Background: an optimization exercise with open tools, aiming at small area, a short achievable clock period and few clock cycles. Do not read the settings as production practice. Only simulation tests tie the RTL to the original design; equivalence was not proved. Not every run is shown, and edits may drop behaviour that the tests do not exercise.

Figure 1. I/O pins on the die edge (run 1).
Bar = 200 um. Pins as bars across the die edge, other pins in gray.
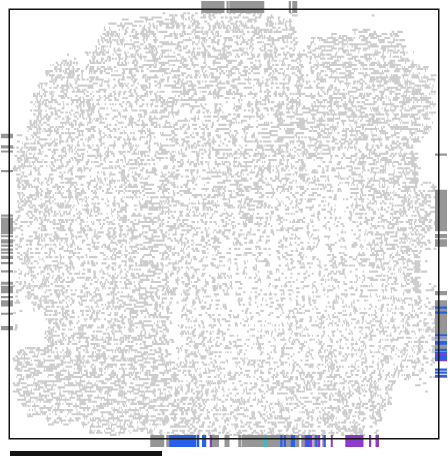
Figure 2. Routed clock nets over the placement (run 1).
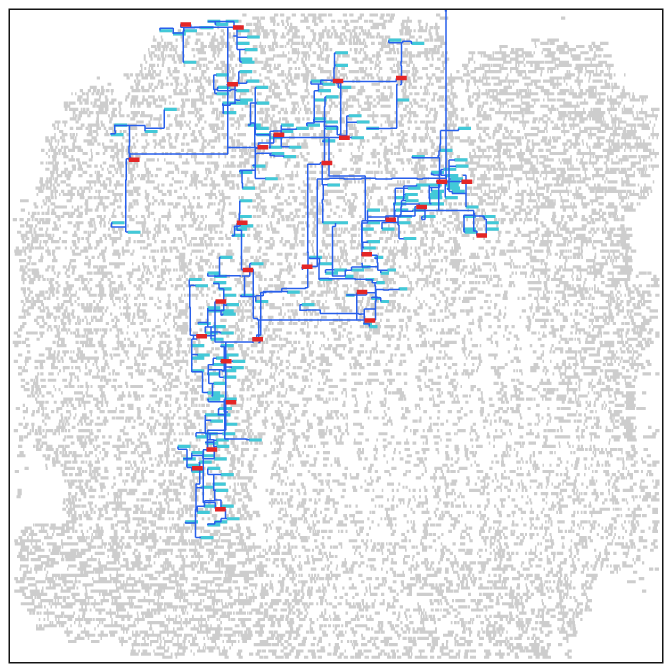
Figure 3. Met3 routing (run 1).
Bar = 200 um.
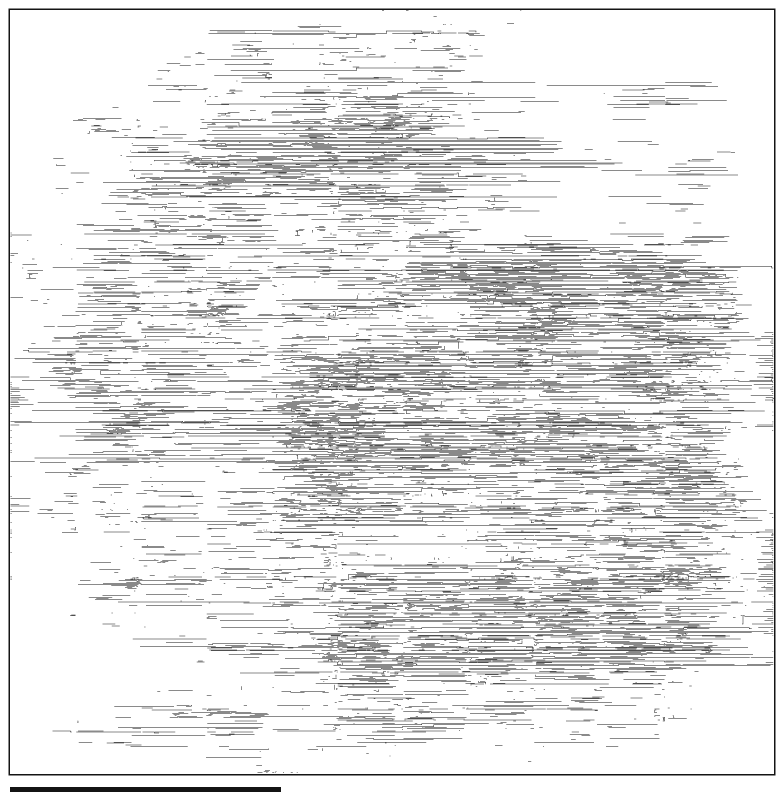
<file path="design/flow/run.sh">
#!/bin/bash
# synth_recipe.tcl (not shown) runs the flow's synth.tcl, then flattens the netlist and writes it again
# the make line also repeats each setting of config.mk as NAME=value (left out here)
make -C /OpenROAD-flow-scripts/flow DESIGN_CONFIG=/design/flow/config.mk WORK_HOME=/design/flow/orfs CLKGATE_MAP_FILE= SYNTH_SCRIPT=/design/flow/synth_recipe.tcl finish
</file>
<file path="design/flow/config.mk">
export PLATFORM = sky130hd
export DESIGN_NAME = exunit
export DESIGN_NICKNAME = exunit
export VERILOG_FILES = /design/flow/design.v
export SDC_FILE = /design/flow/constraint.sdc
export NUM_CORES = 4
export LEC_CHECK = 0
export CAP_MARGIN = 40
export CORE_MARGIN = 2
export CORE_UTILIZATION = 30
export GPL_ROUTABILITY_DRIVEN = 1
export PLACE_DENSITY = 0.45
export SLEW_MARGIN = 40
</file>
<file path="design/flow/constraint.sdc">
create_clock -name core_clock -period 20.0 [get_ports {clk}]
set_input_delay 4.0000 -clock core_clock [delete_from_list [all_inputs] [get_ports {clk}]]
set_output_delay 4.0000 -clock core_clock [all_outputs]
set_load 0.01 [all_outputs]
</file>
<file path="design/flow/design.v">
`timescale 1 ns / 1 ps
`default_nettype none
localparam
DECINVALID = 0,
DECREGRS = 1,
DECREGRT = 2,
DECREGFS = 3,
DECREGFT = 4,
DECZIMM = 5,
DECSIMM = 6,
DECALU = 7,  
DECSETRD = 12,
DECSETRT = 13,
DECMEMRD = 14,
DECMEMWR = 15,
DECSIGNED = 16,
DECSHIMM = 17,  
DECSHIMM32 = 18,
DECTARGR = 19,  
DECLOAD = 25,
DECSZ = 26,  
DECDWORD = 29,
DECLLSC = 30,
DECSTORE = 31,
DECCOND = 32,  
DECBRANCH = 36,
DECLIKELY = 37,
DECLINK = 38,
DECJUMP = 39,
DECJUMPREG = 40,
DECPANIC = 41,
DECWHY = 42,  
DECSYSCALL = 47,
DECBREAK = 48,
DECSETFD = 49,
DECSETFT = 50,
DECCACHE = 51,
DECDCACHE = 52,
DECCACHEOP = 53,  
DECERET = 56,
DECTLBR = 57,
DECTLBWI = 58,
DECTLBWR = 59,
DECTLBP = 60,
DECLONGALU = 61,
DECTRAP = 62,
DECCOP = 63,
DEC64 = 64,
DECMTC0 = 65,
DECMFC0 = 66,
ALUNOP = 0,
ALUADD = 1,
ALUSUB = 2,
ALUAND = 3,
ALUOR = 4,
ALUNOR = 5,
ALUXOR = 6,
ALUSLL = 7,
ALUSRL = 8,
ALUSRA = 9,
ALUMUL = 10,
ALUDIV = 11,
ALULUI = 12,
ALUADDIMM = 13,
ALUSLT = 14,
ALUMFLO = 15,
ALUMFHI = 16,
ALUMTLO = 17,
ALUMTHI = 18,
CONDAL = 0,
CONDEQ = 1,
CONDNE = 2,
CONDGE = 3,
CONDGT = 4,
CONDLE = 5,
CONDLT = 6,
CONDGET = 7,
CONDGEUT = 8,
CONDLTT = 9,
CONDLTUT = 10,
SZWORD = 0,
SZBYTE = 1,
SZHALF = 2,
SZLEFT = 3,
SZRIGHT = 4,
SZDWORD = 8,
SZDLEFT = 11,
SZDRIGHT = 12,
WHYINTR = 5'h0,
WHYTLBM = 5'h1,
WHYTLBL = 5'h2,
WHYTLBS = 5'h3,
WHYADEL = 5'h4,
WHYADES = 5'h5,
WHYIBE = 5'h6,
WHYDBE = 5'h7,
WHYSYSC = 5'h8,
WHYBRPT = 5'h9,
WHYRSVD = 5'h10,
WHYCPU = 5'h11,
WHYOVFL = 5'h12,
WHYTRAP = 5'h13,
WHYFPE = 5'h15,
WHYWAT = 5'h23,
WHYRST = 5'h31,
WHYNMI = 5'h30,
WHYIADE = 5'h29,
WHYITLB = 5'h28,
IE = 0,
EXL = 1,
ERL = 2,
KSU = 3,
UX = 5,
SX = 6,
KX = 7,
IM = 8,
SR = 20,
TS = 21,
BEV = 22,
RE = 25,
FR = 26,
RP = 27,
CU = 28,
KERN = 0,
SUPR = 1,
USER = 2,
IP = 8,
BD = 31,
K0 = 0,
BE = 15,
EP = 24
;
 `timescale 1 ns / 1 ps
`default_nettype none
module idec(
	input wire [31:0] rfinstr,
	output reg [66:0] rfdec
);
 localparam
DECINVALID = 0,
DECREGRS = 1,
DECREGRT = 2,
DECREGFS = 3,
DECREGFT = 4,
DECZIMM = 5,
DECSIMM = 6,
DECALU = 7,  
DECSETRD = 12,
DECSETRT = 13,
DECMEMRD = 14,
DECMEMWR = 15,
DECSIGNED = 16,
DECSHIMM = 17,  
DECSHIMM32 = 18,
DECTARGR = 19,  
DECLOAD = 25,
DECSZ = 26,  
DECDWORD = 29,
DECLLSC = 30,
DECSTORE = 31,
DECCOND = 32,  
DECBRANCH = 36,
DECLIKELY = 37,
DECLINK = 38,
DECJUMP = 39,
DECJUMPREG = 40,
DECPANIC = 41,
DECWHY = 42,  
DECSYSCALL = 47,
DECBREAK = 48,
DECSETFD = 49,
DECSETFT = 50,
DECCACHE = 51,
DECDCACHE = 52,
DECCACHEOP = 53,  
DECERET = 56,
DECTLBR = 57,
DECTLBWI = 58,
DECTLBWR = 59,
DECTLBP = 60,
DECLONGALU = 61,
DECTRAP = 62,
DECCOP = 63,
DEC64 = 64,
DECMTC0 = 65,
DECMFC0 = 66,
ALUNOP = 0,
ALUADD = 1,
ALUSUB = 2,
ALUAND = 3,
ALUOR = 4,
ALUNOR = 5,
ALUXOR = 6,
ALUSLL = 7,
ALUSRL = 8,
ALUSRA = 9,
ALUMUL = 10,
ALUDIV = 11,
ALULUI = 12,
ALUADDIMM = 13,
ALUSLT = 14,
ALUMFLO = 15,
ALUMFHI = 16,
ALUMTLO = 17,
ALUMTHI = 18,
CONDAL = 0,
CONDEQ = 1,
CONDNE = 2,
CONDGE = 3,
CONDGT = 4,
CONDLE = 5,
CONDLT = 6,
CONDGET = 7,
CONDGEUT = 8,
CONDLTT = 9,
CONDLTUT = 10,
SZWORD = 0,
SZBYTE = 1,
SZHALF = 2,
SZLEFT = 3,
SZRIGHT = 4,
SZDWORD = 8,
SZDLEFT = 11,
SZDRIGHT = 12,
WHYINTR = 5'h0,
WHYTLBM = 5'h1,
WHYTLBL = 5'h2,
WHYTLBS = 5'h3,
WHYADEL = 5'h4,
WHYADES = 5'h5,
WHYIBE = 5'h6,
WHYDBE = 5'h7,
WHYSYSC = 5'h8,
WHYBRPT = 5'h9,
WHYRSVD = 5'h10,
WHYCPU = 5'h11,
WHYOVFL = 5'h12,
WHYTRAP = 5'h13,
WHYFPE = 5'h15,
WHYWAT = 5'h23,
WHYRST = 5'h31,
WHYNMI = 5'h30,
WHYIADE = 5'h29,
WHYITLB = 5'h28,
IE = 0,
EXL = 1,
ERL = 2,
KSU = 3,
UX = 5,
SX = 6,
KX = 7,
IM = 8,
SR = 20,
TS = 21,
BEV = 22,
RE = 25,
FR = 26,
RP = 27,
CU = 28,
KERN = 0,
SUPR = 1,
USER = 2,
IP = 8,
BD = 31,
K0 = 0,
BE = 15,
EP = 24
;
	localparam [66:0] LOADINSTR = ALUADDIMM<<DECALU|1<<DECREGRS|1<<DECSETRT|1<<DECLOAD;
	localparam [66:0] STOREINSTR = ALUADDIMM<<DECALU|1<<DECREGRS|1<<DECREGRT|1<<DECSTORE;
	always @(*) begin
		rfdec = 1<<DECINVALID;
		casez(rfinstr)
		32'b000000_zzzzz_zzzzz_zzzzz_00000_100000: rfdec = ALUADD<<DECALU|1<<DECREGRS|1<<DECREGRT|1<<DECSETRD|1<<DECSIGNED;  
		32'b001000_zzzzz_zzzzz_zzzzzzzz_zzzzzzzz: rfdec = ALUADD<<DECALU|1<<DECREGRS|1<<DECSIMM|1<<DECSETRT|1<<DECSIGNED;  
		32'b001001_zzzzz_zzzzz_zzzzzzzz_zzzzzzzz: rfdec = ALUADD<<DECALU|1<<DECREGRS|1<<DECSIMM|1<<DECSETRT;  
		32'b000000_zzzzz_zzzzz_zzzzz_00000_100001: rfdec = ALUADD<<DECALU|1<<DECREGRS|1<<DECREGRT|1<<DECSETRD;  
		32'b000000_zzzzz_zzzzz_zzzzz_00000_100100: rfdec = ALUAND<<DECALU|1<<DECREGRS|1<<DECREGRT|1<<DECSETRD;  
		32'b001100_zzzzz_zzzzz_zzzzzzzz_zzzzzzzz: rfdec = ALUAND<<DECALU|1<<DECREGRS|1<<DECZIMM|1<<DECSETRT;  
		32'b000000_zzzzz_zzzzz_zzzzz_00000_101100: rfdec = ALUADD<<DECALU|1<<DECREGRS|1<<DECREGRT|1<<DECSETRD|1<<DECSIGNED|1<<DECDWORD|1<<DEC64;  
		32'b011000_zzzzz_zzzzz_zzzzzzzz_zzzzzzzz: rfdec = ALUADD<<DECALU|1<<DECREGRS|1<<DECSIMM|1<<DECSETRT|1<<DECSIGNED|1<<DECDWORD|1<<DEC64;  
		32'b011001_zzzzz_zzzzz_zzzzzzzz_zzzzzzzz: rfdec = ALUADD<<DECALU|1<<DECREGRS|1<<DECSIMM|1<<DECSETRT|1<<DECDWORD|1<<DEC64;  
		32'b000000_zzzzz_zzzzz_zzzzz_00000_101101: rfdec = ALUADD<<DECALU|1<<DECREGRS|1<<DECREGRT|1<<DECSETRD|1<<DECDWORD|1<<DEC64;  
		32'b000000_zzzzz_zzzzz_zzzzz_00000_011110: rfdec = ALUDIV<<DECALU|1<<DECREGRS|1<<DECREGRT|1<<DECDWORD|1<<DECSIGNED|1<<DEC64;  
		32'b000000_zzzzz_zzzzz_zzzzz_00000_011111: rfdec = ALUDIV<<DECALU|1<<DECREGRS|1<<DECREGRT|1<<DECDWORD|1<<DEC64;  
		32'b000000_zzzzz_zzzzz_zzzzz_00000_011010: rfdec = ALUDIV<<DECALU|1<<DECREGRS|1<<DECREGRT|1<<DECSIGNED;  
		32'b000000_zzzzz_zzzzz_zzzzz_00000_011011: rfdec = ALUDIV<<DECALU|1<<DECREGRS|1<<DECREGRT;  
		32'b000000_zzzzz_zzzzz_zzzzz_00000_011100: rfdec = ALUMUL<<DECALU|1<<DECREGRS|1<<DECREGRT|1<<DECDWORD|1<<DECSIGNED|1<<DEC64;  
		32'b000000_zzzzz_zzzzz_zzzzz_00000_011101: rfdec = ALUMUL<<DECALU|1<<DECREGRS|1<<DECREGRT|1<<DECDWORD|1<<DEC64;  
		32'b000000_00000_zzzzz_zzzzz_zzzzz_111000: rfdec = ALUSLL<<DECALU|1<<DECREGRT|1<<DECSHIMM|1<<DECSETRD|1<<DECDWORD|1<<DEC64;  
		32'b000000_zzzzz_zzzzz_zzzzz_00000_010100: rfdec = ALUSLL<<DECALU|1<<DECREGRS|1<<DECREGRT|1<<DECSETRD|1<<DECDWORD|1<<DEC64;  
		32'b000000_00000_zzzzz_zzzzz_zzzzz_111100: rfdec = ALUSLL<<DECALU|1<<DECREGRT|3<<DECSHIMM|1<<DECSETRD|1<<DECDWORD|1<<DEC64;  
		32'b000000_00000_zzzzz_zzzzz_zzzzz_111011: rfdec = ALUSRA<<DECALU|1<<DECREGRT|1<<DECSHIMM|1<<DECSETRD|1<<DECDWORD|1<<DEC64;  
		32'b000000_zzzzz_zzzzz_zzzzz_00000_010111: rfdec = ALUSRA<<DECALU|1<<DECREGRS|1<<DECREGRT|1<<DECSETRD|1<<DECDWORD;  
		32'b000000_00000_zzzzz_zzzzz_zzzzz_111111: rfdec = ALUSRA<<DECALU|1<<DECREGRT|3<<DECSHIMM|1<<DECSETRD|1<<DECDWORD;  
		32'b000000_00000_zzzzz_zzzzz_zzzzz_111010: rfdec = ALUSRL<<DECALU|1<<DECREGRT|1<<DECSHIMM|1<<DECSETRD|1<<DECDWORD;  
		32'b000000_zzzzz_zzzzz_zzzzz_00000_010110: rfdec = ALUSRL<<DECALU|1<<DECREGRS|1<<DECREGRT|1<<DECSETRD|1<<DECDWORD;  
		32'b000000_00000_zzzzz_zzzzz_zzzzz_111110: rfdec = ALUSRL<<DECALU|1<<DECREGRT|3<<DECSHIMM|1<<DECSETRD|1<<DECDWORD|1<<DEC64;  	
		32'b000000_zzzzz_zzzzz_zzzzz_00000_101110: rfdec = ALUSUB<<DECALU|1<<DECREGRS|1<<DECREGRT|1<<DECSETRD|1<<DECSIGNED|1<<DECDWORD|1<<DEC64;  
		32'b000000_zzzzz_zzzzz_zzzzz_00000_101111: rfdec = ALUSUB<<DECALU|1<<DECREGRS|1<<DECREGRT|1<<DECSETRD|1<<DECDWORD|1<<DEC64;  
		32'b001111_00000_zzzzz_zzzzzzzz_zzzzzzzz: rfdec = ALULUI<<DECALU|1<<DECSETRT|1<<DECZIMM;  
		32'b000000_zzzzz_zzzzz_zzzzz_00000_011000: rfdec = ALUMUL<<DECALU|1<<DECREGRS|1<<DECREGRT|1<<DECSIGNED;  
		32'b000000_zzzzz_zzzzz_zzzzz_00000_011001: rfdec = ALUMUL<<DECALU|1<<DECREGRS|1<<DECREGRT;  
		32'b000000_zzzzz_zzzzz_zzzzz_00000_100111: rfdec = ALUNOR<<DECALU|1<<DECREGRS|1<<DECREGRT|1<<DECSETRD;  
		32'b000000_zzzzz_zzzzz_zzzzz_00000_100101: rfdec = ALUOR<<DECALU|1<<DECREGRS|1<<DECREGRT|1<<DECSETRD;  
		32'b001101_zzzzz_zzzzz_zzzzzzzz_zzzzzzzz: rfdec = ALUOR<<DECALU|1<<DECREGRS|1<<DECZIMM|1<<DECSETRT;  
		32'b000000_00000_zzzzz_zzzzz_zzzzz_000000: rfdec = ALUSLL<<DECALU|1<<DECREGRT|1<<DECSHIMM|1<<DECSETRD;  
		32'b000000_zzzzz_zzzzz_zzzzz_00000_000100: rfdec = ALUSLL<<DECALU|1<<DECREGRS|1<<DECREGRT|1<<DECSETRD;  
		32'b000000_zzzzz_zzzzz_zzzzz_00000_101010: rfdec = ALUSLT<<DECALU|1<<DECREGRS|1<<DECREGRT|1<<DECSETRD|1<<DECSIGNED;  
		32'b001010_zzzzz_zzzzz_zzzzzzzz_zzzzzzzz: rfdec = ALUSLT<<DECALU|1<<DECREGRS|1<<DECSIMM|1<<DECSETRT|1<<DECSIGNED;  
		32'b000000_zzzzz_zzzzz_zzzzz_00000_101010: rfdec = ALUSLT<<DECALU|1<<DECREGRS|1<<DECREGRT|1<<DECSETRD;  
		32'b001011_zzzzz_zzzzz_zzzzzzzz_zzzzzzzz: rfdec = ALUSLT<<DECALU|1<<DECREGRS|1<<DECSIMM|1<<DECSETRT;  
		32'b000000_00000_zzzzz_zzzzz_zzzzz_000011: rfdec = ALUSRA<<DECALU|1<<DECREGRT|1<<DECSHIMM|1<<DECSETRD;  
		32'b000000_zzzzz_zzzzz_zzzzz_00000_000111: rfdec = ALUSRA<<DECALU|1<<DECREGRS|1<<DECREGRT|1<<DECSETRD;  
		32'b000000_00000_zzzzz_zzzzz_zzzzz_000010: rfdec = ALUSRL<<DECALU|1<<DECREGRT|1<<DECSHIMM|1<<DECSETRD;  
		32'b000000_zzzzz_zzzzz_zzzzz_00000_000110: rfdec = ALUSRL<<DECALU|1<<DECREGRS|1<<DECREGRT|1<<DECSETRD;  
		32'b000000_zzzzz_zzzzz_zzzzz_00000_100010: rfdec = ALUSUB<<DECALU|1<<DECREGRS|1<<DECREGRT|1<<DECSETRD|1<<DECSIGNED;  
		32'b000000_zzzzz_zzzzz_zzzzz_00000_100011: rfdec = ALUSUB<<DECALU|1<<DECREGRS|1<<DECREGRT|1<<DECSETRD;  
		32'b000000_zzzzz_zzzzz_zzzzz_00000_100110: rfdec = ALUXOR<<DECALU|1<<DECREGRS|1<<DECREGRT|1<<DECSETRD;  
		32'b001110_zzzzz_zzzzz_zzzzzzzz_zzzzzzzz: rfdec = ALUXOR<<DECALU|1<<DECREGRS|1<<DECZIMM|1<<DECSETRT;  
		32'b100000_zzzzz_zzzzz_zzzzzzzz_zzzzzzzz: rfdec = LOADINSTR|SZBYTE<<DECSZ|1<<DECSIGNED;  
		32'b100100_zzzzz_zzzzz_zzzzzzzz_zzzzzzzz: rfdec = LOADINSTR|SZBYTE<<DECSZ;  
		32'b110111_zzzzz_zzzzz_zzzzzzzz_zzzzzzzz: rfdec = LOADINSTR|SZDWORD<<DECSZ;  
		32'b110101_zzzzz_zzzzz_zzzzzzzz_zzzzzzzz: rfdec = LOADINSTR&~(1<<DECSETRT)|1<<DECSETFT|SZDWORD<<DECSZ|1<<DECCOP|1<<DEC64;  
		32'b011010_zzzzz_zzzzz_zzzzzzzz_zzzzzzzz: rfdec = LOADINSTR|1<<DECREGRT|SZDLEFT<<DECSZ|1<<DEC64;  
		32'b011011_zzzzz_zzzzz_zzzzzzzz_zzzzzzzz: rfdec = LOADINSTR|1<<DECREGRT|SZDRIGHT<<DECSZ|1<<DEC64;  
		32'b100001_zzzzz_zzzzz_zzzzzzzz_zzzzzzzz: rfdec = LOADINSTR|SZHALF<<DECSZ|1<<DECSIGNED;  
		32'b100101_zzzzz_zzzzz_zzzzzzzz_zzzzzzzz: rfdec = LOADINSTR|SZHALF<<DECSZ;  
		32'b110000_zzzzz_zzzzz_zzzzzzzz_zzzzzzzz: rfdec = LOADINSTR|SZWORD<<DECSZ|1<<DECLLSC;  
		32'b110100_zzzzz_zzzzz_zzzzzzzz_zzzzzzzz: rfdec = LOADINSTR|SZDWORD<<DECSZ|1<<DECLLSC|1<<DEC64;  
		32'b100011_zzzzz_zzzzz_zzzzzzzz_zzzzzzzz: rfdec = LOADINSTR|SZWORD<<DECSZ|1<<DECSIGNED;  
		32'b110001_zzzzz_zzzzz_zzzzzzzz_zzzzzzzz: rfdec = LOADINSTR&~(1<<DECSETRT)|1<<DECSETFT|SZWORD<<DECSZ|1<<DECCOP;  
		32'b100010_zzzzz_zzzzz_zzzzzzzz_zzzzzzzz: rfdec = LOADINSTR|1<<DECREGRT|SZLEFT<<DECSZ;  
		32'b100110_zzzzz_zzzzz_zzzzzzzz_zzzzzzzz: rfdec = LOADINSTR|1<<DECREGRT|SZRIGHT<<DECSZ;  
		32'b100111_zzzzz_zzzzz_zzzzzzzz_zzzzzzzz: rfdec = LOADINSTR|SZWORD<<DECSZ|1<<DEC64;  
		32'b101000_zzzzz_zzzzz_zzzzzzzz_zzzzzzzz: rfdec = STOREINSTR|SZBYTE<<DECSZ;  
		32'b111000_zzzzz_zzzzz_zzzzzzzz_zzzzzzzz: rfdec = STOREINSTR|SZWORD<<DECSZ|1<<DECSETRT|1<<DECLLSC;  
		32'b111100_zzzzz_zzzzz_zzzzzzzz_zzzzzzzz: rfdec = STOREINSTR|SZDWORD<<DECSZ|1<<DECSETRT|1<<DECLLSC|1<<DEC64;  
		32'b111111_zzzzz_zzzzz_zzzzzzzz_zzzzzzzz: rfdec = STOREINSTR|SZDWORD<<DECSZ|1<<DEC64;  
		32'b111101_zzzzz_zzzzz_zzzzzzzz_zzzzzzzz: rfdec = STOREINSTR&~(1<<DECREGRT)|1<<DECREGFT|SZDWORD<<DECSZ|1<<DECCOP|1<<DEC64;  
		32'b101100_zzzzz_zzzzz_zzzzzzzz_zzzzzzzz: rfdec = STOREINSTR|SZDLEFT<<DECSZ|1<<DEC64;  
		32'b101101_zzzzz_zzzzz_zzzzzzzz_zzzzzzzz: rfdec = STOREINSTR|SZDRIGHT<<DECSZ|1<<DEC64;  
		32'b101001_zzzzz_zzzzz_zzzzzzzz_zzzzzzzz: rfdec = STOREINSTR|SZHALF<<DECSZ;  
		32'b101011_zzzzz_zzzzz_zzzzzzzz_zzzzzzzz: rfdec = STOREINSTR|SZWORD<<DECSZ;  
		32'b111001_zzzzz_zzzzz_zzzzzzzz_zzzzzzzz: rfdec = STOREINSTR&~(1<<DECREGRT)|1<<DECREGFT|SZWORD<<DECSZ|1<<DECCOP;  
		32'b101010_zzzzz_zzzzz_zzzzzzzz_zzzzzzzz: rfdec = STOREINSTR|SZLEFT<<DECSZ;  
		32'b101110_zzzzz_zzzzz_zzzzzzzz_zzzzzzzz: rfdec = STOREINSTR|SZRIGHT<<DECSZ;  
		32'b000100_zzzzz_zzzzz_zzzzzzzz_zzzzzzzz: rfdec = 1<<DECBRANCH|1<<DECREGRS|1<<DECREGRT|CONDEQ<<DECCOND;  
		32'b010100_zzzzz_zzzzz_zzzzzzzz_zzzzzzzz: rfdec = 1<<DECBRANCH|1<<DECREGRS|1<<DECREGRT|CONDEQ<<DECCOND|1<<DECLIKELY;  
		32'b000001_zzzzz_00001_zzzzzzzz_zzzzzzzz: rfdec = 1<<DECBRANCH|1<<DECREGRS|CONDGE<<DECCOND;  
		32'b000001_zzzzz_10001_zzzzzzzz_zzzzzzzz: rfdec = 1<<DECBRANCH|1<<DECREGRS|CONDGE<<DECCOND|1<<DECLINK;  
		32'b000001_zzzzz_10011_zzzzzzzz_zzzzzzzz: rfdec = 1<<DECBRANCH|1<<DECREGRS|CONDGE<<DECCOND|1<<DECLINK|1<<DECLIKELY;  
		32'b000001_zzzzz_00011_zzzzzzzz_zzzzzzzz: rfdec = 1<<DECBRANCH|1<<DECREGRS|CONDGE<<DECCOND|1<<DECLIKELY;  
		32'b000111_zzzzz_00000_zzzzzzzz_zzzzzzzz: rfdec = 1<<DECBRANCH|1<<DECREGRS|CONDGT<<DECCOND;  
		32'b010111_zzzzz_00000_zzzzzzzz_zzzzzzzz: rfdec = 1<<DECBRANCH|1<<DECREGRS|CONDGT<<DECCOND|1<<DECLIKELY;  
		32'b000110_zzzzz_00000_zzzzzzzz_zzzzzzzz: rfdec = 1<<DECBRANCH|1<<DECREGRS|CONDLE<<DECCOND;  
		32'b010110_zzzzz_00000_zzzzzzzz_zzzzzzzz: rfdec = 1<<DECBRANCH|1<<DECREGRS|CONDLE<<DECCOND|1<<DECLIKELY;  
		32'b000001_zzzzz_00000_zzzzzzzz_zzzzzzzz: rfdec = 1<<DECBRANCH|1<<DECREGRS|CONDLT<<DECCOND;  
		32'b000001_zzzzz_10000_zzzzzzzz_zzzzzzzz: rfdec = 1<<DECBRANCH|1<<DECREGRS|CONDLT<<DECCOND|1<<DECLINK;  
		32'b000001_zzzzz_10010_zzzzzzzz_zzzzzzzz: rfdec = 1<<DECBRANCH|1<<DECREGRS|CONDLT<<DECCOND|1<<DECLINK|1<<DECLIKELY;  
		32'b000001_zzzzz_00010_zzzzzzzz_zzzzzzzz: rfdec = 1<<DECBRANCH|1<<DECREGRS|CONDLT<<DECCOND|1<<DECLIKELY;  
		32'b000101_zzzzz_zzzzz_zzzzzzzz_zzzzzzzz: rfdec = 1<<DECBRANCH|1<<DECREGRS|1<<DECREGRT|CONDNE<<DECCOND;  
		32'b010101_zzzzz_zzzzz_zzzzzzzz_zzzzzzzz: rfdec = 1<<DECBRANCH|1<<DECREGRS|1<<DECREGRT|CONDNE<<DECCOND|1<<DECLIKELY;  
		32'b000010_zz_zzzzzzzz_zzzzzzzz_zzzzzzzz: rfdec = 1<<DECBRANCH|1<<DECJUMP;  
		32'b000011_zz_zzzzzzzz_zzzzzzzz_zzzzzzzz: rfdec = 1<<DECBRANCH|1<<DECJUMP|1<<DECLINK;  
		32'b000000_zzzzz_00000_zzzzz_00000_001001: rfdec = 1<<DECBRANCH|1<<DECJUMPREG|1<<DECREGRS|1<<DECSETRD|1<<DECLINK;  
		32'b000000_zzzzz_00000_00000_00000_001000: rfdec = 1<<DECBRANCH|1<<DECJUMPREG|1<<DECREGRS;  
		32'b000000_zzzzzzzzzz_zzzzzzzzzz_001100: rfdec = 1<<DECSYSCALL;  
		32'b000000_zzzzzzzzzz_zzzzzzzzzz_001101: rfdec = 1<<DECBREAK;  
		32'b101111_zzzzz_zzz0z_zzzzzzzz_zzzzzzzz: rfdec = 1<<DECCACHE|ALUADD<<DECALU|1<<DECREGRS|1<<DECSIMM|rfinstr[16]<<DECDCACHE|rfinstr[20:18]<<DECCACHEOP|1<<DECCOP;  
		32'b010000_1000000000_0000000000_011000: rfdec = 1<<DECBRANCH|1<<DECERET;  
		32'b010000_1000000000_0000000000_000001: rfdec = 1<<DECTLBR|1<<DECCOP;  
		32'b010000_1000000000_0000000000_000010: rfdec = 1<<DECTLBWI|1<<DECCOP;  
		32'b010000_1000000000_0000000000_000110: rfdec = 1<<DECTLBWR|1<<DECCOP;  
		32'b010000_1000000000_0000000000_001000: rfdec = 1<<DECTLBP|1<<DECCOP;  
		32'b000000_0000000000_zzzzz_00000_010010: rfdec = ALUMFLO<<DECALU|1<<DECSETRD;  
		32'b000000_0000000000_zzzzz_00000_010000: rfdec = ALUMFHI<<DECALU|1<<DECSETRD;  
		32'b000000_zzzzz_000000000000000_010001: rfdec = ALUMTLO<<DECALU|1<<DECREGRS;  
		32'b000000_zzzzz_000000000000000_010011: rfdec = ALUMTHI<<DECALU|1<<DECREGRS;  
		32'b000000_zzzzz_zzzzz_zzzzzzzzzz_110100: rfdec = 1<<DECTRAP|1<<DECREGRS|1<<DECREGRT|CONDEQ<<DECCOND;  
		32'b000001_zzzzz_01100_zzzzzzzz_zzzzzzzz: rfdec = 1<<DECTRAP|1<<DECREGRS|1<<DECSIMM|CONDEQ<<DECCOND;  
		32'b000000_zzzzz_zzzzz_zzzzzzzzzz_110000: rfdec = 1<<DECTRAP|1<<DECREGRS|1<<DECREGRT|CONDGET<<DECCOND;  
		32'b000001_zzzzz_01000_zzzzzzzz_zzzzzzzz: rfdec = 1<<DECTRAP|1<<DECREGRS|1<<DECSIMM|CONDGET<<DECCOND;  
		32'b000000_zzzzz_zzzzz_zzzzzzzzzz_110001: rfdec = 1<<DECTRAP|1<<DECREGRS|1<<DECREGRT|CONDGEUT<<DECCOND;  
		32'b000001_zzzzz_01001_zzzzzzzz_zzzzzzzz: rfdec = 1<<DECTRAP|1<<DECREGRS|1<<DECSIMM|CONDGEUT<<DECCOND;  
		32'b000000_zzzzz_zzzzz_zzzzzzzzzz_110110: rfdec = 1<<DECTRAP|1<<DECREGRS|1<<DECREGRT|CONDNE<<DECCOND;  
		32'b000001_zzzzz_01110_zzzzzzzz_zzzzzzzz: rfdec = 1<<DECTRAP|1<<DECREGRS|1<<DECSIMM|CONDNE<<DECCOND;  
		32'b000000_zzzzz_zzzzz_zzzzzzzzzz_110010: rfdec = 1<<DECTRAP|1<<DECREGRS|1<<DECREGRT|CONDLTT<<DECCOND;  
		32'b000001_zzzzz_01010_zzzzzzzz_zzzzzzzz: rfdec = 1<<DECTRAP|1<<DECREGRS|1<<DECSIMM|CONDLTT<<DECCOND;  
		32'b000000_zzzzz_zzzzz_zzzzzzzzzz_110011: rfdec = 1<<DECTRAP|1<<DECREGRS|1<<DECREGRT|CONDLTUT<<DECCOND;  
		32'b000001_zzzzz_01011_zzzzzzzz_zzzzzzzz: rfdec = 1<<DECTRAP|1<<DECREGRS|1<<DECSIMM|CONDLTUT<<DECCOND;  
		32'b010000_00100_zzzzz_zzzzz_00000000000: rfdec = 1<<DECMTC0|1<<DECREGRT|1<<DECCOP;  
		32'b010000_00101_zzzzz_zzzzz_00000000000: rfdec = 1<<DECMTC0|1<<DECREGRT|1<<DECCOP|1<<DECDWORD|1<<DEC64;  
		32'b010000_00000_zzzzz_zzzzz_00000000000: rfdec = 1<<DECMFC0|1<<DECSETRT|1<<DECCOP;  
		32'b010000_00001_zzzzz_zzzzz_00000000000: rfdec = 1<<DECMFC0|1<<DECSETRT|1<<DECCOP|1<<DECDWORD|1<<DEC64;  
		endcase
		if(rfdec[DECSETRD])
			rfdec[DECTARGR+5:DECTARGR] = {1'b0, rfinstr[15:11]};
		else if(rfdec[DECSETRT])
			rfdec[DECTARGR+5:DECTARGR] = {1'b0, rfinstr[20:16]};
		else if(rfdec[DECLINK])
			rfdec[DECTARGR+5:DECTARGR] = 31;
		if(rfdec[DECALU+4:DECALU] == ALUMUL || rfdec[DECALU+4:DECALU] == ALUDIV)
			rfdec[DECLONGALU] = 1;
	end
endmodule
 `timescale 1 ns / 1 ps
`default_nettype none
module alu(
	input wire clk,
	input wire reset,
	input wire [66:0] exdec,
	input wire [31:0] exinstr,
	input wire [63:0] exr0,
	input wire [63:0] exr1,
	input wire [63:0] exlink,
	output reg [63:0] exalur,
	output reg exovfl,
	output reg exbcmp,
	input wire alugo,
	output reg alubusy,
	output wire [63:0] lo,
	output wire [63:0] hi
);
 localparam
DECINVALID = 0,
DECREGRS = 1,
DECREGRT = 2,
DECREGFS = 3,
DECREGFT = 4,
DECZIMM = 5,
DECSIMM = 6,
DECALU = 7,  
DECSETRD = 12,
DECSETRT = 13,
DECMEMRD = 14,
DECMEMWR = 15,
DECSIGNED = 16,
DECSHIMM = 17,  
DECSHIMM32 = 18,
DECTARGR = 19,  
DECLOAD = 25,
DECSZ = 26,  
DECDWORD = 29,
DECLLSC = 30,
DECSTORE = 31,
DECCOND = 32,  
DECBRANCH = 36,
DECLIKELY = 37,
DECLINK = 38,
DECJUMP = 39,
DECJUMPREG = 40,
DECPANIC = 41,
DECWHY = 42,  
DECSYSCALL = 47,
DECBREAK = 48,
DECSETFD = 49,
DECSETFT = 50,
DECCACHE = 51,
DECDCACHE = 52,
DECCACHEOP = 53,  
DECERET = 56,
DECTLBR = 57,
DECTLBWI = 58,
DECTLBWR = 59,
DECTLBP = 60,
DECLONGALU = 61,
DECTRAP = 62,
DECCOP = 63,
DEC64 = 64,
DECMTC0 = 65,
DECMFC0 = 66,
ALUNOP = 0,
ALUADD = 1,
ALUSUB = 2,
ALUAND = 3,
ALUOR = 4,
ALUNOR = 5,
ALUXOR = 6,
ALUSLL = 7,
ALUSRL = 8,
ALUSRA = 9,
ALUMUL = 10,
ALUDIV = 11,
ALULUI = 12,
ALUADDIMM = 13,
ALUSLT = 14,
ALUMFLO = 15,
ALUMFHI = 16,
ALUMTLO = 17,
ALUMTHI = 18,
CONDAL = 0,
CONDEQ = 1,
CONDNE = 2,
CONDGE = 3,
CONDGT = 4,
CONDLE = 5,
CONDLT = 6,
CONDGET = 7,
CONDGEUT = 8,
CONDLTT = 9,
CONDLTUT = 10,
SZWORD = 0,
SZBYTE = 1,
SZHALF = 2,
SZLEFT = 3,
SZRIGHT = 4,
SZDWORD = 8,
SZDLEFT = 11,
SZDRIGHT = 12,
WHYINTR = 5'h0,
WHYTLBM = 5'h1,
WHYTLBL = 5'h2,
WHYTLBS = 5'h3,
WHYADEL = 5'h4,
WHYADES = 5'h5,
WHYIBE = 5'h6,
WHYDBE = 5'h7,
WHYSYSC = 5'h8,
WHYBRPT = 5'h9,
WHYRSVD = 5'h10,
WHYCPU = 5'h11,
WHYOVFL = 5'h12,
WHYTRAP = 5'h13,
WHYFPE = 5'h15,
WHYWAT = 5'h23,
WHYRST = 5'h31,
WHYNMI = 5'h30,
WHYIADE = 5'h29,
WHYITLB = 5'h28,
IE = 0,
EXL = 1,
ERL = 2,
KSU = 3,
UX = 5,
SX = 6,
KX = 7,
IM = 8,
SR = 20,
TS = 21,
BEV = 22,
RE = 25,
FR = 26,
RP = 27,
CU = 28,
KERN = 0,
SUPR = 1,
USER = 2,
IP = 8,
BD = 31,
K0 = 0,
BE = 15,
EP = 24
;
	reg [63:0] v;
	wire [5:0] n = {exdec[DECSHIMM32], exr0[4:0]};
	wire signed [31:0] s32 = exr1[31:0];
	wire signed [63:0] s64 = exr1;
	wire signed [63:0] s640 = exr0;	
	wire sx = exdec[DECSIGNED];
	always @(*) begin
		exovfl = 0;
		v = 0;
		exalur = 64'bx;
		case(exdec[DECALU+4:DECALU])
		ALUNOP: exalur = exr0;
		ALUADD: begin
			exalur = exr0 + exr1;
			v = ~(exr0 ^ exr1) & (exr0 ^ exalur);
			exovfl = sx && (exdec[DECDWORD] ? v[63] : v[31]);
		end
		ALUSUB: begin
			exalur = exr0 - exr1;
			v = (exr0 ^ exr1) & (exr0 ^ exalur);
			exovfl = sx && (exdec[DECDWORD] ? v[63] : v[31]);
		end
		ALUAND: exalur = exr0 & exr1;
		ALUOR: exalur = exr0 | exr1;
		ALUNOR: exalur = ~(exr0 | exr1);
		ALUXOR: exalur = exr0 ^ exr1;
		ALUSLL: begin
			exalur = exr1 << n;
			if(!exdec[DECDWORD])
				exalur[63:32] = {32{exalur[31]}};
		end
		ALUSRL: begin
			if(exdec[DECDWORD])
				exalur = exr1 >> n;
			else
				exalur = {32'd0, exr1[31:0] >> n};
			if(!exdec[DECDWORD])
				exalur[63:32] = {32{exalur[31]}};
		end
		ALUSRA:
			if(exdec[DECDWORD])
				exalur = s64 >>> n;
			else
				exalur = {{32{s32[31]}}, s32 >>> n};
		ALULUI: exalur = {{32{exr1[15]}}, exr1[15:0], 16'd0};
		ALUADDIMM: exalur = {{48{exinstr[15]}}, exinstr[15:0]} + exr0;
		ALUSLT:
			if(sx)
				exalur = {63'd0, s640 < s64};
			else
				exalur = {63'd0, exr0 < exr1};
		ALUMFLO:
			exalur = lo;
		ALUMFHI:
			exalur = hi;
		endcase
		if(exdec[DECLINK])
			exalur = exlink;
	end
	always @(*) begin
		case(exdec[DECCOND+3:DECCOND])
		CONDAL: exbcmp = 1;
		CONDEQ: exbcmp = exr0 == exr1;
		CONDNE: exbcmp = exr0 != exr1;
		CONDGE: exbcmp = !exr0[63];
		CONDGT: exbcmp = !exr0[63] && exr0 != 0;
		CONDLT: exbcmp = exr0[63];
		CONDLE: exbcmp = exr0[63] || exr0 == 0;
		CONDGET: exbcmp = s640 >= s64;
		CONDGEUT: exbcmp = exr0 >= exr1;
		CONDLTT: exbcmp = s640 < s64;
		CONDLTUT: exbcmp = exr0 < exr1;
		default: exbcmp = 1'bx;
		endcase
	end
	reg signed [17:0] mula, mulb, mulc, muld;
	reg [7:0] src, src0;
	wire sx0 = sx && src[6] && (src[7] || !exdec[DECDWORD]);
	wire sx1 = sx && src[4] && (src[5] || !exdec[DECDWORD]);
	wire sx2 = sx && src[3:2] == 3;
	wire sx3 = sx && src[1:0] == 3;
	always @(*) begin
		mula[15:0] = exr0[src[7:6] * 16 +: 16];
		mulb[15:0] = exr1[src[5:4] * 16 +: 16];
		mulc[15:0] = exr0[src[3:2] * 16 +: 16];
		muld[15:0] = exr1[src[1:0] * 16 +: 16];
		mula[17:16] = {2{sx0 && mula[15]}};
		mulb[17:16] = {2{sx1 && mulb[15]}};
		mulc[17:16] = {2{sx2 && mulc[15]}};
		muld[17:16] = {2{sx3 && muld[15]}};
	end
	wire signed [35:0] mulr = mula * mulb;
	wire signed [35:0] muls = mulc * muld;
	reg [3:0] dst;
	reg lohifix, lohiclr, lohimul, lohidiv, lohiconv;
	reg [127:0] hilo, hilo_;
	reg [63:0] div, div_;
	wire [63:0] divisor = exdec[DECDWORD] ? exr1 : {{32{exdec[DECSIGNED] && exr1[31]}}, exr1[31:0]};
	reg d0sign, d1sign, d0sign_, d1sign_;
	reg [4:0] state, state_;
	localparam IDLE = 0;
	localparam MUL0 = 1;
	localparam MUL1 = 2;
	localparam MUL2 = 3;
	localparam MUL3 = 4;
	localparam DM0 = 5;
	localparam DM1 = 6;
	localparam DM2 = 7;
	localparam DM3 = 8;
	localparam DM4 = 9;
	localparam DM5 = 10;
	localparam DM6 = 11;
	localparam DIV0 = 12;
	localparam DIV1 = 13;
	localparam DIV2 = 14;
	localparam DIV3 = 15;
	localparam DIV4 = 16;
	reg [5:0] ctr, ctr_;
	always @(posedge clk)
		begin
			state <= reset ? IDLE : state_;
			hilo <= hilo_;
			src0 <= src;
			ctr <= ctr_;
			div <= div_;
			d0sign <= d0sign_;
			d1sign <= d1sign_;
		end
	assign lo = hilo[63:0];
	assign hi = hilo[127:64];
	always @(*) begin
		hilo_ = hilo;
		div_ = div;
		d0sign_ = d0sign;
		d1sign_ = d1sign;
		if(lohimul) begin
			if(lohiclr)
				hilo_ = 0;
			if(lohifix)
				hilo_ = {{32{hilo[63]}}, hilo[63:32], {32{hilo[31]}}, hilo[31:0]};
			else begin
				hilo_ = hilo_ + ({{96{(sx0 || sx1) && mulr[31]}}, mulr[31:0]} << {{1'b0, src[7:6]} + {1'b0, src[5:4]}, 4'd0});
				if(exdec[DECDWORD])
					hilo_ = hilo_ + ({{96{(sx2 || sx3) && muls[31]}}, muls[31:0]} << {{1'b0, src[3:2]} + {1'b0, src[1:0]}, 4'd0});
			end
		end else if(lohidiv) begin
			case(state)
			IDLE: begin
				hilo_ = exdec[DECDWORD] ? {64'd0, exr0} : {64'd0, exr0[31:0], 32'd0};
				d1sign_ = exdec[DECSIGNED] && (exdec[DECDWORD] ? exr1[63] : exr1[31]);
				if(d1sign_)
					div_ = -divisor;
				else
					div_ = divisor;
			end
			DIV0: begin
				d0sign_ = exdec[DECSIGNED] && hilo[63];
				if(d0sign_)
					hilo_[63:0] = -hilo[63:0];
			end
			DIV1: begin
				if(hilo[127])
					hilo_ = {hilo_[126:0], 1'b0} + {div, 64'd0};
				else
					hilo_ = {hilo_[126:0], 1'b0} - {div, 64'd0};
				hilo_[0] = !hilo_[127];
			end
			DIV2: begin
				if(hilo[127])
					hilo_ = hilo + {div, 64'd0};
				if(!exdec[DECDWORD]) begin
					hilo_[127:96] = {32{hilo_[95]}};
					hilo_[63:32] = {32{hilo_[31]}};
				end
			end
			DIV3:
				if(d0sign ^ d1sign)
					hilo_[63:0] = -hilo[63:0];
			DIV4:
				if(d0sign)
					hilo_[127:64] = -hilo[127:64];
			endcase
		end else if(exdec[DECALU+4:DECALU] == ALUMTLO)
			hilo_[63:0] = exr0;
		else if(exdec[DECALU+4:DECALU] == ALUMTHI)
			hilo_[127:64] = exr0;
	end
	always @(*) begin
		state_ = state;
		alubusy = 1;
		src = 0;
		dst = 0;
		lohifix = 0;
		lohiclr = 0;
		lohidiv = 0;
		lohimul = 0;
		ctr_ = ctr;
		case(state)
		IDLE: begin
			alubusy = 0;
			if(alugo)
				case(exdec[DECALU+4:DECALU])
				ALUMUL: begin
					lohimul = 1;
					lohiclr = 1;
					if(exdec[DECDWORD]) begin
						src = 8'b00000001;
						state_ = DM0;
					end else begin
						src = 8'b00000000;
						state_ = MUL0;
					end
				end
				ALUDIV: begin
					lohidiv = 1;
					ctr_ = 0;
					state_ = DIV0;
				end
				endcase
		end
		MUL0: begin
			lohimul = 1;
			src = 8'b00010000;
			state_ = MUL1;
		end
		MUL1: begin
			lohimul = 1;
			src = 8'b01000000;
			state_ = MUL2;
		end
		MUL2: begin
			lohimul = 1;
			src = 8'b01010000;
			state_ = MUL3;
		end
		MUL3: begin
			lohimul = 1;
			lohifix = 1;
			state_ = IDLE;
			alubusy = 0;
		end
		DM0, DM1, DM2, DM3, DM4, DM5: begin
			lohimul = 1;
			src = src0 + 8'b00100010;
			state_ = state + 1;
		end
		DM6: begin
			lohimul = 1;
			src = src0 + 8'b00100010;
			state_ = IDLE;
			alubusy = 0;
		end
		DIV0, DIV2, DIV3: begin
			lohidiv = 1;
			state_ = state + 1;
		end
		DIV1: begin
			lohidiv = 1;
			ctr_ = ctr + 1;
			if(ctr == {exdec[DECDWORD], 5'd31})
				state_ = state + 1;
		end
		DIV4: begin
			lohidiv = 1;
			state_ = IDLE;
			alubusy = 0;
		end
		endcase
	end
endmodule
 `timescale 1 ns / 1 ps
`default_nettype none
module exunit(
	input wire clk,
	input wire reset,
	input wire [31:0] exinstr,
	input wire [63:0] exr0,
	input wire [63:0] exr1,
	input wire [63:0] exlink,
	input wire alugo,
	output wire [63:0] exalur,
	output wire exovfl,
	output wire exbcmp,
	output wire alubusy,
	output wire [63:0] lo,
	output wire [63:0] hi
);
	wire [66:0] exdec;
	idec idec0(
		.rfinstr(exinstr),
		.rfdec(exdec)
	);
	alu alu0(
		.clk(clk),
		.reset(reset),
		.exdec(exdec),
		.exinstr(exinstr),
		.exr0(exr0),
		.exr1(exr1),
		.exlink(exlink),
		.exalur(exalur),
		.exovfl(exovfl),
		.exbcmp(exbcmp),
		.alugo(alugo),
		.alubusy(alubusy),
		.lo(lo),
		.hi(hi)
	);
endmodule
</file>
==> flow_summary.ini, run 1 <==
[cells_and_area]
nFillCells = 34100
fin_util_pct = 35.0
regArea_um2 = 6270
non_clock_buffer_count = 1362
multi_input_cells = 11000
drive_gt1_share_pct = 10.6
syn_to_final_growth_pct = 16.3
layout_commonest_cell = nor2_1
top_regs = alu0.hilo x128, alu0.div x64, alu0.src0 x8

[synthesis]
syn-mean-instance-area_um2 = 7.17
syn_nets = 14700
synthCells = 13100
ys_top_cells_by_area = fa_1, ha_1, a21oi_1
ys.flop_type = edfxtp_1
async_flop_share_pct = 0
seq_area_frac_synth_pct = 6.68
synthSimpleGateAreaFrac_pct = 20.3
synth_top_area_share_pct = 12.2

[global_route]
overflow = 0
first_global_vias = 109000
met1_usage_pct = 54.6

[run_status]
status = complete, no violations

[sta]
fin_hold_ws_ps = 582
finalSetupViolCount = 0
slew_headroom_pct = 21.9
rsz0062_at_grt = false

[clock_network]
cts_made_buffers = 29
post_cts_buffers = 0
cts_tree = yes
cts_root_buf = clkbuf_16

[setup_path]
path_class = in -> reg
cp_common_cell = fa_1
crit_path_start = exinstr[1]
path_buf_inv = 8
crit_required_ps = 20430
cp_slowest_stage_delay_ps = 800

[die]
num_io_pins = 422

[run]
drv_cap = 0

[placement]
placed_area_um2 = 108000
Testbench counts for the RTL of run 1, summed over its fixed seeds: cycles 16,434.
-- Figure 1 (at the start) --
`exbcmp` -> cyan  # pins 1, direction output, edge bottom
`exr0` -> blue  # pins 64, direction input, edge 49 bottom, 15 right
`exinstr` -> purple  # pins 32, direction input, edge 29 bottom, 3 right
all pins by edge = 200 bottom, 107 right, 66 top, 49 left
port bufs: 421
Die Ht: 563 um
Die Wd: 563 um

-- Figure 2 (at the start) --
flip-flops -> cyan  # count 213
clock wires -> blue  # length 5040 um
clock-net drivers -> red  # count 29
routed clock nets = 30
clk_skew: 82.1 ps
Clk Latency, worst-skew pair: 700 ps

-- Figure 3 (at the start) --
main direction = horizontal
longest straight run = 312 um
nets with wire on the layer = 2417
share of all routed wire = 12%
via count: 118000
GRT met3 Usage: 15.5%
wirelength, routed: 734 mm

Figure 4. Critical path on the layout (run 1).
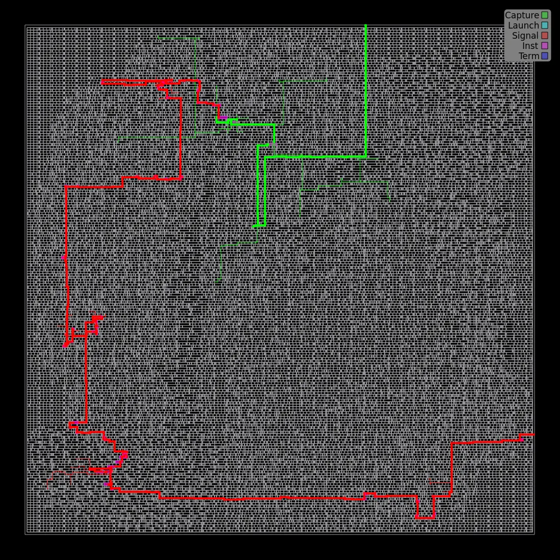

==> run 2: changes to the inputs <==
--- a/design/flow/design.v
+++ b/design/flow/design.v
@@ -552,275 +552,329 @@
 BE = 15,
 EP = 24
 ;
-	reg [63:0] v;
-	wire [5:0] n = {exdec[DECSHIMM32], exr0[4:0]};
-	wire signed [31:0] s32 = exr1[31:0];
-	wire signed [63:0] s64 = exr1;
-	wire signed [63:0] s640 = exr0;	
+	wire [4:0] op = exdec[DECALU+4:DECALU];
+	wire [3:0] cond = exdec[DECCOND+3:DECCOND];
 	wire sx = exdec[DECSIGNED];
+	wire dw = exdec[DECDWORD];
+	reg [63:0] rlo, rhi;
+	assign lo = rlo;
+	assign hi = rhi;
+	wire opadd = op == ALUADD;
+	wire opsub = op == ALUSUB;
+	wire opimm = op == ALUADDIMM;
+	wire opslt = op == ALUSLT;
+	wire dosub = opsub | opslt | cond == CONDGET | cond[3];
+	wire [63:0] ysrc = opimm ? {{48{exinstr[15]}}, exinstr[15:0]} : exr1;
+	wire [63:0] yeff = ysrc ^ {64{dosub}};
+	wire [64:0] asum;
+	bkadd #(64) aadd(.a(exr0), .b(yeff), .c(dosub), .s(asum));
+	wire [63:0] sum = asum[63:0];
+	wire ltu = !asum[64];
+	wire lts = (exr0[63] ^ exr1[63]) ? exr0[63] : sum[63];
+	wire [63:0] v = ~(exr0 ^ yeff) & (exr0 ^ sum);
+	wire [63:0] aext = dw ? exr0 : {{32{sx & exr0[31]}}, exr0[31:0]};
+	wire [63:0] bext = dw ? exr1 : {{32{sx & exr1[31]}}, exr1[31:0]};
+	wire sa = sx & aext[63];
+	wire sb = sx & bext[63];
+	localparam S_IDLE = 3'd0;
+	localparam S_MUL = 3'd1;
+	localparam S_NORM = 3'd2;
+	localparam S_ITER = 3'd3;
+	localparam S_FIXQ = 3'd4;
+	localparam S_FIXR = 3'd5;
+	reg [2:0] state;
+	reg [6:0] cnt;
+	wire st_idle = state == S_IDLE;
+	wire st_mul = state == S_MUL;
+	wire st_norm = state == S_NORM;
+	wire st_iter = state == S_ITER;
+	wire st_fixq = state == S_FIXQ;
+	wire st_fixr = state == S_FIXR;
+	wire [63:0] xd = st_iter ? {rhi[62:0], rlo[63]} : st_idle ? aext ^ {64{sa}} : 64'd0;
+	wire [63:0] yd = st_iter ? bext ^ {64{!sb}} : st_fixr ? ~rhi : st_fixq ? ~rlo : 64'd0;
+	wire cind = st_iter ? !sb : st_idle ? sa : 1'b1;
+	wire [64:0] dsum;
+	bkadd #(64) dadd(.a(xd), .b(yd), .c(cind), .s(dsum));
+	wire qbit = dsum[64] & !(bzero & xd[63]);
+	function [6:0] clz64(input [63:0] x);
+		reg [31:0] y5;
+		reg [15:0] y4;
+		reg [7:0] y3;
+		reg [3:0] y2;
+		reg [1:0] y1;
+		reg n5, n4, n3, n2, n1, n0;
+		begin
+			n5 = x[63:32] == 0;
+			y5 = n5 ? x[31:0] : x[63:32];
+			n4 = y5[31:16] == 0;
+			y4 = n4 ? y5[15:0] : y5[31:16];
+			n3 = y4[15:8] == 0;
+			y3 = n3 ? y4[7:0] : y4[15:8];
+			n2 = y3[7:4] == 0;
+			y2 = n2 ? y3[3:0] : y3[7:4];
+			n1 = y2[3:2] == 0;
+			y1 = n1 ? y2[1:0] : y2[3:2];
+			n0 = !y1[1];
+			clz64 = (n0 && !y1[0]) ? 7'd64 : {1'b0, n5, n4, n3, n2, n1, n0};
+		end
+	endfunction
+	wire [6:0] cv = clz64(sa ? {~aext[62:0], 1'b1} : aext);
+	wire [6:0] cb1 = clz64({1'b0, bext[63:1] ^ {63{sb}}});
+	wire bzero = bext == 64'd0;
+	wire [7:0] nraw = {1'b0, cb1} - {1'b0, cv};
+	wire [6:0] ndiv = bzero ? 7'd64 : nraw[7] ? 7'd0 : nraw[6:0];
+	wire opsll = op == ALUSLL;
+	wire opsrl = op == ALUSRL;
+	wire opsra = op == ALUSRA;
+	wire opdiv = op == ALUDIV;
+	wire [5:0] nsh = {exdec[DECSHIMM32], exr0[4:0]};
+	wire [63:0] xsh = dw ? exr1 : opsra ? {{32{exr1[31]}}, exr1[31:0]} : opsrl ? {32'd0, exr1[31:0]} : exr1;
+	wire [63:0] rin = opdiv ? rlo : xsh;
+	wire [5:0] ramt = opdiv ? cnt[5:0] : opsll ? -nsh : nsh;
+	wire [6:0] mamt = opdiv ? cnt : {1'b0, nsh};
+	wire mright = !opsll;
+	wire [63:0] r0 = ramt[0] ? {rin[0], rin[63:1]} : rin;
+	wire [63:0] r1 = ramt[1] ? {r0[1:0], r0[63:2]} : r0;
+	wire [63:0] r2 = ramt[2] ? {r1[3:0], r1[63:4]} : r1;
+	wire [63:0] r3 = ramt[3] ? {r2[7:0], r2[63:8]} : r2;
+	wire [63:0] r4 = ramt[4] ? {r3[15:0], r3[63:16]} : r3;
+	wire [63:0] rot = ramt[5] ? {r4[31:0], r4[63:32]} : r4;
+	reg [63:0] therm, mask;
+	integer ti;
+	always @(*) begin
+		for(ti = 0; ti < 64; ti = ti + 1)
+			therm[ti] = mamt <= ti;
+		for(ti = 0; ti < 64; ti = ti + 1)
+			mask[ti] = mright ? therm[63 - ti] : therm[ti];
+	end
+	wire fill = opsra & xsh[63];
+	wire [63:0] shr = (rot & mask) | ({64{fill}} & ~mask);
+	wire [63:0] shres = dw ? shr : {{32{shr[31]}}, shr[31:0]};
 	always @(*) begin
-		exovfl = 0;
-		v = 0;
-		exalur = 64'bx;
-		case(exdec[DECALU+4:DECALU])
+		exalur = 64'd0;
+		case(op)
 		ALUNOP: exalur = exr0;
-		ALUADD: begin
-			exalur = exr0 + exr1;
-			v = ~(exr0 ^ exr1) & (exr0 ^ exalur);
-			exovfl = sx && (exdec[DECDWORD] ? v[63] : v[31]);
-		end
-		ALUSUB: begin
-			exalur = exr0 - exr1;
-			v = (exr0 ^ exr1) & (exr0 ^ exalur);
-			exovfl = sx && (exdec[DECDWORD] ? v[63] : v[31]);
-		end
+		ALUADD, ALUSUB, ALUADDIMM: exalur = sum;
 		ALUAND: exalur = exr0 & exr1;
 		ALUOR: exalur = exr0 | exr1;
 		ALUNOR: exalur = ~(exr0 | exr1);
 		ALUXOR: exalur = exr0 ^ exr1;
-		ALUSLL: begin
-			exalur = exr1 << n;
-			if(!exdec[DECDWORD])
-				exalur[63:32] = {32{exalur[31]}};
-		end
-		ALUSRL: begin
-			if(exdec[DECDWORD])
-				exalur = exr1 >> n;
-			else
-				exalur = {32'd0, exr1[31:0] >> n};
-			if(!exdec[DECDWORD])
-				exalur[63:32] = {32{exalur[31]}};
-		end
-		ALUSRA:
-			if(exdec[DECDWORD])
-				exalur = s64 >>> n;
-			else
-				exalur = {{32{s32[31]}}, s32 >>> n};
+		ALUSLL, ALUSRL, ALUSRA: exalur = shres;
 		ALULUI: exalur = {{32{exr1[15]}}, exr1[15:0], 16'd0};
-		ALUADDIMM: exalur = {{48{exinstr[15]}}, exinstr[15:0]} + exr0;
-		ALUSLT:
-			if(sx)
-				exalur = {63'd0, s640 < s64};
-			else
-				exalur = {63'd0, exr0 < exr1};
-		ALUMFLO:
-			exalur = lo;
-		ALUMFHI:
-			exalur = hi;
+		ALUSLT: exalur = {63'd0, sx ? lts : ltu};
+		ALUMFLO: exalur = rlo;
+		ALUMFHI: exalur = rhi;
+		default: exalur = 64'd0;
 		endcase
 		if(exdec[DECLINK])
 			exalur = exlink;
+		exovfl = sx & (opadd | opsub) & (dw ? v[63] : v[31]);
 	end
+	wire eq = exr0 == exr1;
+	wire r0zero = exr0 == 64'd0;
 	always @(*) begin
-		case(exdec[DECCOND+3:DECCOND])
-		CONDAL: exbcmp = 1;
-		CONDEQ: exbcmp = exr0 == exr1;
-		CONDNE: exbcmp = exr0 != exr1;
+		case(cond)
+		CONDEQ: exbcmp = eq;
+		CONDNE: exbcmp = !eq;
 		CONDGE: exbcmp = !exr0[63];
-		CONDGT: exbcmp = !exr0[63] && exr0 != 0;
+		CONDGT: exbcmp = !exr0[63] && !r0zero;
 		CONDLT: exbcmp = exr0[63];
-		CONDLE: exbcmp = exr0[63] || exr0 == 0;
-		CONDGET: exbcmp = s640 >= s64;
-		CONDGEUT: exbcmp = exr0 >= exr1;
-		CONDLTT: exbcmp = s640 < s64;
-		CONDLTUT: exbcmp = exr0 < exr1;
-		default: exbcmp = 1'bx;
+		CONDLE: exbcmp = exr0[63] || r0zero;
+		CONDGET: exbcmp = !lts;
+		CONDGEUT: exbcmp = !ltu;
+		CONDLTT: exbcmp = lts;
+		CONDLTUT: exbcmp = ltu;
+		default: exbcmp = 1;
 		endcase
 	end
-	reg signed [17:0] mula, mulb, mulc, muld;
-	reg [7:0] src, src0;
-	wire sx0 = sx && src[6] && (src[7] || !exdec[DECDWORD]);
-	wire sx1 = sx && src[4] && (src[5] || !exdec[DECDWORD]);
-	wire sx2 = sx && src[3:2] == 3;
-	wire sx3 = sx && src[1:0] == 3;
+	wire [64:0] a65 = {sa, aext};
+	reg [7:1] red;
+	integer ri;
+	always @(*)
+		for(ri = 1; ri < 8; ri = ri + 1)
+			red[ri] = sx ? (bext[8*ri+7 -: 9] == {9{sb}}) : (bext[8*ri+7 -: 8] == 8'd0);
+	wire [2:0] j0 = !red[7] ? 3'd7 : !red[6] ? 3'd6 : !red[5] ? 3'd5 : !red[4] ? 3'd4 :
+		!red[3] ? 3'd3 : !red[2] ? 3'd2 : !red[1] ? 3'd1 : 3'd0;
+	wire [2:0] jsel = st_mul ? cnt[2:0] : j0;
+	wire [7:0] chunk = bext[jsel*8 +: 8];
+	wire [8:0] dig = {!st_mul & sx & chunk[7], chunk};
+	wire [10:0] dx = {dig[8], dig, 1'b0};
+	wire [127:0] pin = st_mul ? {rhi, rlo} : 128'd0;
+	wire [65:0] a66 = {a65[64], a65};
+	wire [65:0] a2 = {a65, 1'b0};
+	reg [65:0] row [0:4];
+	reg [4:0] negs;
+	integer bk;
+	always @(*)
+		for(bk = 0; bk < 5; bk = bk + 1) begin : booth
+			reg b2, b1, b0, one, two;
+			b2 = dx[2*bk+2]; b1 = dx[2*bk+1]; b0 = dx[2*bk];
+			one = b1 ^ b0;
+			two = b2 ? (!b1 & !b0) : (b1 & b0);
+			negs[bk] = b2;
+			row[bk] = (({66{one}} & a66) | ({66{two}} & a2)) ^ {66{b2}};
+			row[bk][65] = !row[bk][65];
+		end
+	localparam [77:0] SGNC = -((78'd1 << 65) + (78'd1 << 67) + (78'd1 << 69) + (78'd1 << 71) + (78'd1 << 73));
+	wire [77:0] tlow = {2'b0, pin[67:0], 1'b0, negs[3], 1'b0, negs[2], 1'b0, negs[1], 1'b0, negs[0]} +
+		{12'd0, row[0]} + {10'd0, row[1], 2'd0} + {8'd0, row[2], 4'd0} + {6'd0, row[3], 6'd0} + {4'd0, row[4], 8'd0} +
+		{69'd0, negs[4], 8'd0} + SGNC;
+	wire [51:0] upin = pin[119:68];
+	reg [52:0] pa, pz;
+	reg [51:0] upout;
+	integer ui;
 	always @(*) begin
-		mula[15:0] = exr0[src[7:6] * 16 +: 16];
-		mulb[15:0] = exr1[src[5:4] * 16 +: 16];
-		mulc[15:0] = exr0[src[3:2] * 16 +: 16];
-		muld[15:0] = exr1[src[1:0] * 16 +: 16];
-		mula[17:16] = {2{sx0 && mula[15]}};
-		mulb[17:16] = {2{sx1 && mulb[15]}};
-		mulc[17:16] = {2{sx2 && mulc[15]}};
-		muld[17:16] = {2{sx3 && muld[15]}};
-	end
-	wire signed [35:0] mulr = mula * mulb;
-	wire signed [35:0] muls = mulc * muld;
-	reg [3:0] dst;
-	reg lohifix, lohiclr, lohimul, lohidiv, lohiconv;
-	reg [127:0] hilo, hilo_;
-	reg [63:0] div, div_;
-	wire [63:0] divisor = exdec[DECDWORD] ? exr1 : {{32{exdec[DECSIGNED] && exr1[31]}}, exr1[31:0]};
-	reg d0sign, d1sign, d0sign_, d1sign_;
-	reg [4:0] state, state_;
-	localparam IDLE = 0;
-	localparam MUL0 = 1;
-	localparam MUL1 = 2;
-	localparam MUL2 = 3;
-	localparam MUL3 = 4;
-	localparam DM0 = 5;
-	localparam DM1 = 6;
-	localparam DM2 = 7;
-	localparam DM3 = 8;
-	localparam DM4 = 9;
-	localparam DM5 = 10;
-	localparam DM6 = 11;
-	localparam DIV0 = 12;
-	localparam DIV1 = 13;
-	localparam DIV2 = 14;
-	localparam DIV3 = 15;
-	localparam DIV4 = 16;
-	reg [5:0] ctr, ctr_;
-	always @(posedge clk)
-		begin
-			state <= reset ? IDLE : state_;
-			hilo <= hilo_;
-			src0 <= src;
-			ctr <= ctr_;
-			div <= div_;
-			d0sign <= d0sign_;
-			d1sign <= d1sign_;
+		pa[0] = 1'b1;
+		pz[0] = 1'b1;
+		for(ui = 0; ui < 52; ui = ui + 1) begin
+			pa[ui+1] = pa[ui] & upin[ui];
+			pz[ui+1] = pz[ui] & !upin[ui];
+			upout[ui] = upin[ui] ^ ((tlow[76] & !tlow[77] & pa[ui]) | (tlow[77] & pz[ui]));
 		end
-	assign lo = hilo[63:0];
-	assign hi = hilo[127:64];
-	always @(*) begin
-		hilo_ = hilo;
-		div_ = div;
-		d0sign_ = d0sign;
-		d1sign_ = d1sign;
-		if(lohimul) begin
-			if(lohiclr)
-				hilo_ = 0;
-			if(lohifix)
-				hilo_ = {{32{hilo[63]}}, hilo[63:32], {32{hilo[31]}}, hilo[31:0]};
-			else begin
-				hilo_ = hilo_ + ({{96{(sx0 || sx1) && mulr[31]}}, mulr[31:0]} << {{1'b0, src[7:6]} + {1'b0, src[5:4]}, 4'd0});
-				if(exdec[DECDWORD])
-					hilo_ = hilo_ + ({{96{(sx2 || sx3) && muls[31]}}, muls[31:0]} << {{1'b0, src[3:2]} + {1'b0, src[1:0]}, 4'd0});
-			end
-		end else if(lohidiv) begin
-			case(state)
-			IDLE: begin
-				hilo_ = exdec[DECDWORD] ? {64'd0, exr0} : {64'd0, exr0[31:0], 32'd0};
-				d1sign_ = exdec[DECSIGNED] && (exdec[DECDWORD] ? exr1[63] : exr1[31]);
-				if(d1sign_)
-					div_ = -divisor;
-				else
-					div_ = divisor;
-			end
-			DIV0: begin
-				d0sign_ = exdec[DECSIGNED] && hilo[63];
-				if(d0sign_)
-					hilo_[63:0] = -hilo[63:0];
-			end
-			DIV1: begin
-				if(hilo[127])
-					hilo_ = {hilo_[126:0], 1'b0} + {div, 64'd0};
-				else
-					hilo_ = {hilo_[126:0], 1'b0} - {div, 64'd0};
-				hilo_[0] = !hilo_[127];
-			end
-			DIV2: begin
-				if(hilo[127])
-					hilo_ = hilo + {div, 64'd0};
-				if(!exdec[DECDWORD]) begin
-					hilo_[127:96] = {32{hilo_[95]}};
-					hilo_[63:32] = {32{hilo_[31]}};
-				end
-			end
-			DIV3:
-				if(d0sign ^ d1sign)
-					hilo_[63:0] = -hilo[63:0];
-			DIV4:
-				if(d0sign)
-					hilo_[127:64] = -hilo[127:64];
-			endcase
-		end else if(exdec[DECALU+4:DECALU] == ALUMTLO)
-			hilo_[63:0] = exr0;
-		else if(exdec[DECALU+4:DECALU] == ALUMTHI)
-			hilo_[127:64] = exr0;
 	end
+	wire [127:0] mres = {upout, tlow[75:0]};
+	wire opmul = op == ALUMUL;
+	wire start = st_idle & alugo;
+	wire fixq = sa ^ sb;
+	reg [2:0] state_;
+	reg [6:0] cnt_;
+	reg [63:0] lo_, hi_;
+	reg last, fix32;
 	always @(*) begin
 		state_ = state;
+		cnt_ = cnt;
+		lo_ = rlo;
+		hi_ = rhi;
+		last = 0;
+		fix32 = 0;
 		alubusy = 1;
-		src = 0;
-		dst = 0;
-		lohifix = 0;
-		lohiclr = 0;
-		lohidiv = 0;
-		lohimul = 0;
-		ctr_ = ctr;
 		case(state)
-		IDLE: begin
+		S_IDLE: begin
 			alubusy = 0;
-			if(alugo)
-				case(exdec[DECALU+4:DECALU])
-				ALUMUL: begin
-					lohimul = 1;
-					lohiclr = 1;
-					if(exdec[DECDWORD]) begin
-						src = 8'b00000001;
-						state_ = DM0;
-					end else begin
-						src = 8'b00000000;
-						state_ = MUL0;
-					end
-				end
-				ALUDIV: begin
-					lohidiv = 1;
-					ctr_ = 0;
-					state_ = DIV0;
+			if(start & opmul) begin
+				{hi_, lo_} = mres;
+				cnt_ = {4'd0, j0 - 3'd1};
+				if(j0 == 0) begin
+					last = 1;
+					fix32 = 1;
 				end
-				endcase
-		end
-		MUL0: begin
-			lohimul = 1;
-			src = 8'b00010000;
-			state_ = MUL1;
-		end
-		MUL1: begin
-			lohimul = 1;
-			src = 8'b01000000;
-			state_ = MUL2;
-		end
-		MUL2: begin
-			lohimul = 1;
-			src = 8'b01010000;
-			state_ = MUL3;
-		end
-		MUL3: begin
-			lohimul = 1;
-			lohifix = 1;
-			state_ = IDLE;
-			alubusy = 0;
-		end
-		DM0, DM1, DM2, DM3, DM4, DM5: begin
-			lohimul = 1;
-			src = src0 + 8'b00100010;
-			state_ = state + 1;
+				else
+					state_ = S_MUL;
+			end else if(start & opdiv) begin
+				lo_ = dsum[63:0];
+				cnt_ = ndiv;
+				state_ = S_NORM;
+			end else if(op == ALUMTLO)
+				lo_ = exr0;
+			else if(op == ALUMTHI)
+				hi_ = exr0;
+		end
+		S_MUL: begin
+			{hi_, lo_} = mres;
+			cnt_ = cnt - 7'd1;
+			if(cnt[2:0] == 0) begin
+				fix32 = 1;
+				last = 1;
+				alubusy = 0;
+				state_ = S_IDLE;
+			end
 		end
-		DM6: begin
-			lohimul = 1;
-			src = src0 + 8'b00100010;
-			state_ = IDLE;
-			alubusy = 0;
+		S_NORM: begin
+			hi_ = rot & mask;
+			lo_ = rot & ~mask;
+			if(cnt != 0)
+				state_ = S_ITER;
+			else begin
+				fix32 = 1;
+				if(fixq)
+					state_ = S_FIXQ;
+				else if(sa)
+					state_ = S_FIXR;
+				else begin
+					last = 1;
+					alubusy = 0;
+					state_ = S_IDLE;
+				end
+			end
 		end
-		DIV0, DIV2, DIV3: begin
-			lohidiv = 1;
-			state_ = state + 1;
+		S_ITER: begin
+			hi_ = qbit ? dsum[63:0] : xd;
+			lo_ = {rlo[62:0], qbit};
+			cnt_ = cnt - 7'd1;
+			if(cnt == 1) begin
+				fix32 = 1;
+				if(fixq)
+					state_ = S_FIXQ;
+				else if(sa)
+					state_ = S_FIXR;
+				else begin
+					last = 1;
+					alubusy = 0;
+					state_ = S_IDLE;
+				end
+			end
 		end
-		DIV1: begin
-			lohidiv = 1;
-			ctr_ = ctr + 1;
-			if(ctr == {exdec[DECDWORD], 5'd31})
-				state_ = state + 1;
+		S_FIXQ: begin
+			lo_ = dsum[63:0];
+			if(sa)
+				state_ = S_FIXR;
+			else begin
+				last = 1;
+				alubusy = 0;
+				state_ = S_IDLE;
+			end
 		end
-		DIV4: begin
-			lohidiv = 1;
-			state_ = IDLE;
+		S_FIXR: begin
+			hi_ = dsum[63:0];
+			last = 1;
 			alubusy = 0;
+			state_ = S_IDLE;
 		end
+		default: state_ = S_IDLE;
 		endcase
+		if(fix32 && !dw) begin
+			if(opmul && last)
+				hi_[31:0] = mres[63:32];
+			hi_[63:32] = {32{hi_[31]}};
+			lo_[63:32] = {32{lo_[31]}};
+		end
+	end
+	always @(posedge clk) begin
+		state <= reset ? S_IDLE : state_;
+		cnt <= cnt_;
+		rlo <= lo_;
+		rhi <= hi_;
+	end
+endmodule
+module bkadd #(
+	parameter N = 64
+) (
+	input wire [N-1:0] a,
+	input wire [N-1:0] b,
+	input wire c,
+	output wire [N:0] s
+);
+	localparam L = N > 32 ? 6 : N > 16 ? 5 : N > 8 ? 4 : 3;
+	reg [N-1:0] g, p;
+	integer i, l;
+	always @(*) begin
+		g = a & b;
+		p = a ^ b;
+		g[0] = g[0] | (p[0] & c);
+		for(l = 0; l < L; l = l + 1)
+			for(i = N - 1; i >= 0; i = i - 1)
+				if(((i + 1) % (2 << l)) == 0) begin
+					g[i] = g[i] | (p[i] & g[i - (1 << l)]);
+					p[i] = p[i] & p[i - (1 << l)];
+				end
+		for(l = L - 2; l >= 0; l = l - 1)
+			for(i = N - 1; i >= 0; i = i - 1)
+				if(((i + 1) % (2 << l)) == (1 << l) && i >= (2 << l)) begin
+					g[i] = g[i] | (p[i] & g[i - (1 << l)]);
+					p[i] = p[i] & p[i - (1 << l)];
+				end
 	end
+	assign s = {g[N-1], (a ^ b) ^ {g[N-2:0], c}};
 endmodule
  `timescale 1 ns / 1 ps
 `default_nettype none
Figure 5. Critical path on the layout (run 2).
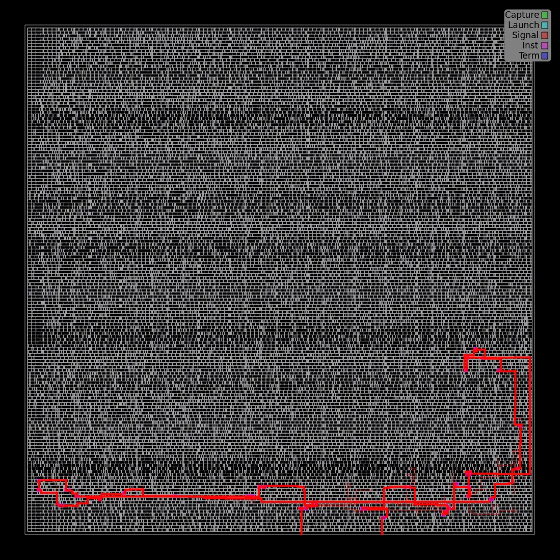
Final Core Density: 35.8%
worst setup margin: 640 ps
final setup TNS: 0 ps
min Tclk post-route: 19360 ps

Figure 6. Cell density map (run 2).
23 x 23 tiles, from white (low) to dark blue (high), 0 to 100% covered.
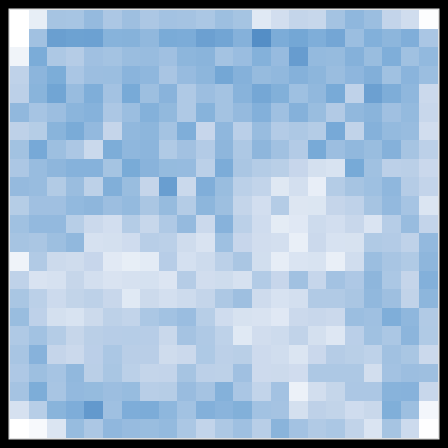
fullest tile = 62%
nearly empty tiles = 0.90%
mean over tiles = 33%
core area: 199000 um2
initial core utilization: 30.1%

==> run 2 against run 1 <==
  * Design area is 35% lower
  * Synthesized cell count decreased by 35%
  * Global-route usage up 2.8 points
  * Utilization grew 0.80 points
  * Setup slack improved by 30 ps
  * Largest cell class unchanged
==> flow_summary.ini, run 2 <==
[die]
die_h_um = 451
die_w_um = 451
num_io_pins = 422
row_count = 164
fp.dieArea_um2 = 204000

[synthesis]
seq_area_frac_synth_pct = 6.30
ys.flop_type = edfxtp_1
syn-mean-instance-area_um2 = 7.03
synthCells = 8540
synthAdderAreaFrac_pct = 19.0
async_flop_share_pct = 0
synthXorXnorAreaFrac_pct = 9.29
synth_top_area_share_pct = 10.3
synthSimpleGateAreaFrac_pct = 17.8
ys_top_cells_by_area = ha_1, fa_1, xnor2_1
syn_nets = 9521

[clock_network]
cts_made_buffers = 17
cts_resized = 0
clk_pin_slew_ps = 70
cts_tree = yes
post_cts_buffers = 0
cts_root_buf = clkbuf_16

[cells_and_area]
layout_commonest_cell = nand2_1
drive_gt1_share_pct = 11.8
nFillCells = 21600
multi_input_cells = 7119
syn_to_final_growth_pct = 18.9
multi_input_area_um2 = 52600
multi_input_area_share_pct = 73.7
biggestCellCategory = multi-input combinational cells
non_clock_buffer_count = 1048
top_regs = alu0.rhi x64, alu0.rlo x64, alu0.cnt x7
regArea_um2 = 3790
finish.instance_area_um2 = 71400
sh_seq_area_pct = 5.30

[setup_path]
cp_common_cell = a21o_1
cp.depth = 39
path_class = in -> out
reg2regPathDepth = 51
crit_path_start = exinstr[30]
crit_path_end_kind = primary output
cp_slowest_stage_delay_ps = 750
crit_required_ps = 16000
path_buf_inv = 4

[global_route]
first_global_vias = 71600
overflow = 0
met1_usage_pct = 58.8
grt_pass1_wl_mm = 662
grt_max_degree = 94

[run_status]
status = complete, no violations

[sta]
slew_headroom_pct = 29.1
finalSetupViolCount = 0
tightest_slew_ps = 1060
fin_hold_ws_ps = 778
rsz0062_at_grt = false

[drt]
wl_met3_mm = 63.4
met1_length_mm = 193
route.detailed.drc = 0
dr.pass1.iters = 10

[placement]
placed_area_um2 = 70500
portBuffers = 421

[run]
drv_cap = 0

[min_path]
hold_end = alu0.cnt[0]
Testbench counts for the RTL of run 2, summed over its fixed seeds: cycles 10,149.
Figure 7. Met3 routing (run 2).
Bar = 100 um.
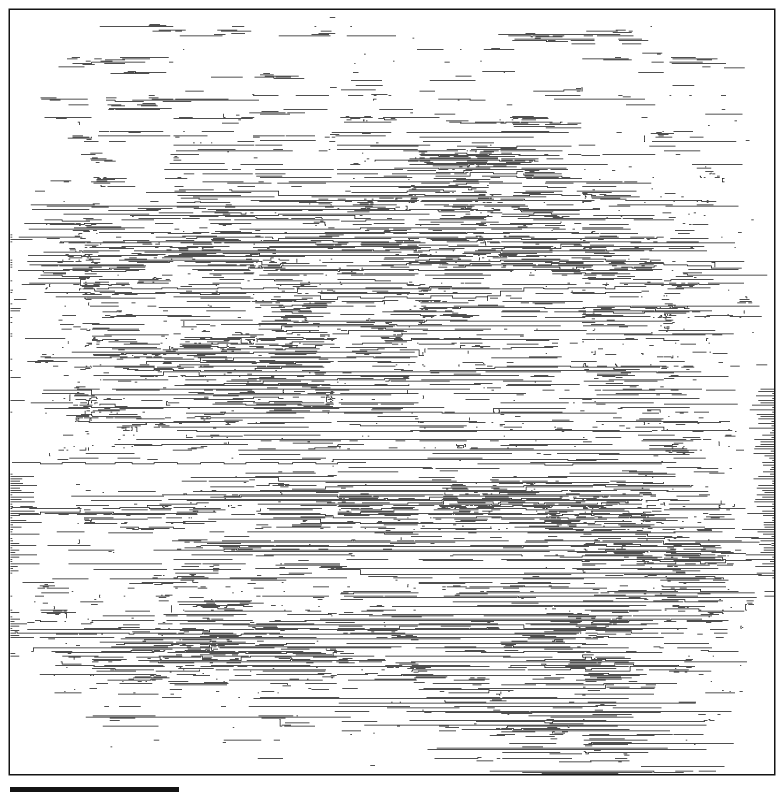
wire length on this layer = 63.4 mm
share of all routed wire = 13%
wirelength, routed: 504 mm
via count: 78100
GRT met3 Usage: 16.9%

Figure 8. Routed clock nets over the placement (run 2).
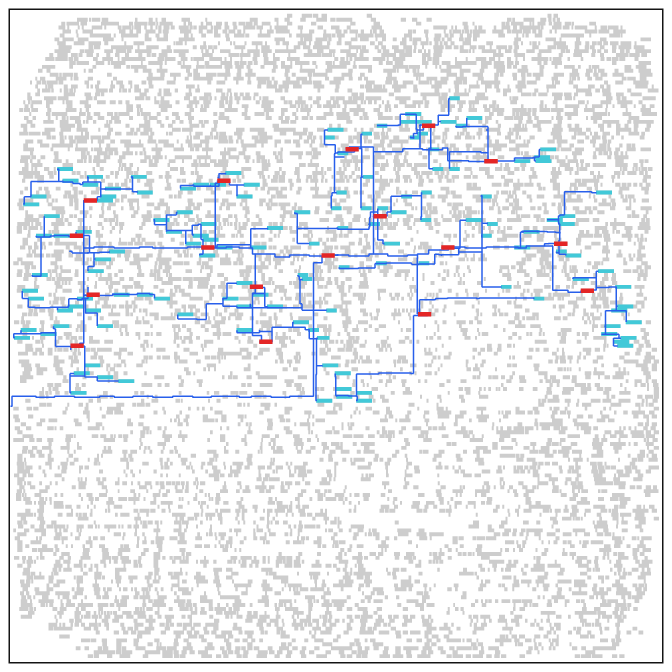
clock wires -> blue  # length 3720 um
clock-net drivers -> red  # count 17
flip-flops -> cyan  # count 138
routed clock nets = 18
clk_skew: 23.9 ps
Clk Latency, worst-skew pair: 550 ps

==> run 3: changes to the inputs <==
--- a/design/flow/config.mk
+++ b/design/flow/config.mk
@@ -10,4 +10,5 @@
 export CORE_UTILIZATION = 30
 export GPL_ROUTABILITY_DRIVEN = 1
 export PLACE_DENSITY = 0.45
+export SETUP_SLACK_MARGIN = 5
 export SLEW_MARGIN = 40
==> run 3 against run 2 <==
  * The layout now fails its checks (antenna violations)
  * Register-to-register slack improved by 2100 ps
  * Design area increased by 5.7%
  * Non-clock buffer count increased by 128
  * First-iteration DRC count decreased by 1.9%
  * Critical endpoint is now alu0.rhi[40]
==> flow_summary.ini, run 3 <==
[setup_path]
r2r-start = alu0.state[2]
crit_path_end_kind = flop
cp.depth = 58
reg2regPathDepth = 55
path_class = in -> reg
crit_required_ps = 20280
path_buf_inv = 12
worstPathArrival_ps = 17120
r2r_slack_ps = 6880
cp_slowest_stage_delay_ps = 670
crit_path_start = exr1[19]
cp_common_cell = buf_4
crit_family = compound AO/OA/AOI/OAI gates

[cells_and_area]
finish.instance_area_um2 = 75500
top_regs = alu0.rhi x64, alu0.rlo x64, alu0.cnt x7
non_clock_buffer_count = 1176
flops_and_latches = 138
multi_input_area_share_pct = 73.1
nFillCells = 21300
syn_to_final_growth_pct = 25.7
fin_util_pct = 37.9
final_cell_mix = nand2_1, nor2_1, buf_4
layout_commonest_cell = nand2_1
drive_gt1_share_pct = 17.5
regArea_um2 = 3790
inverters = 510
multi_input_cells = 7123
multi_input_area_um2 = 55200
clk_share_pct = 0.744
sh_seq_area_pct = 5.02
biggestCellCategory = multi-input combinational cells

[run_status]
status = failed layout checks
check.faults = antenna violations

[drt]
highest_layer = met5
ant_nets = 1
route.detailed.drc = 0
dr.pass1.iters = 10
wl_met3_mm = 63.9
met1_length_mm = 196
avgRoutedWirePerCell_um = 43.7

[sta]
tightest_slew_ps = 1210
finalSetupViolCount = 0
slew_headroom_pct = 19.2
final.period_utilization_pct = 84.2
rsz0062_at_grt = true
setup_tns_ps = 0
fin_hold_ws_ps = 872
hold_viol = 0

[synthesis]
synthXorXnorAreaFrac_pct = 9.29
seq_area_frac_synth_pct = 6.30
synth_top_family_by_area = compound AO/OA/AOI/OAI gates
ys.flop_type = edfxtp_1
synthSimpleGateAreaFrac_pct = 17.8
synth_compound_area_share_pct = 32.5
ys_top_cells_by_area = ha_1, fa_1, xnor2_1
syn_nets = 9521
syn_area_um2 = 60100
ys_types = 115
syn-mean-instance-area_um2 = 7.03
yosysMostFrequentCell = nand2_1
synth_top_area_share_pct = 10.3
synthAdderAreaFrac_pct = 19.0
synthCells = 8540
async_flop_share_pct = 0

[die]
taps = 2656
fp.dieArea_um2 = 204000
num_io_pins = 422
initial_core_util_pct = 30.1
row_count = 164
core_area_um2 = 199000

[clock_network]
cts_resized = 526
cts_root_buf = clkbuf_16
cts_tree = yes
cts_buffer_depth = 2
cts_made_buffers = 17
clk_pin_slew_ps = 80
htreeDepth = 4
post_cts_buffers = 147

[run]
drv_cap = 0

[global_route]
met1_usage_pct = 60.0
grt_max_degree = 78
grt_pass1_wl_mm = 670
met2_usage_pct = 66.2
antenna_found_initial = 72
overflow = 0
first_global_vias = 72400
grt_usage_pct = 48.0

[placement]
gp_congestion = 1.08
portBuffers = 421
placed_area_um2 = 69900

[min_path]
hold_end = alu0.rhi[21]
hold_class = reg -> reg
Figure 9. Critical path on the layout (run 3).
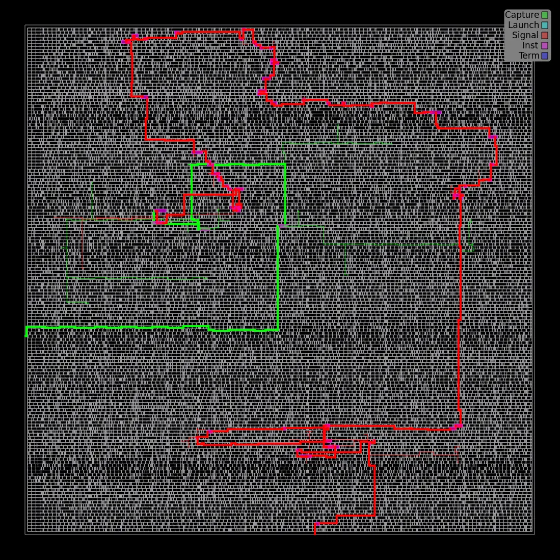
min Tclk post-route: 16840 ps
worst setup margin: 3160 ps

Figure 10. Routed clock nets over the placement (run 3).
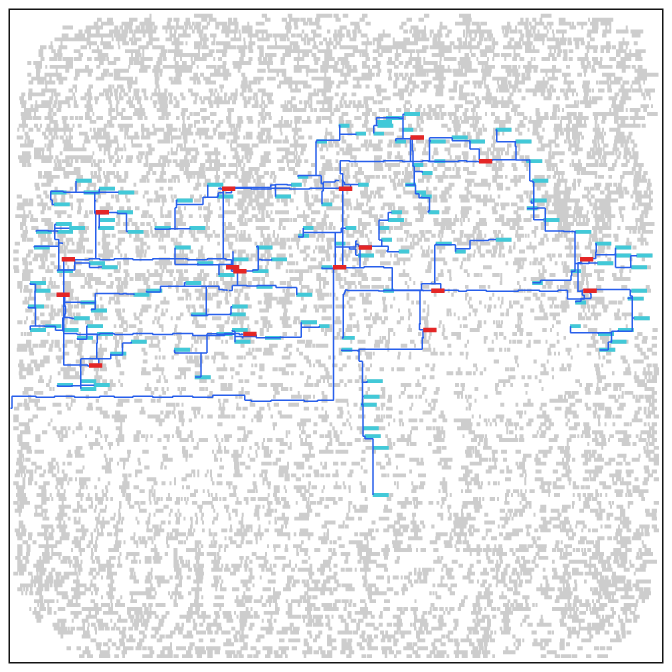
clock wires -> blue  # length 3920 um
flip-flops -> cyan  # count 138
clock-net drivers -> red  # count 17
routed clock nets = 18
Clk Latency, worst-skew pair: 570 ps
clk_skew: 14.6 ps

Figure 11. I/O pins on the die edge (run 3).
Bar = 100 um. Pins as bars across the die edge, other pins in gray.
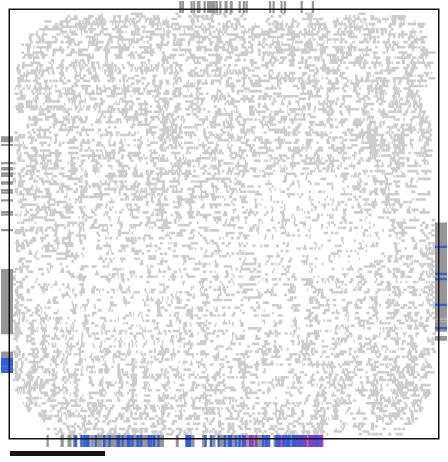
`exbcmp` -> cyan  # pins 1, direction output, edge bottom
`exinstr` -> purple  # pins 32, direction input, edge bottom
`exr0` -> blue  # pins 64, direction input, edge 50 bottom, 9 left, 5 right
Die Ht: 451 um
Die Wd: 451 um

Figure 12. Met3 routing (run 3).
Bar = 100 um.
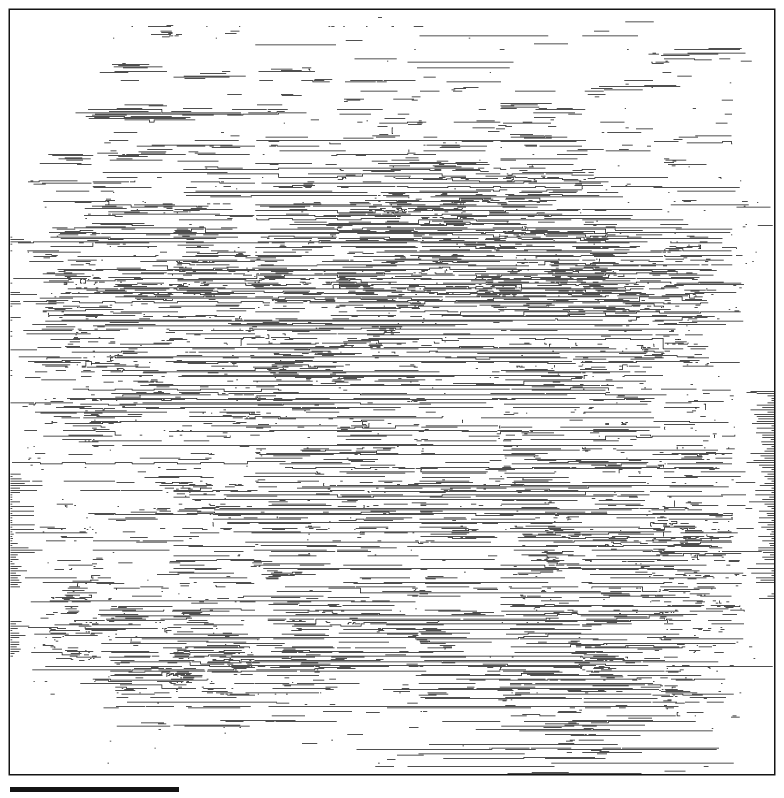
wirelength, routed: 511 mm
via count: 79200
GRT met3 Usage: 16.2%

==> run 4: changes to the inputs <==
--- a/design/flow/design.v
+++ b/design/flow/design.v
@@ -567,7 +567,7 @@
 	wire [63:0] ysrc = opimm ? {{48{exinstr[15]}}, exinstr[15:0]} : exr1;
 	wire [63:0] yeff = ysrc ^ {64{dosub}};
 	wire [64:0] asum;
-	bkadd #(64) aadd(.a(exr0), .b(yeff), .c(dosub), .s(asum));
+	ksadd #(64, 6) aadd(.a(exr0), .b(yeff), .c(dosub), .s(asum));
 	wire [63:0] sum = asum[63:0];
 	wire ltu = !asum[64];
 	wire lts = (exr0[63] ^ exr1[63]) ? exr0[63] : sum[63];
@@ -716,9 +716,26 @@
 			row[bk][65] = !row[bk][65];
 		end
 	localparam [77:0] SGNC = -((78'd1 << 65) + (78'd1 << 67) + (78'd1 << 69) + (78'd1 << 71) + (78'd1 << 73));
-	wire [77:0] tlow = {2'b0, pin[67:0], 1'b0, negs[3], 1'b0, negs[2], 1'b0, negs[1], 1'b0, negs[0]} +
-		{12'd0, row[0]} + {10'd0, row[1], 2'd0} + {8'd0, row[2], 4'd0} + {6'd0, row[3], 6'd0} + {4'd0, row[4], 8'd0} +
-		{69'd0, negs[4], 8'd0} + SGNC;
+	wire [77:0] m0 = {2'b0, pin[67:0], 1'b0, negs[3], 1'b0, negs[2], 1'b0, negs[1], 1'b0, negs[0]};
+	wire [77:0] m1 = {12'd0, row[0]};
+	wire [77:0] m2 = {10'd0, row[1], 2'd0};
+	wire [77:0] m3 = {8'd0, row[2], 4'd0};
+	wire [77:0] m4 = {6'd0, row[3], 6'd0};
+	wire [77:0] m5 = {4'd0, row[4], 8'd0};
+	wire [77:0] m6 = SGNC | {69'd0, negs[4], 8'd0};
+	wire [77:0] s1 = m1 ^ m2 ^ m3;
+	wire [77:0] c1 = {(m1[76:0] & m2[76:0]) | (m1[76:0] & m3[76:0]) | (m2[76:0] & m3[76:0]), 1'b0};
+	wire [77:0] s2 = m4 ^ m5 ^ m6;
+	wire [77:0] c2 = {(m4[76:0] & m5[76:0]) | (m4[76:0] & m6[76:0]) | (m5[76:0] & m6[76:0]), 1'b0};
+	wire [77:0] s3 = s1 ^ c1 ^ s2;
+	wire [77:0] c3 = {(s1[76:0] & c1[76:0]) | (s1[76:0] & s2[76:0]) | (c1[76:0] & s2[76:0]), 1'b0};
+	wire [77:0] s4 = s3 ^ c3 ^ c2;
+	wire [77:0] c4 = {(s3[76:0] & c3[76:0]) | (s3[76:0] & c2[76:0]) | (c3[76:0] & c2[76:0]), 1'b0};
+	wire [77:0] s5 = s4 ^ c4 ^ m0;
+	wire [77:0] c5 = {(s4[76:0] & c4[76:0]) | (s4[76:0] & m0[76:0]) | (c4[76:0] & m0[76:0]), 1'b0};
+	wire [78:0] tsum;
+	ksadd #(78, 7) madd(.a(s5), .b(c5), .c(1'b0), .s(tsum));
+	wire [77:0] tlow = tsum[77:0];
 	wire [51:0] upin = pin[119:68];
 	reg [52:0] pa, pz;
 	reg [51:0] upout;
@@ -873,6 +890,30 @@
 					g[i] = g[i] | (p[i] & g[i - (1 << l)]);
 					p[i] = p[i] & p[i - (1 << l)];
 				end
+	end
+	assign s = {g[N-1], (a ^ b) ^ {g[N-2:0], c}};
+endmodule
+module ksadd #(
+	parameter N = 64,
+	parameter L = 6
+) (
+	input wire [N-1:0] a,
+	input wire [N-1:0] b,
+	input wire c,
+	output wire [N:0] s
+);
+	reg [N-1:0] g, p;
+	integer i, l;
+	always @(*) begin
+		g = a & b;
+		p = a ^ b;
+		g[0] = g[0] | (p[0] & c);
+		for(l = 0; l < L; l = l + 1)
+			for(i = N - 1; i >= 0; i = i - 1)
+				if(i >= (1 << l)) begin
+					g[i] = g[i] | (p[i] & g[i - (1 << l)]);
+					p[i] = p[i] & p[i - (1 << l)];
+				end
 	end
 	assign s = {g[N-1], (a ^ b) ^ {g[N-2:0], c}};
 endmodule
--- a/design/flow/config.mk
+++ b/design/flow/config.mk
@@ -6,6 +6,7 @@
 export NUM_CORES = 4
 export LEC_CHECK = 0
 export CAP_MARGIN = 40
+export CELL_PAD_IN_SITES_DETAIL_PLACEMENT = 1
 export CORE_MARGIN = 2
 export CORE_UTILIZATION = 30
 export GPL_ROUTABILITY_DRIVEN = 1
Figure 13. Cell density map (run 4).
23 x 23 tiles, from white (low) to dark blue (high), 0 to 100% covered.
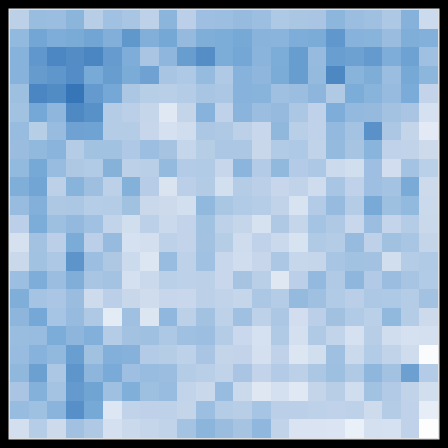
Final Core Density: 38.0%
initial core utilization: 30.2%
core area: 207000 um2

Figure 14. Routed clock nets over the placement (run 4).
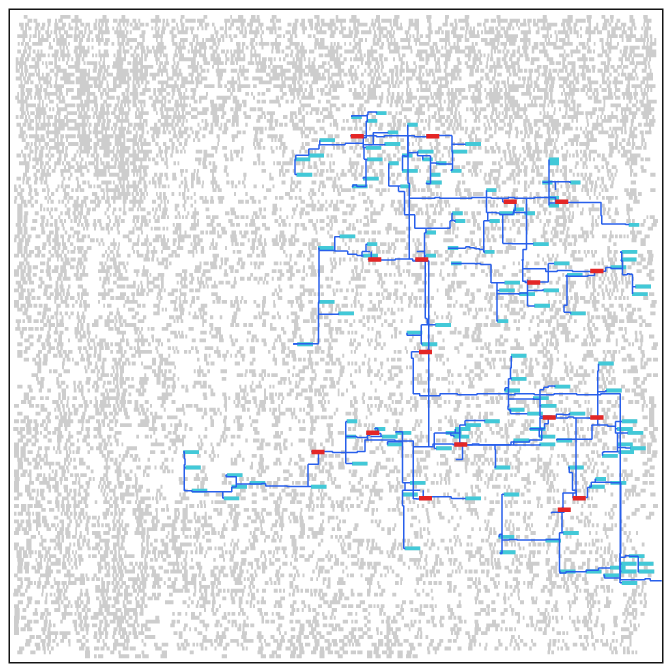
clk_skew: 25.9 ps

Figure 15. Critical path on the layout (run 4).
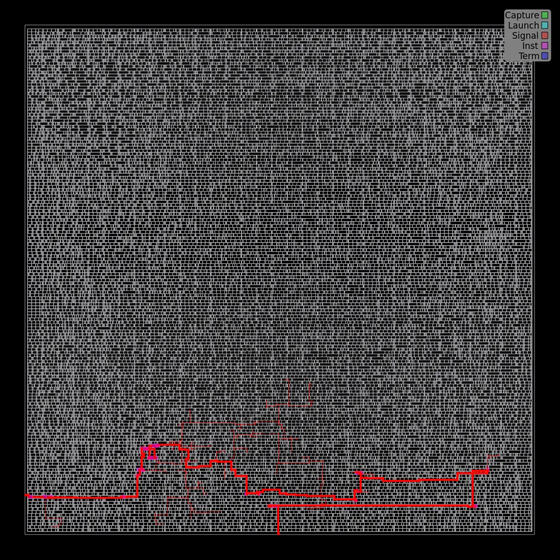
min Tclk post-route: 15250 ps
Non-Filler Instances: 12200
worst setup margin: 4750 ps

Figure 16. I/O pins on the die edge (run 4).
Bar = 100 um. Pins as bars across the die edge, other pins in gray.
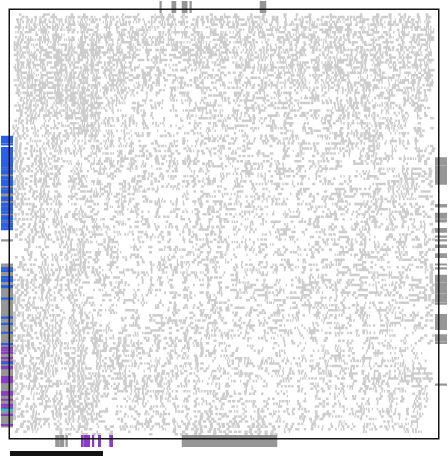
`exinstr` -> purple  # pins 32, direction input, edge 21 left, 11 bottom
`exr0` -> blue  # pins 64, direction input, edge left
`exbcmp` -> cyan  # pins 1, direction output, edge left
all pins by edge = 201 left, 127 bottom, 79 right, 15 top
Die Ht: 460 um
Die Wd: 460 um

==> run 4 against run 3 <==
  * Now clean on timing, DRC and antenna
  * Utilization grew 0.18 points
  * Non-clock buffer count grew 52
  * First-iteration DRC count grew 41%
  * Synthesized cell count grew 4.2%
  * Largest cell class unchanged
  * Clock skew grew 11 ps
  * Register-to-register slack gained 2200 ps
  * Via count grew 17%
  * Cell count grew 4.3%
  * Hold slack lost 17 ps
  * Critical path depth shrank 39
==> flow_summary.ini, run 4 <==
[clock_network]
cts_root_buf = clkbuf_16
cts_tree = yes
cts_resized = 349
holdBufCountCts = 0
post_cts_buffers = 108
clk_pin_slew_ps = 80
htreeDepth = 4
cts_buffer_depth = 2
clk_latency_ps = 550
cts_made_buffers = 17

[synthesis]
synth_top_family_by_area = compound AO/OA/AOI/OAI gates
yosysMostFrequentCell = a21oi_1
synth_compound_area_share_pct = 38.1
ys.flop_type = edfxtp_1
ys_top_cells_by_area = fa_1, ha_1, a21oi_1
seq_area_frac_synth_pct = 6.05
synthSimpleGateAreaFrac_pct = 17.4
synthXorXnorAreaFrac_pct = 6.64
async_flop_share_pct = 0
syn_area_um2 = 62500
synth_top_area_share_pct = 9.26
synthCells = 8899
syn-mean-instance-area_um2 = 7.02
synthAdderAreaFrac_pct = 17.9
syn_nets = 9848
ys_types = 108

[setup_path]
worstPathArrival_ps = 11250
endpoint = exalur[49]
cp_common_cell = a211oi_1
cp_slowest_stage_delay_ps = 740
r2r-start = alu0.state[0]
crit_path_end_kind = primary output
crit_required_ps = 16000
crit_family = compound AO/OA/AOI/OAI gates
reg2regPathDepth = 31
path_class = in -> out
crit_path_start = exinstr[17]
path_buf_inv = 4
r2r_slack_ps = 9110

[global_route]
globalRouteMet3Util_pct = 30.6
met2_usage_pct = 72.4
met1_usage_pct = 68.7
overflow = 0
grt_pass1_wl_mm = 811
grt_usage_pct = 56.8
grt_max_degree = 102
antenna_found_initial = 134
first_global_vias = 83200

[run]
drv_cap = 0

[cells_and_area]
sh_seq_area_pct = 4.81
flops_and_latches = 138
regArea_um2 = 3780
biggestCellCategory = multi-input combinational cells
inverters = 523
nFillCells = 25000
drive_gt1_share_pct = 16.7
top_regs = alu0.rhi x64, alu0.rlo x64, alu0.cnt x7
multi_input_area_um2 = 57000
syn_to_final_growth_pct = 26.0
final_cell_mix = nand2_1, a21oi_1, buf_4
multi_input_cells = 7348
clk_share_pct = 0.756
non_clock_buffer_count = 1228
multi_input_area_share_pct = 72.4
layout_commonest_cell = nand2_1

[drt]
met1_length_mm = 233
dr.pass1.iters = 11
wl_mm = 635
avgRoutedWirePerCell_um = 52.0
ant_nets = 0
wl_met3_mm = 104
highest_layer = met5
route.detailed.drc = 0

[min_path]
hold_end = alu0.rhi[31]
hold_class = reg -> reg

[die]
taps = 2788
row_count = 167
fp.dieArea_um2 = 212000

[sta]
setup_tns_ps = 0
fin_hold_ws_ps = 854
finalSetupViolCount = 0
rsz0062_at_grt = true
slew_headroom_pct = 20.7
hold_viol = 0
final.period_utilization_pct = 76.2
tightest_slew_ps = 1180

[placement]
placed_area_um2 = 72700
gp_congestion = 1.15
portBuffers = 421

[run_status]
status = complete, no violations
Testbench counts for the RTL of run 4, summed over its fixed seeds: cycles 10,149.

afterwards: timing with drivers on the ports:
In the flow no input, the clock included, has a driving cell. The finished layouts below were timed again as built, in two steps. Step 1 assumes that a clkbuf_16 drives the clock port and a buf_2 every other input. Step 2 adds t to the input delays and takes it off the output delays; t is the mean of the earliest and latest rising clock arrival at the registers after step 1. Input paths then give back, and output paths get back, about the clock's delay inside the block. Three values: ideal ports, drivers, drivers and shift; two values: the first two.
| run | shift t [ns] | slack for setup (ns) | worst hold slack (ns) | worst data-port slew with drivers (ns) | pins driven straight from the clock port |
|---|---|---|---|---|---|
| run 1 | 0.752 | 0.609 / 0.664 / -0.088 | 0.582 / 0.582 / 0.582 | 0.29 | 1 |
| run 2 | 0.621 | 0.640 / 0.610 / 0.168 | 0.778 / 0.778 / 0.778 | 0.15 | 1 |
| run 3 | 0.645 | 3.163 / 3.222 / 2.577 | 0.872 / 0.872 / 0.872 | 0.11 | 1 |
| run 4 | 0.634 | 4.750 / 4.728 / 4.344 | 0.854 / 0.854 / 0.854 | 0.12 | 1 |
Met with ideal ports but missed after step 2: setup timing in run 1. The setup slack of run 1, which loses most, moves by +0.055 ns with the drivers and by -0.697 ns with both steps.
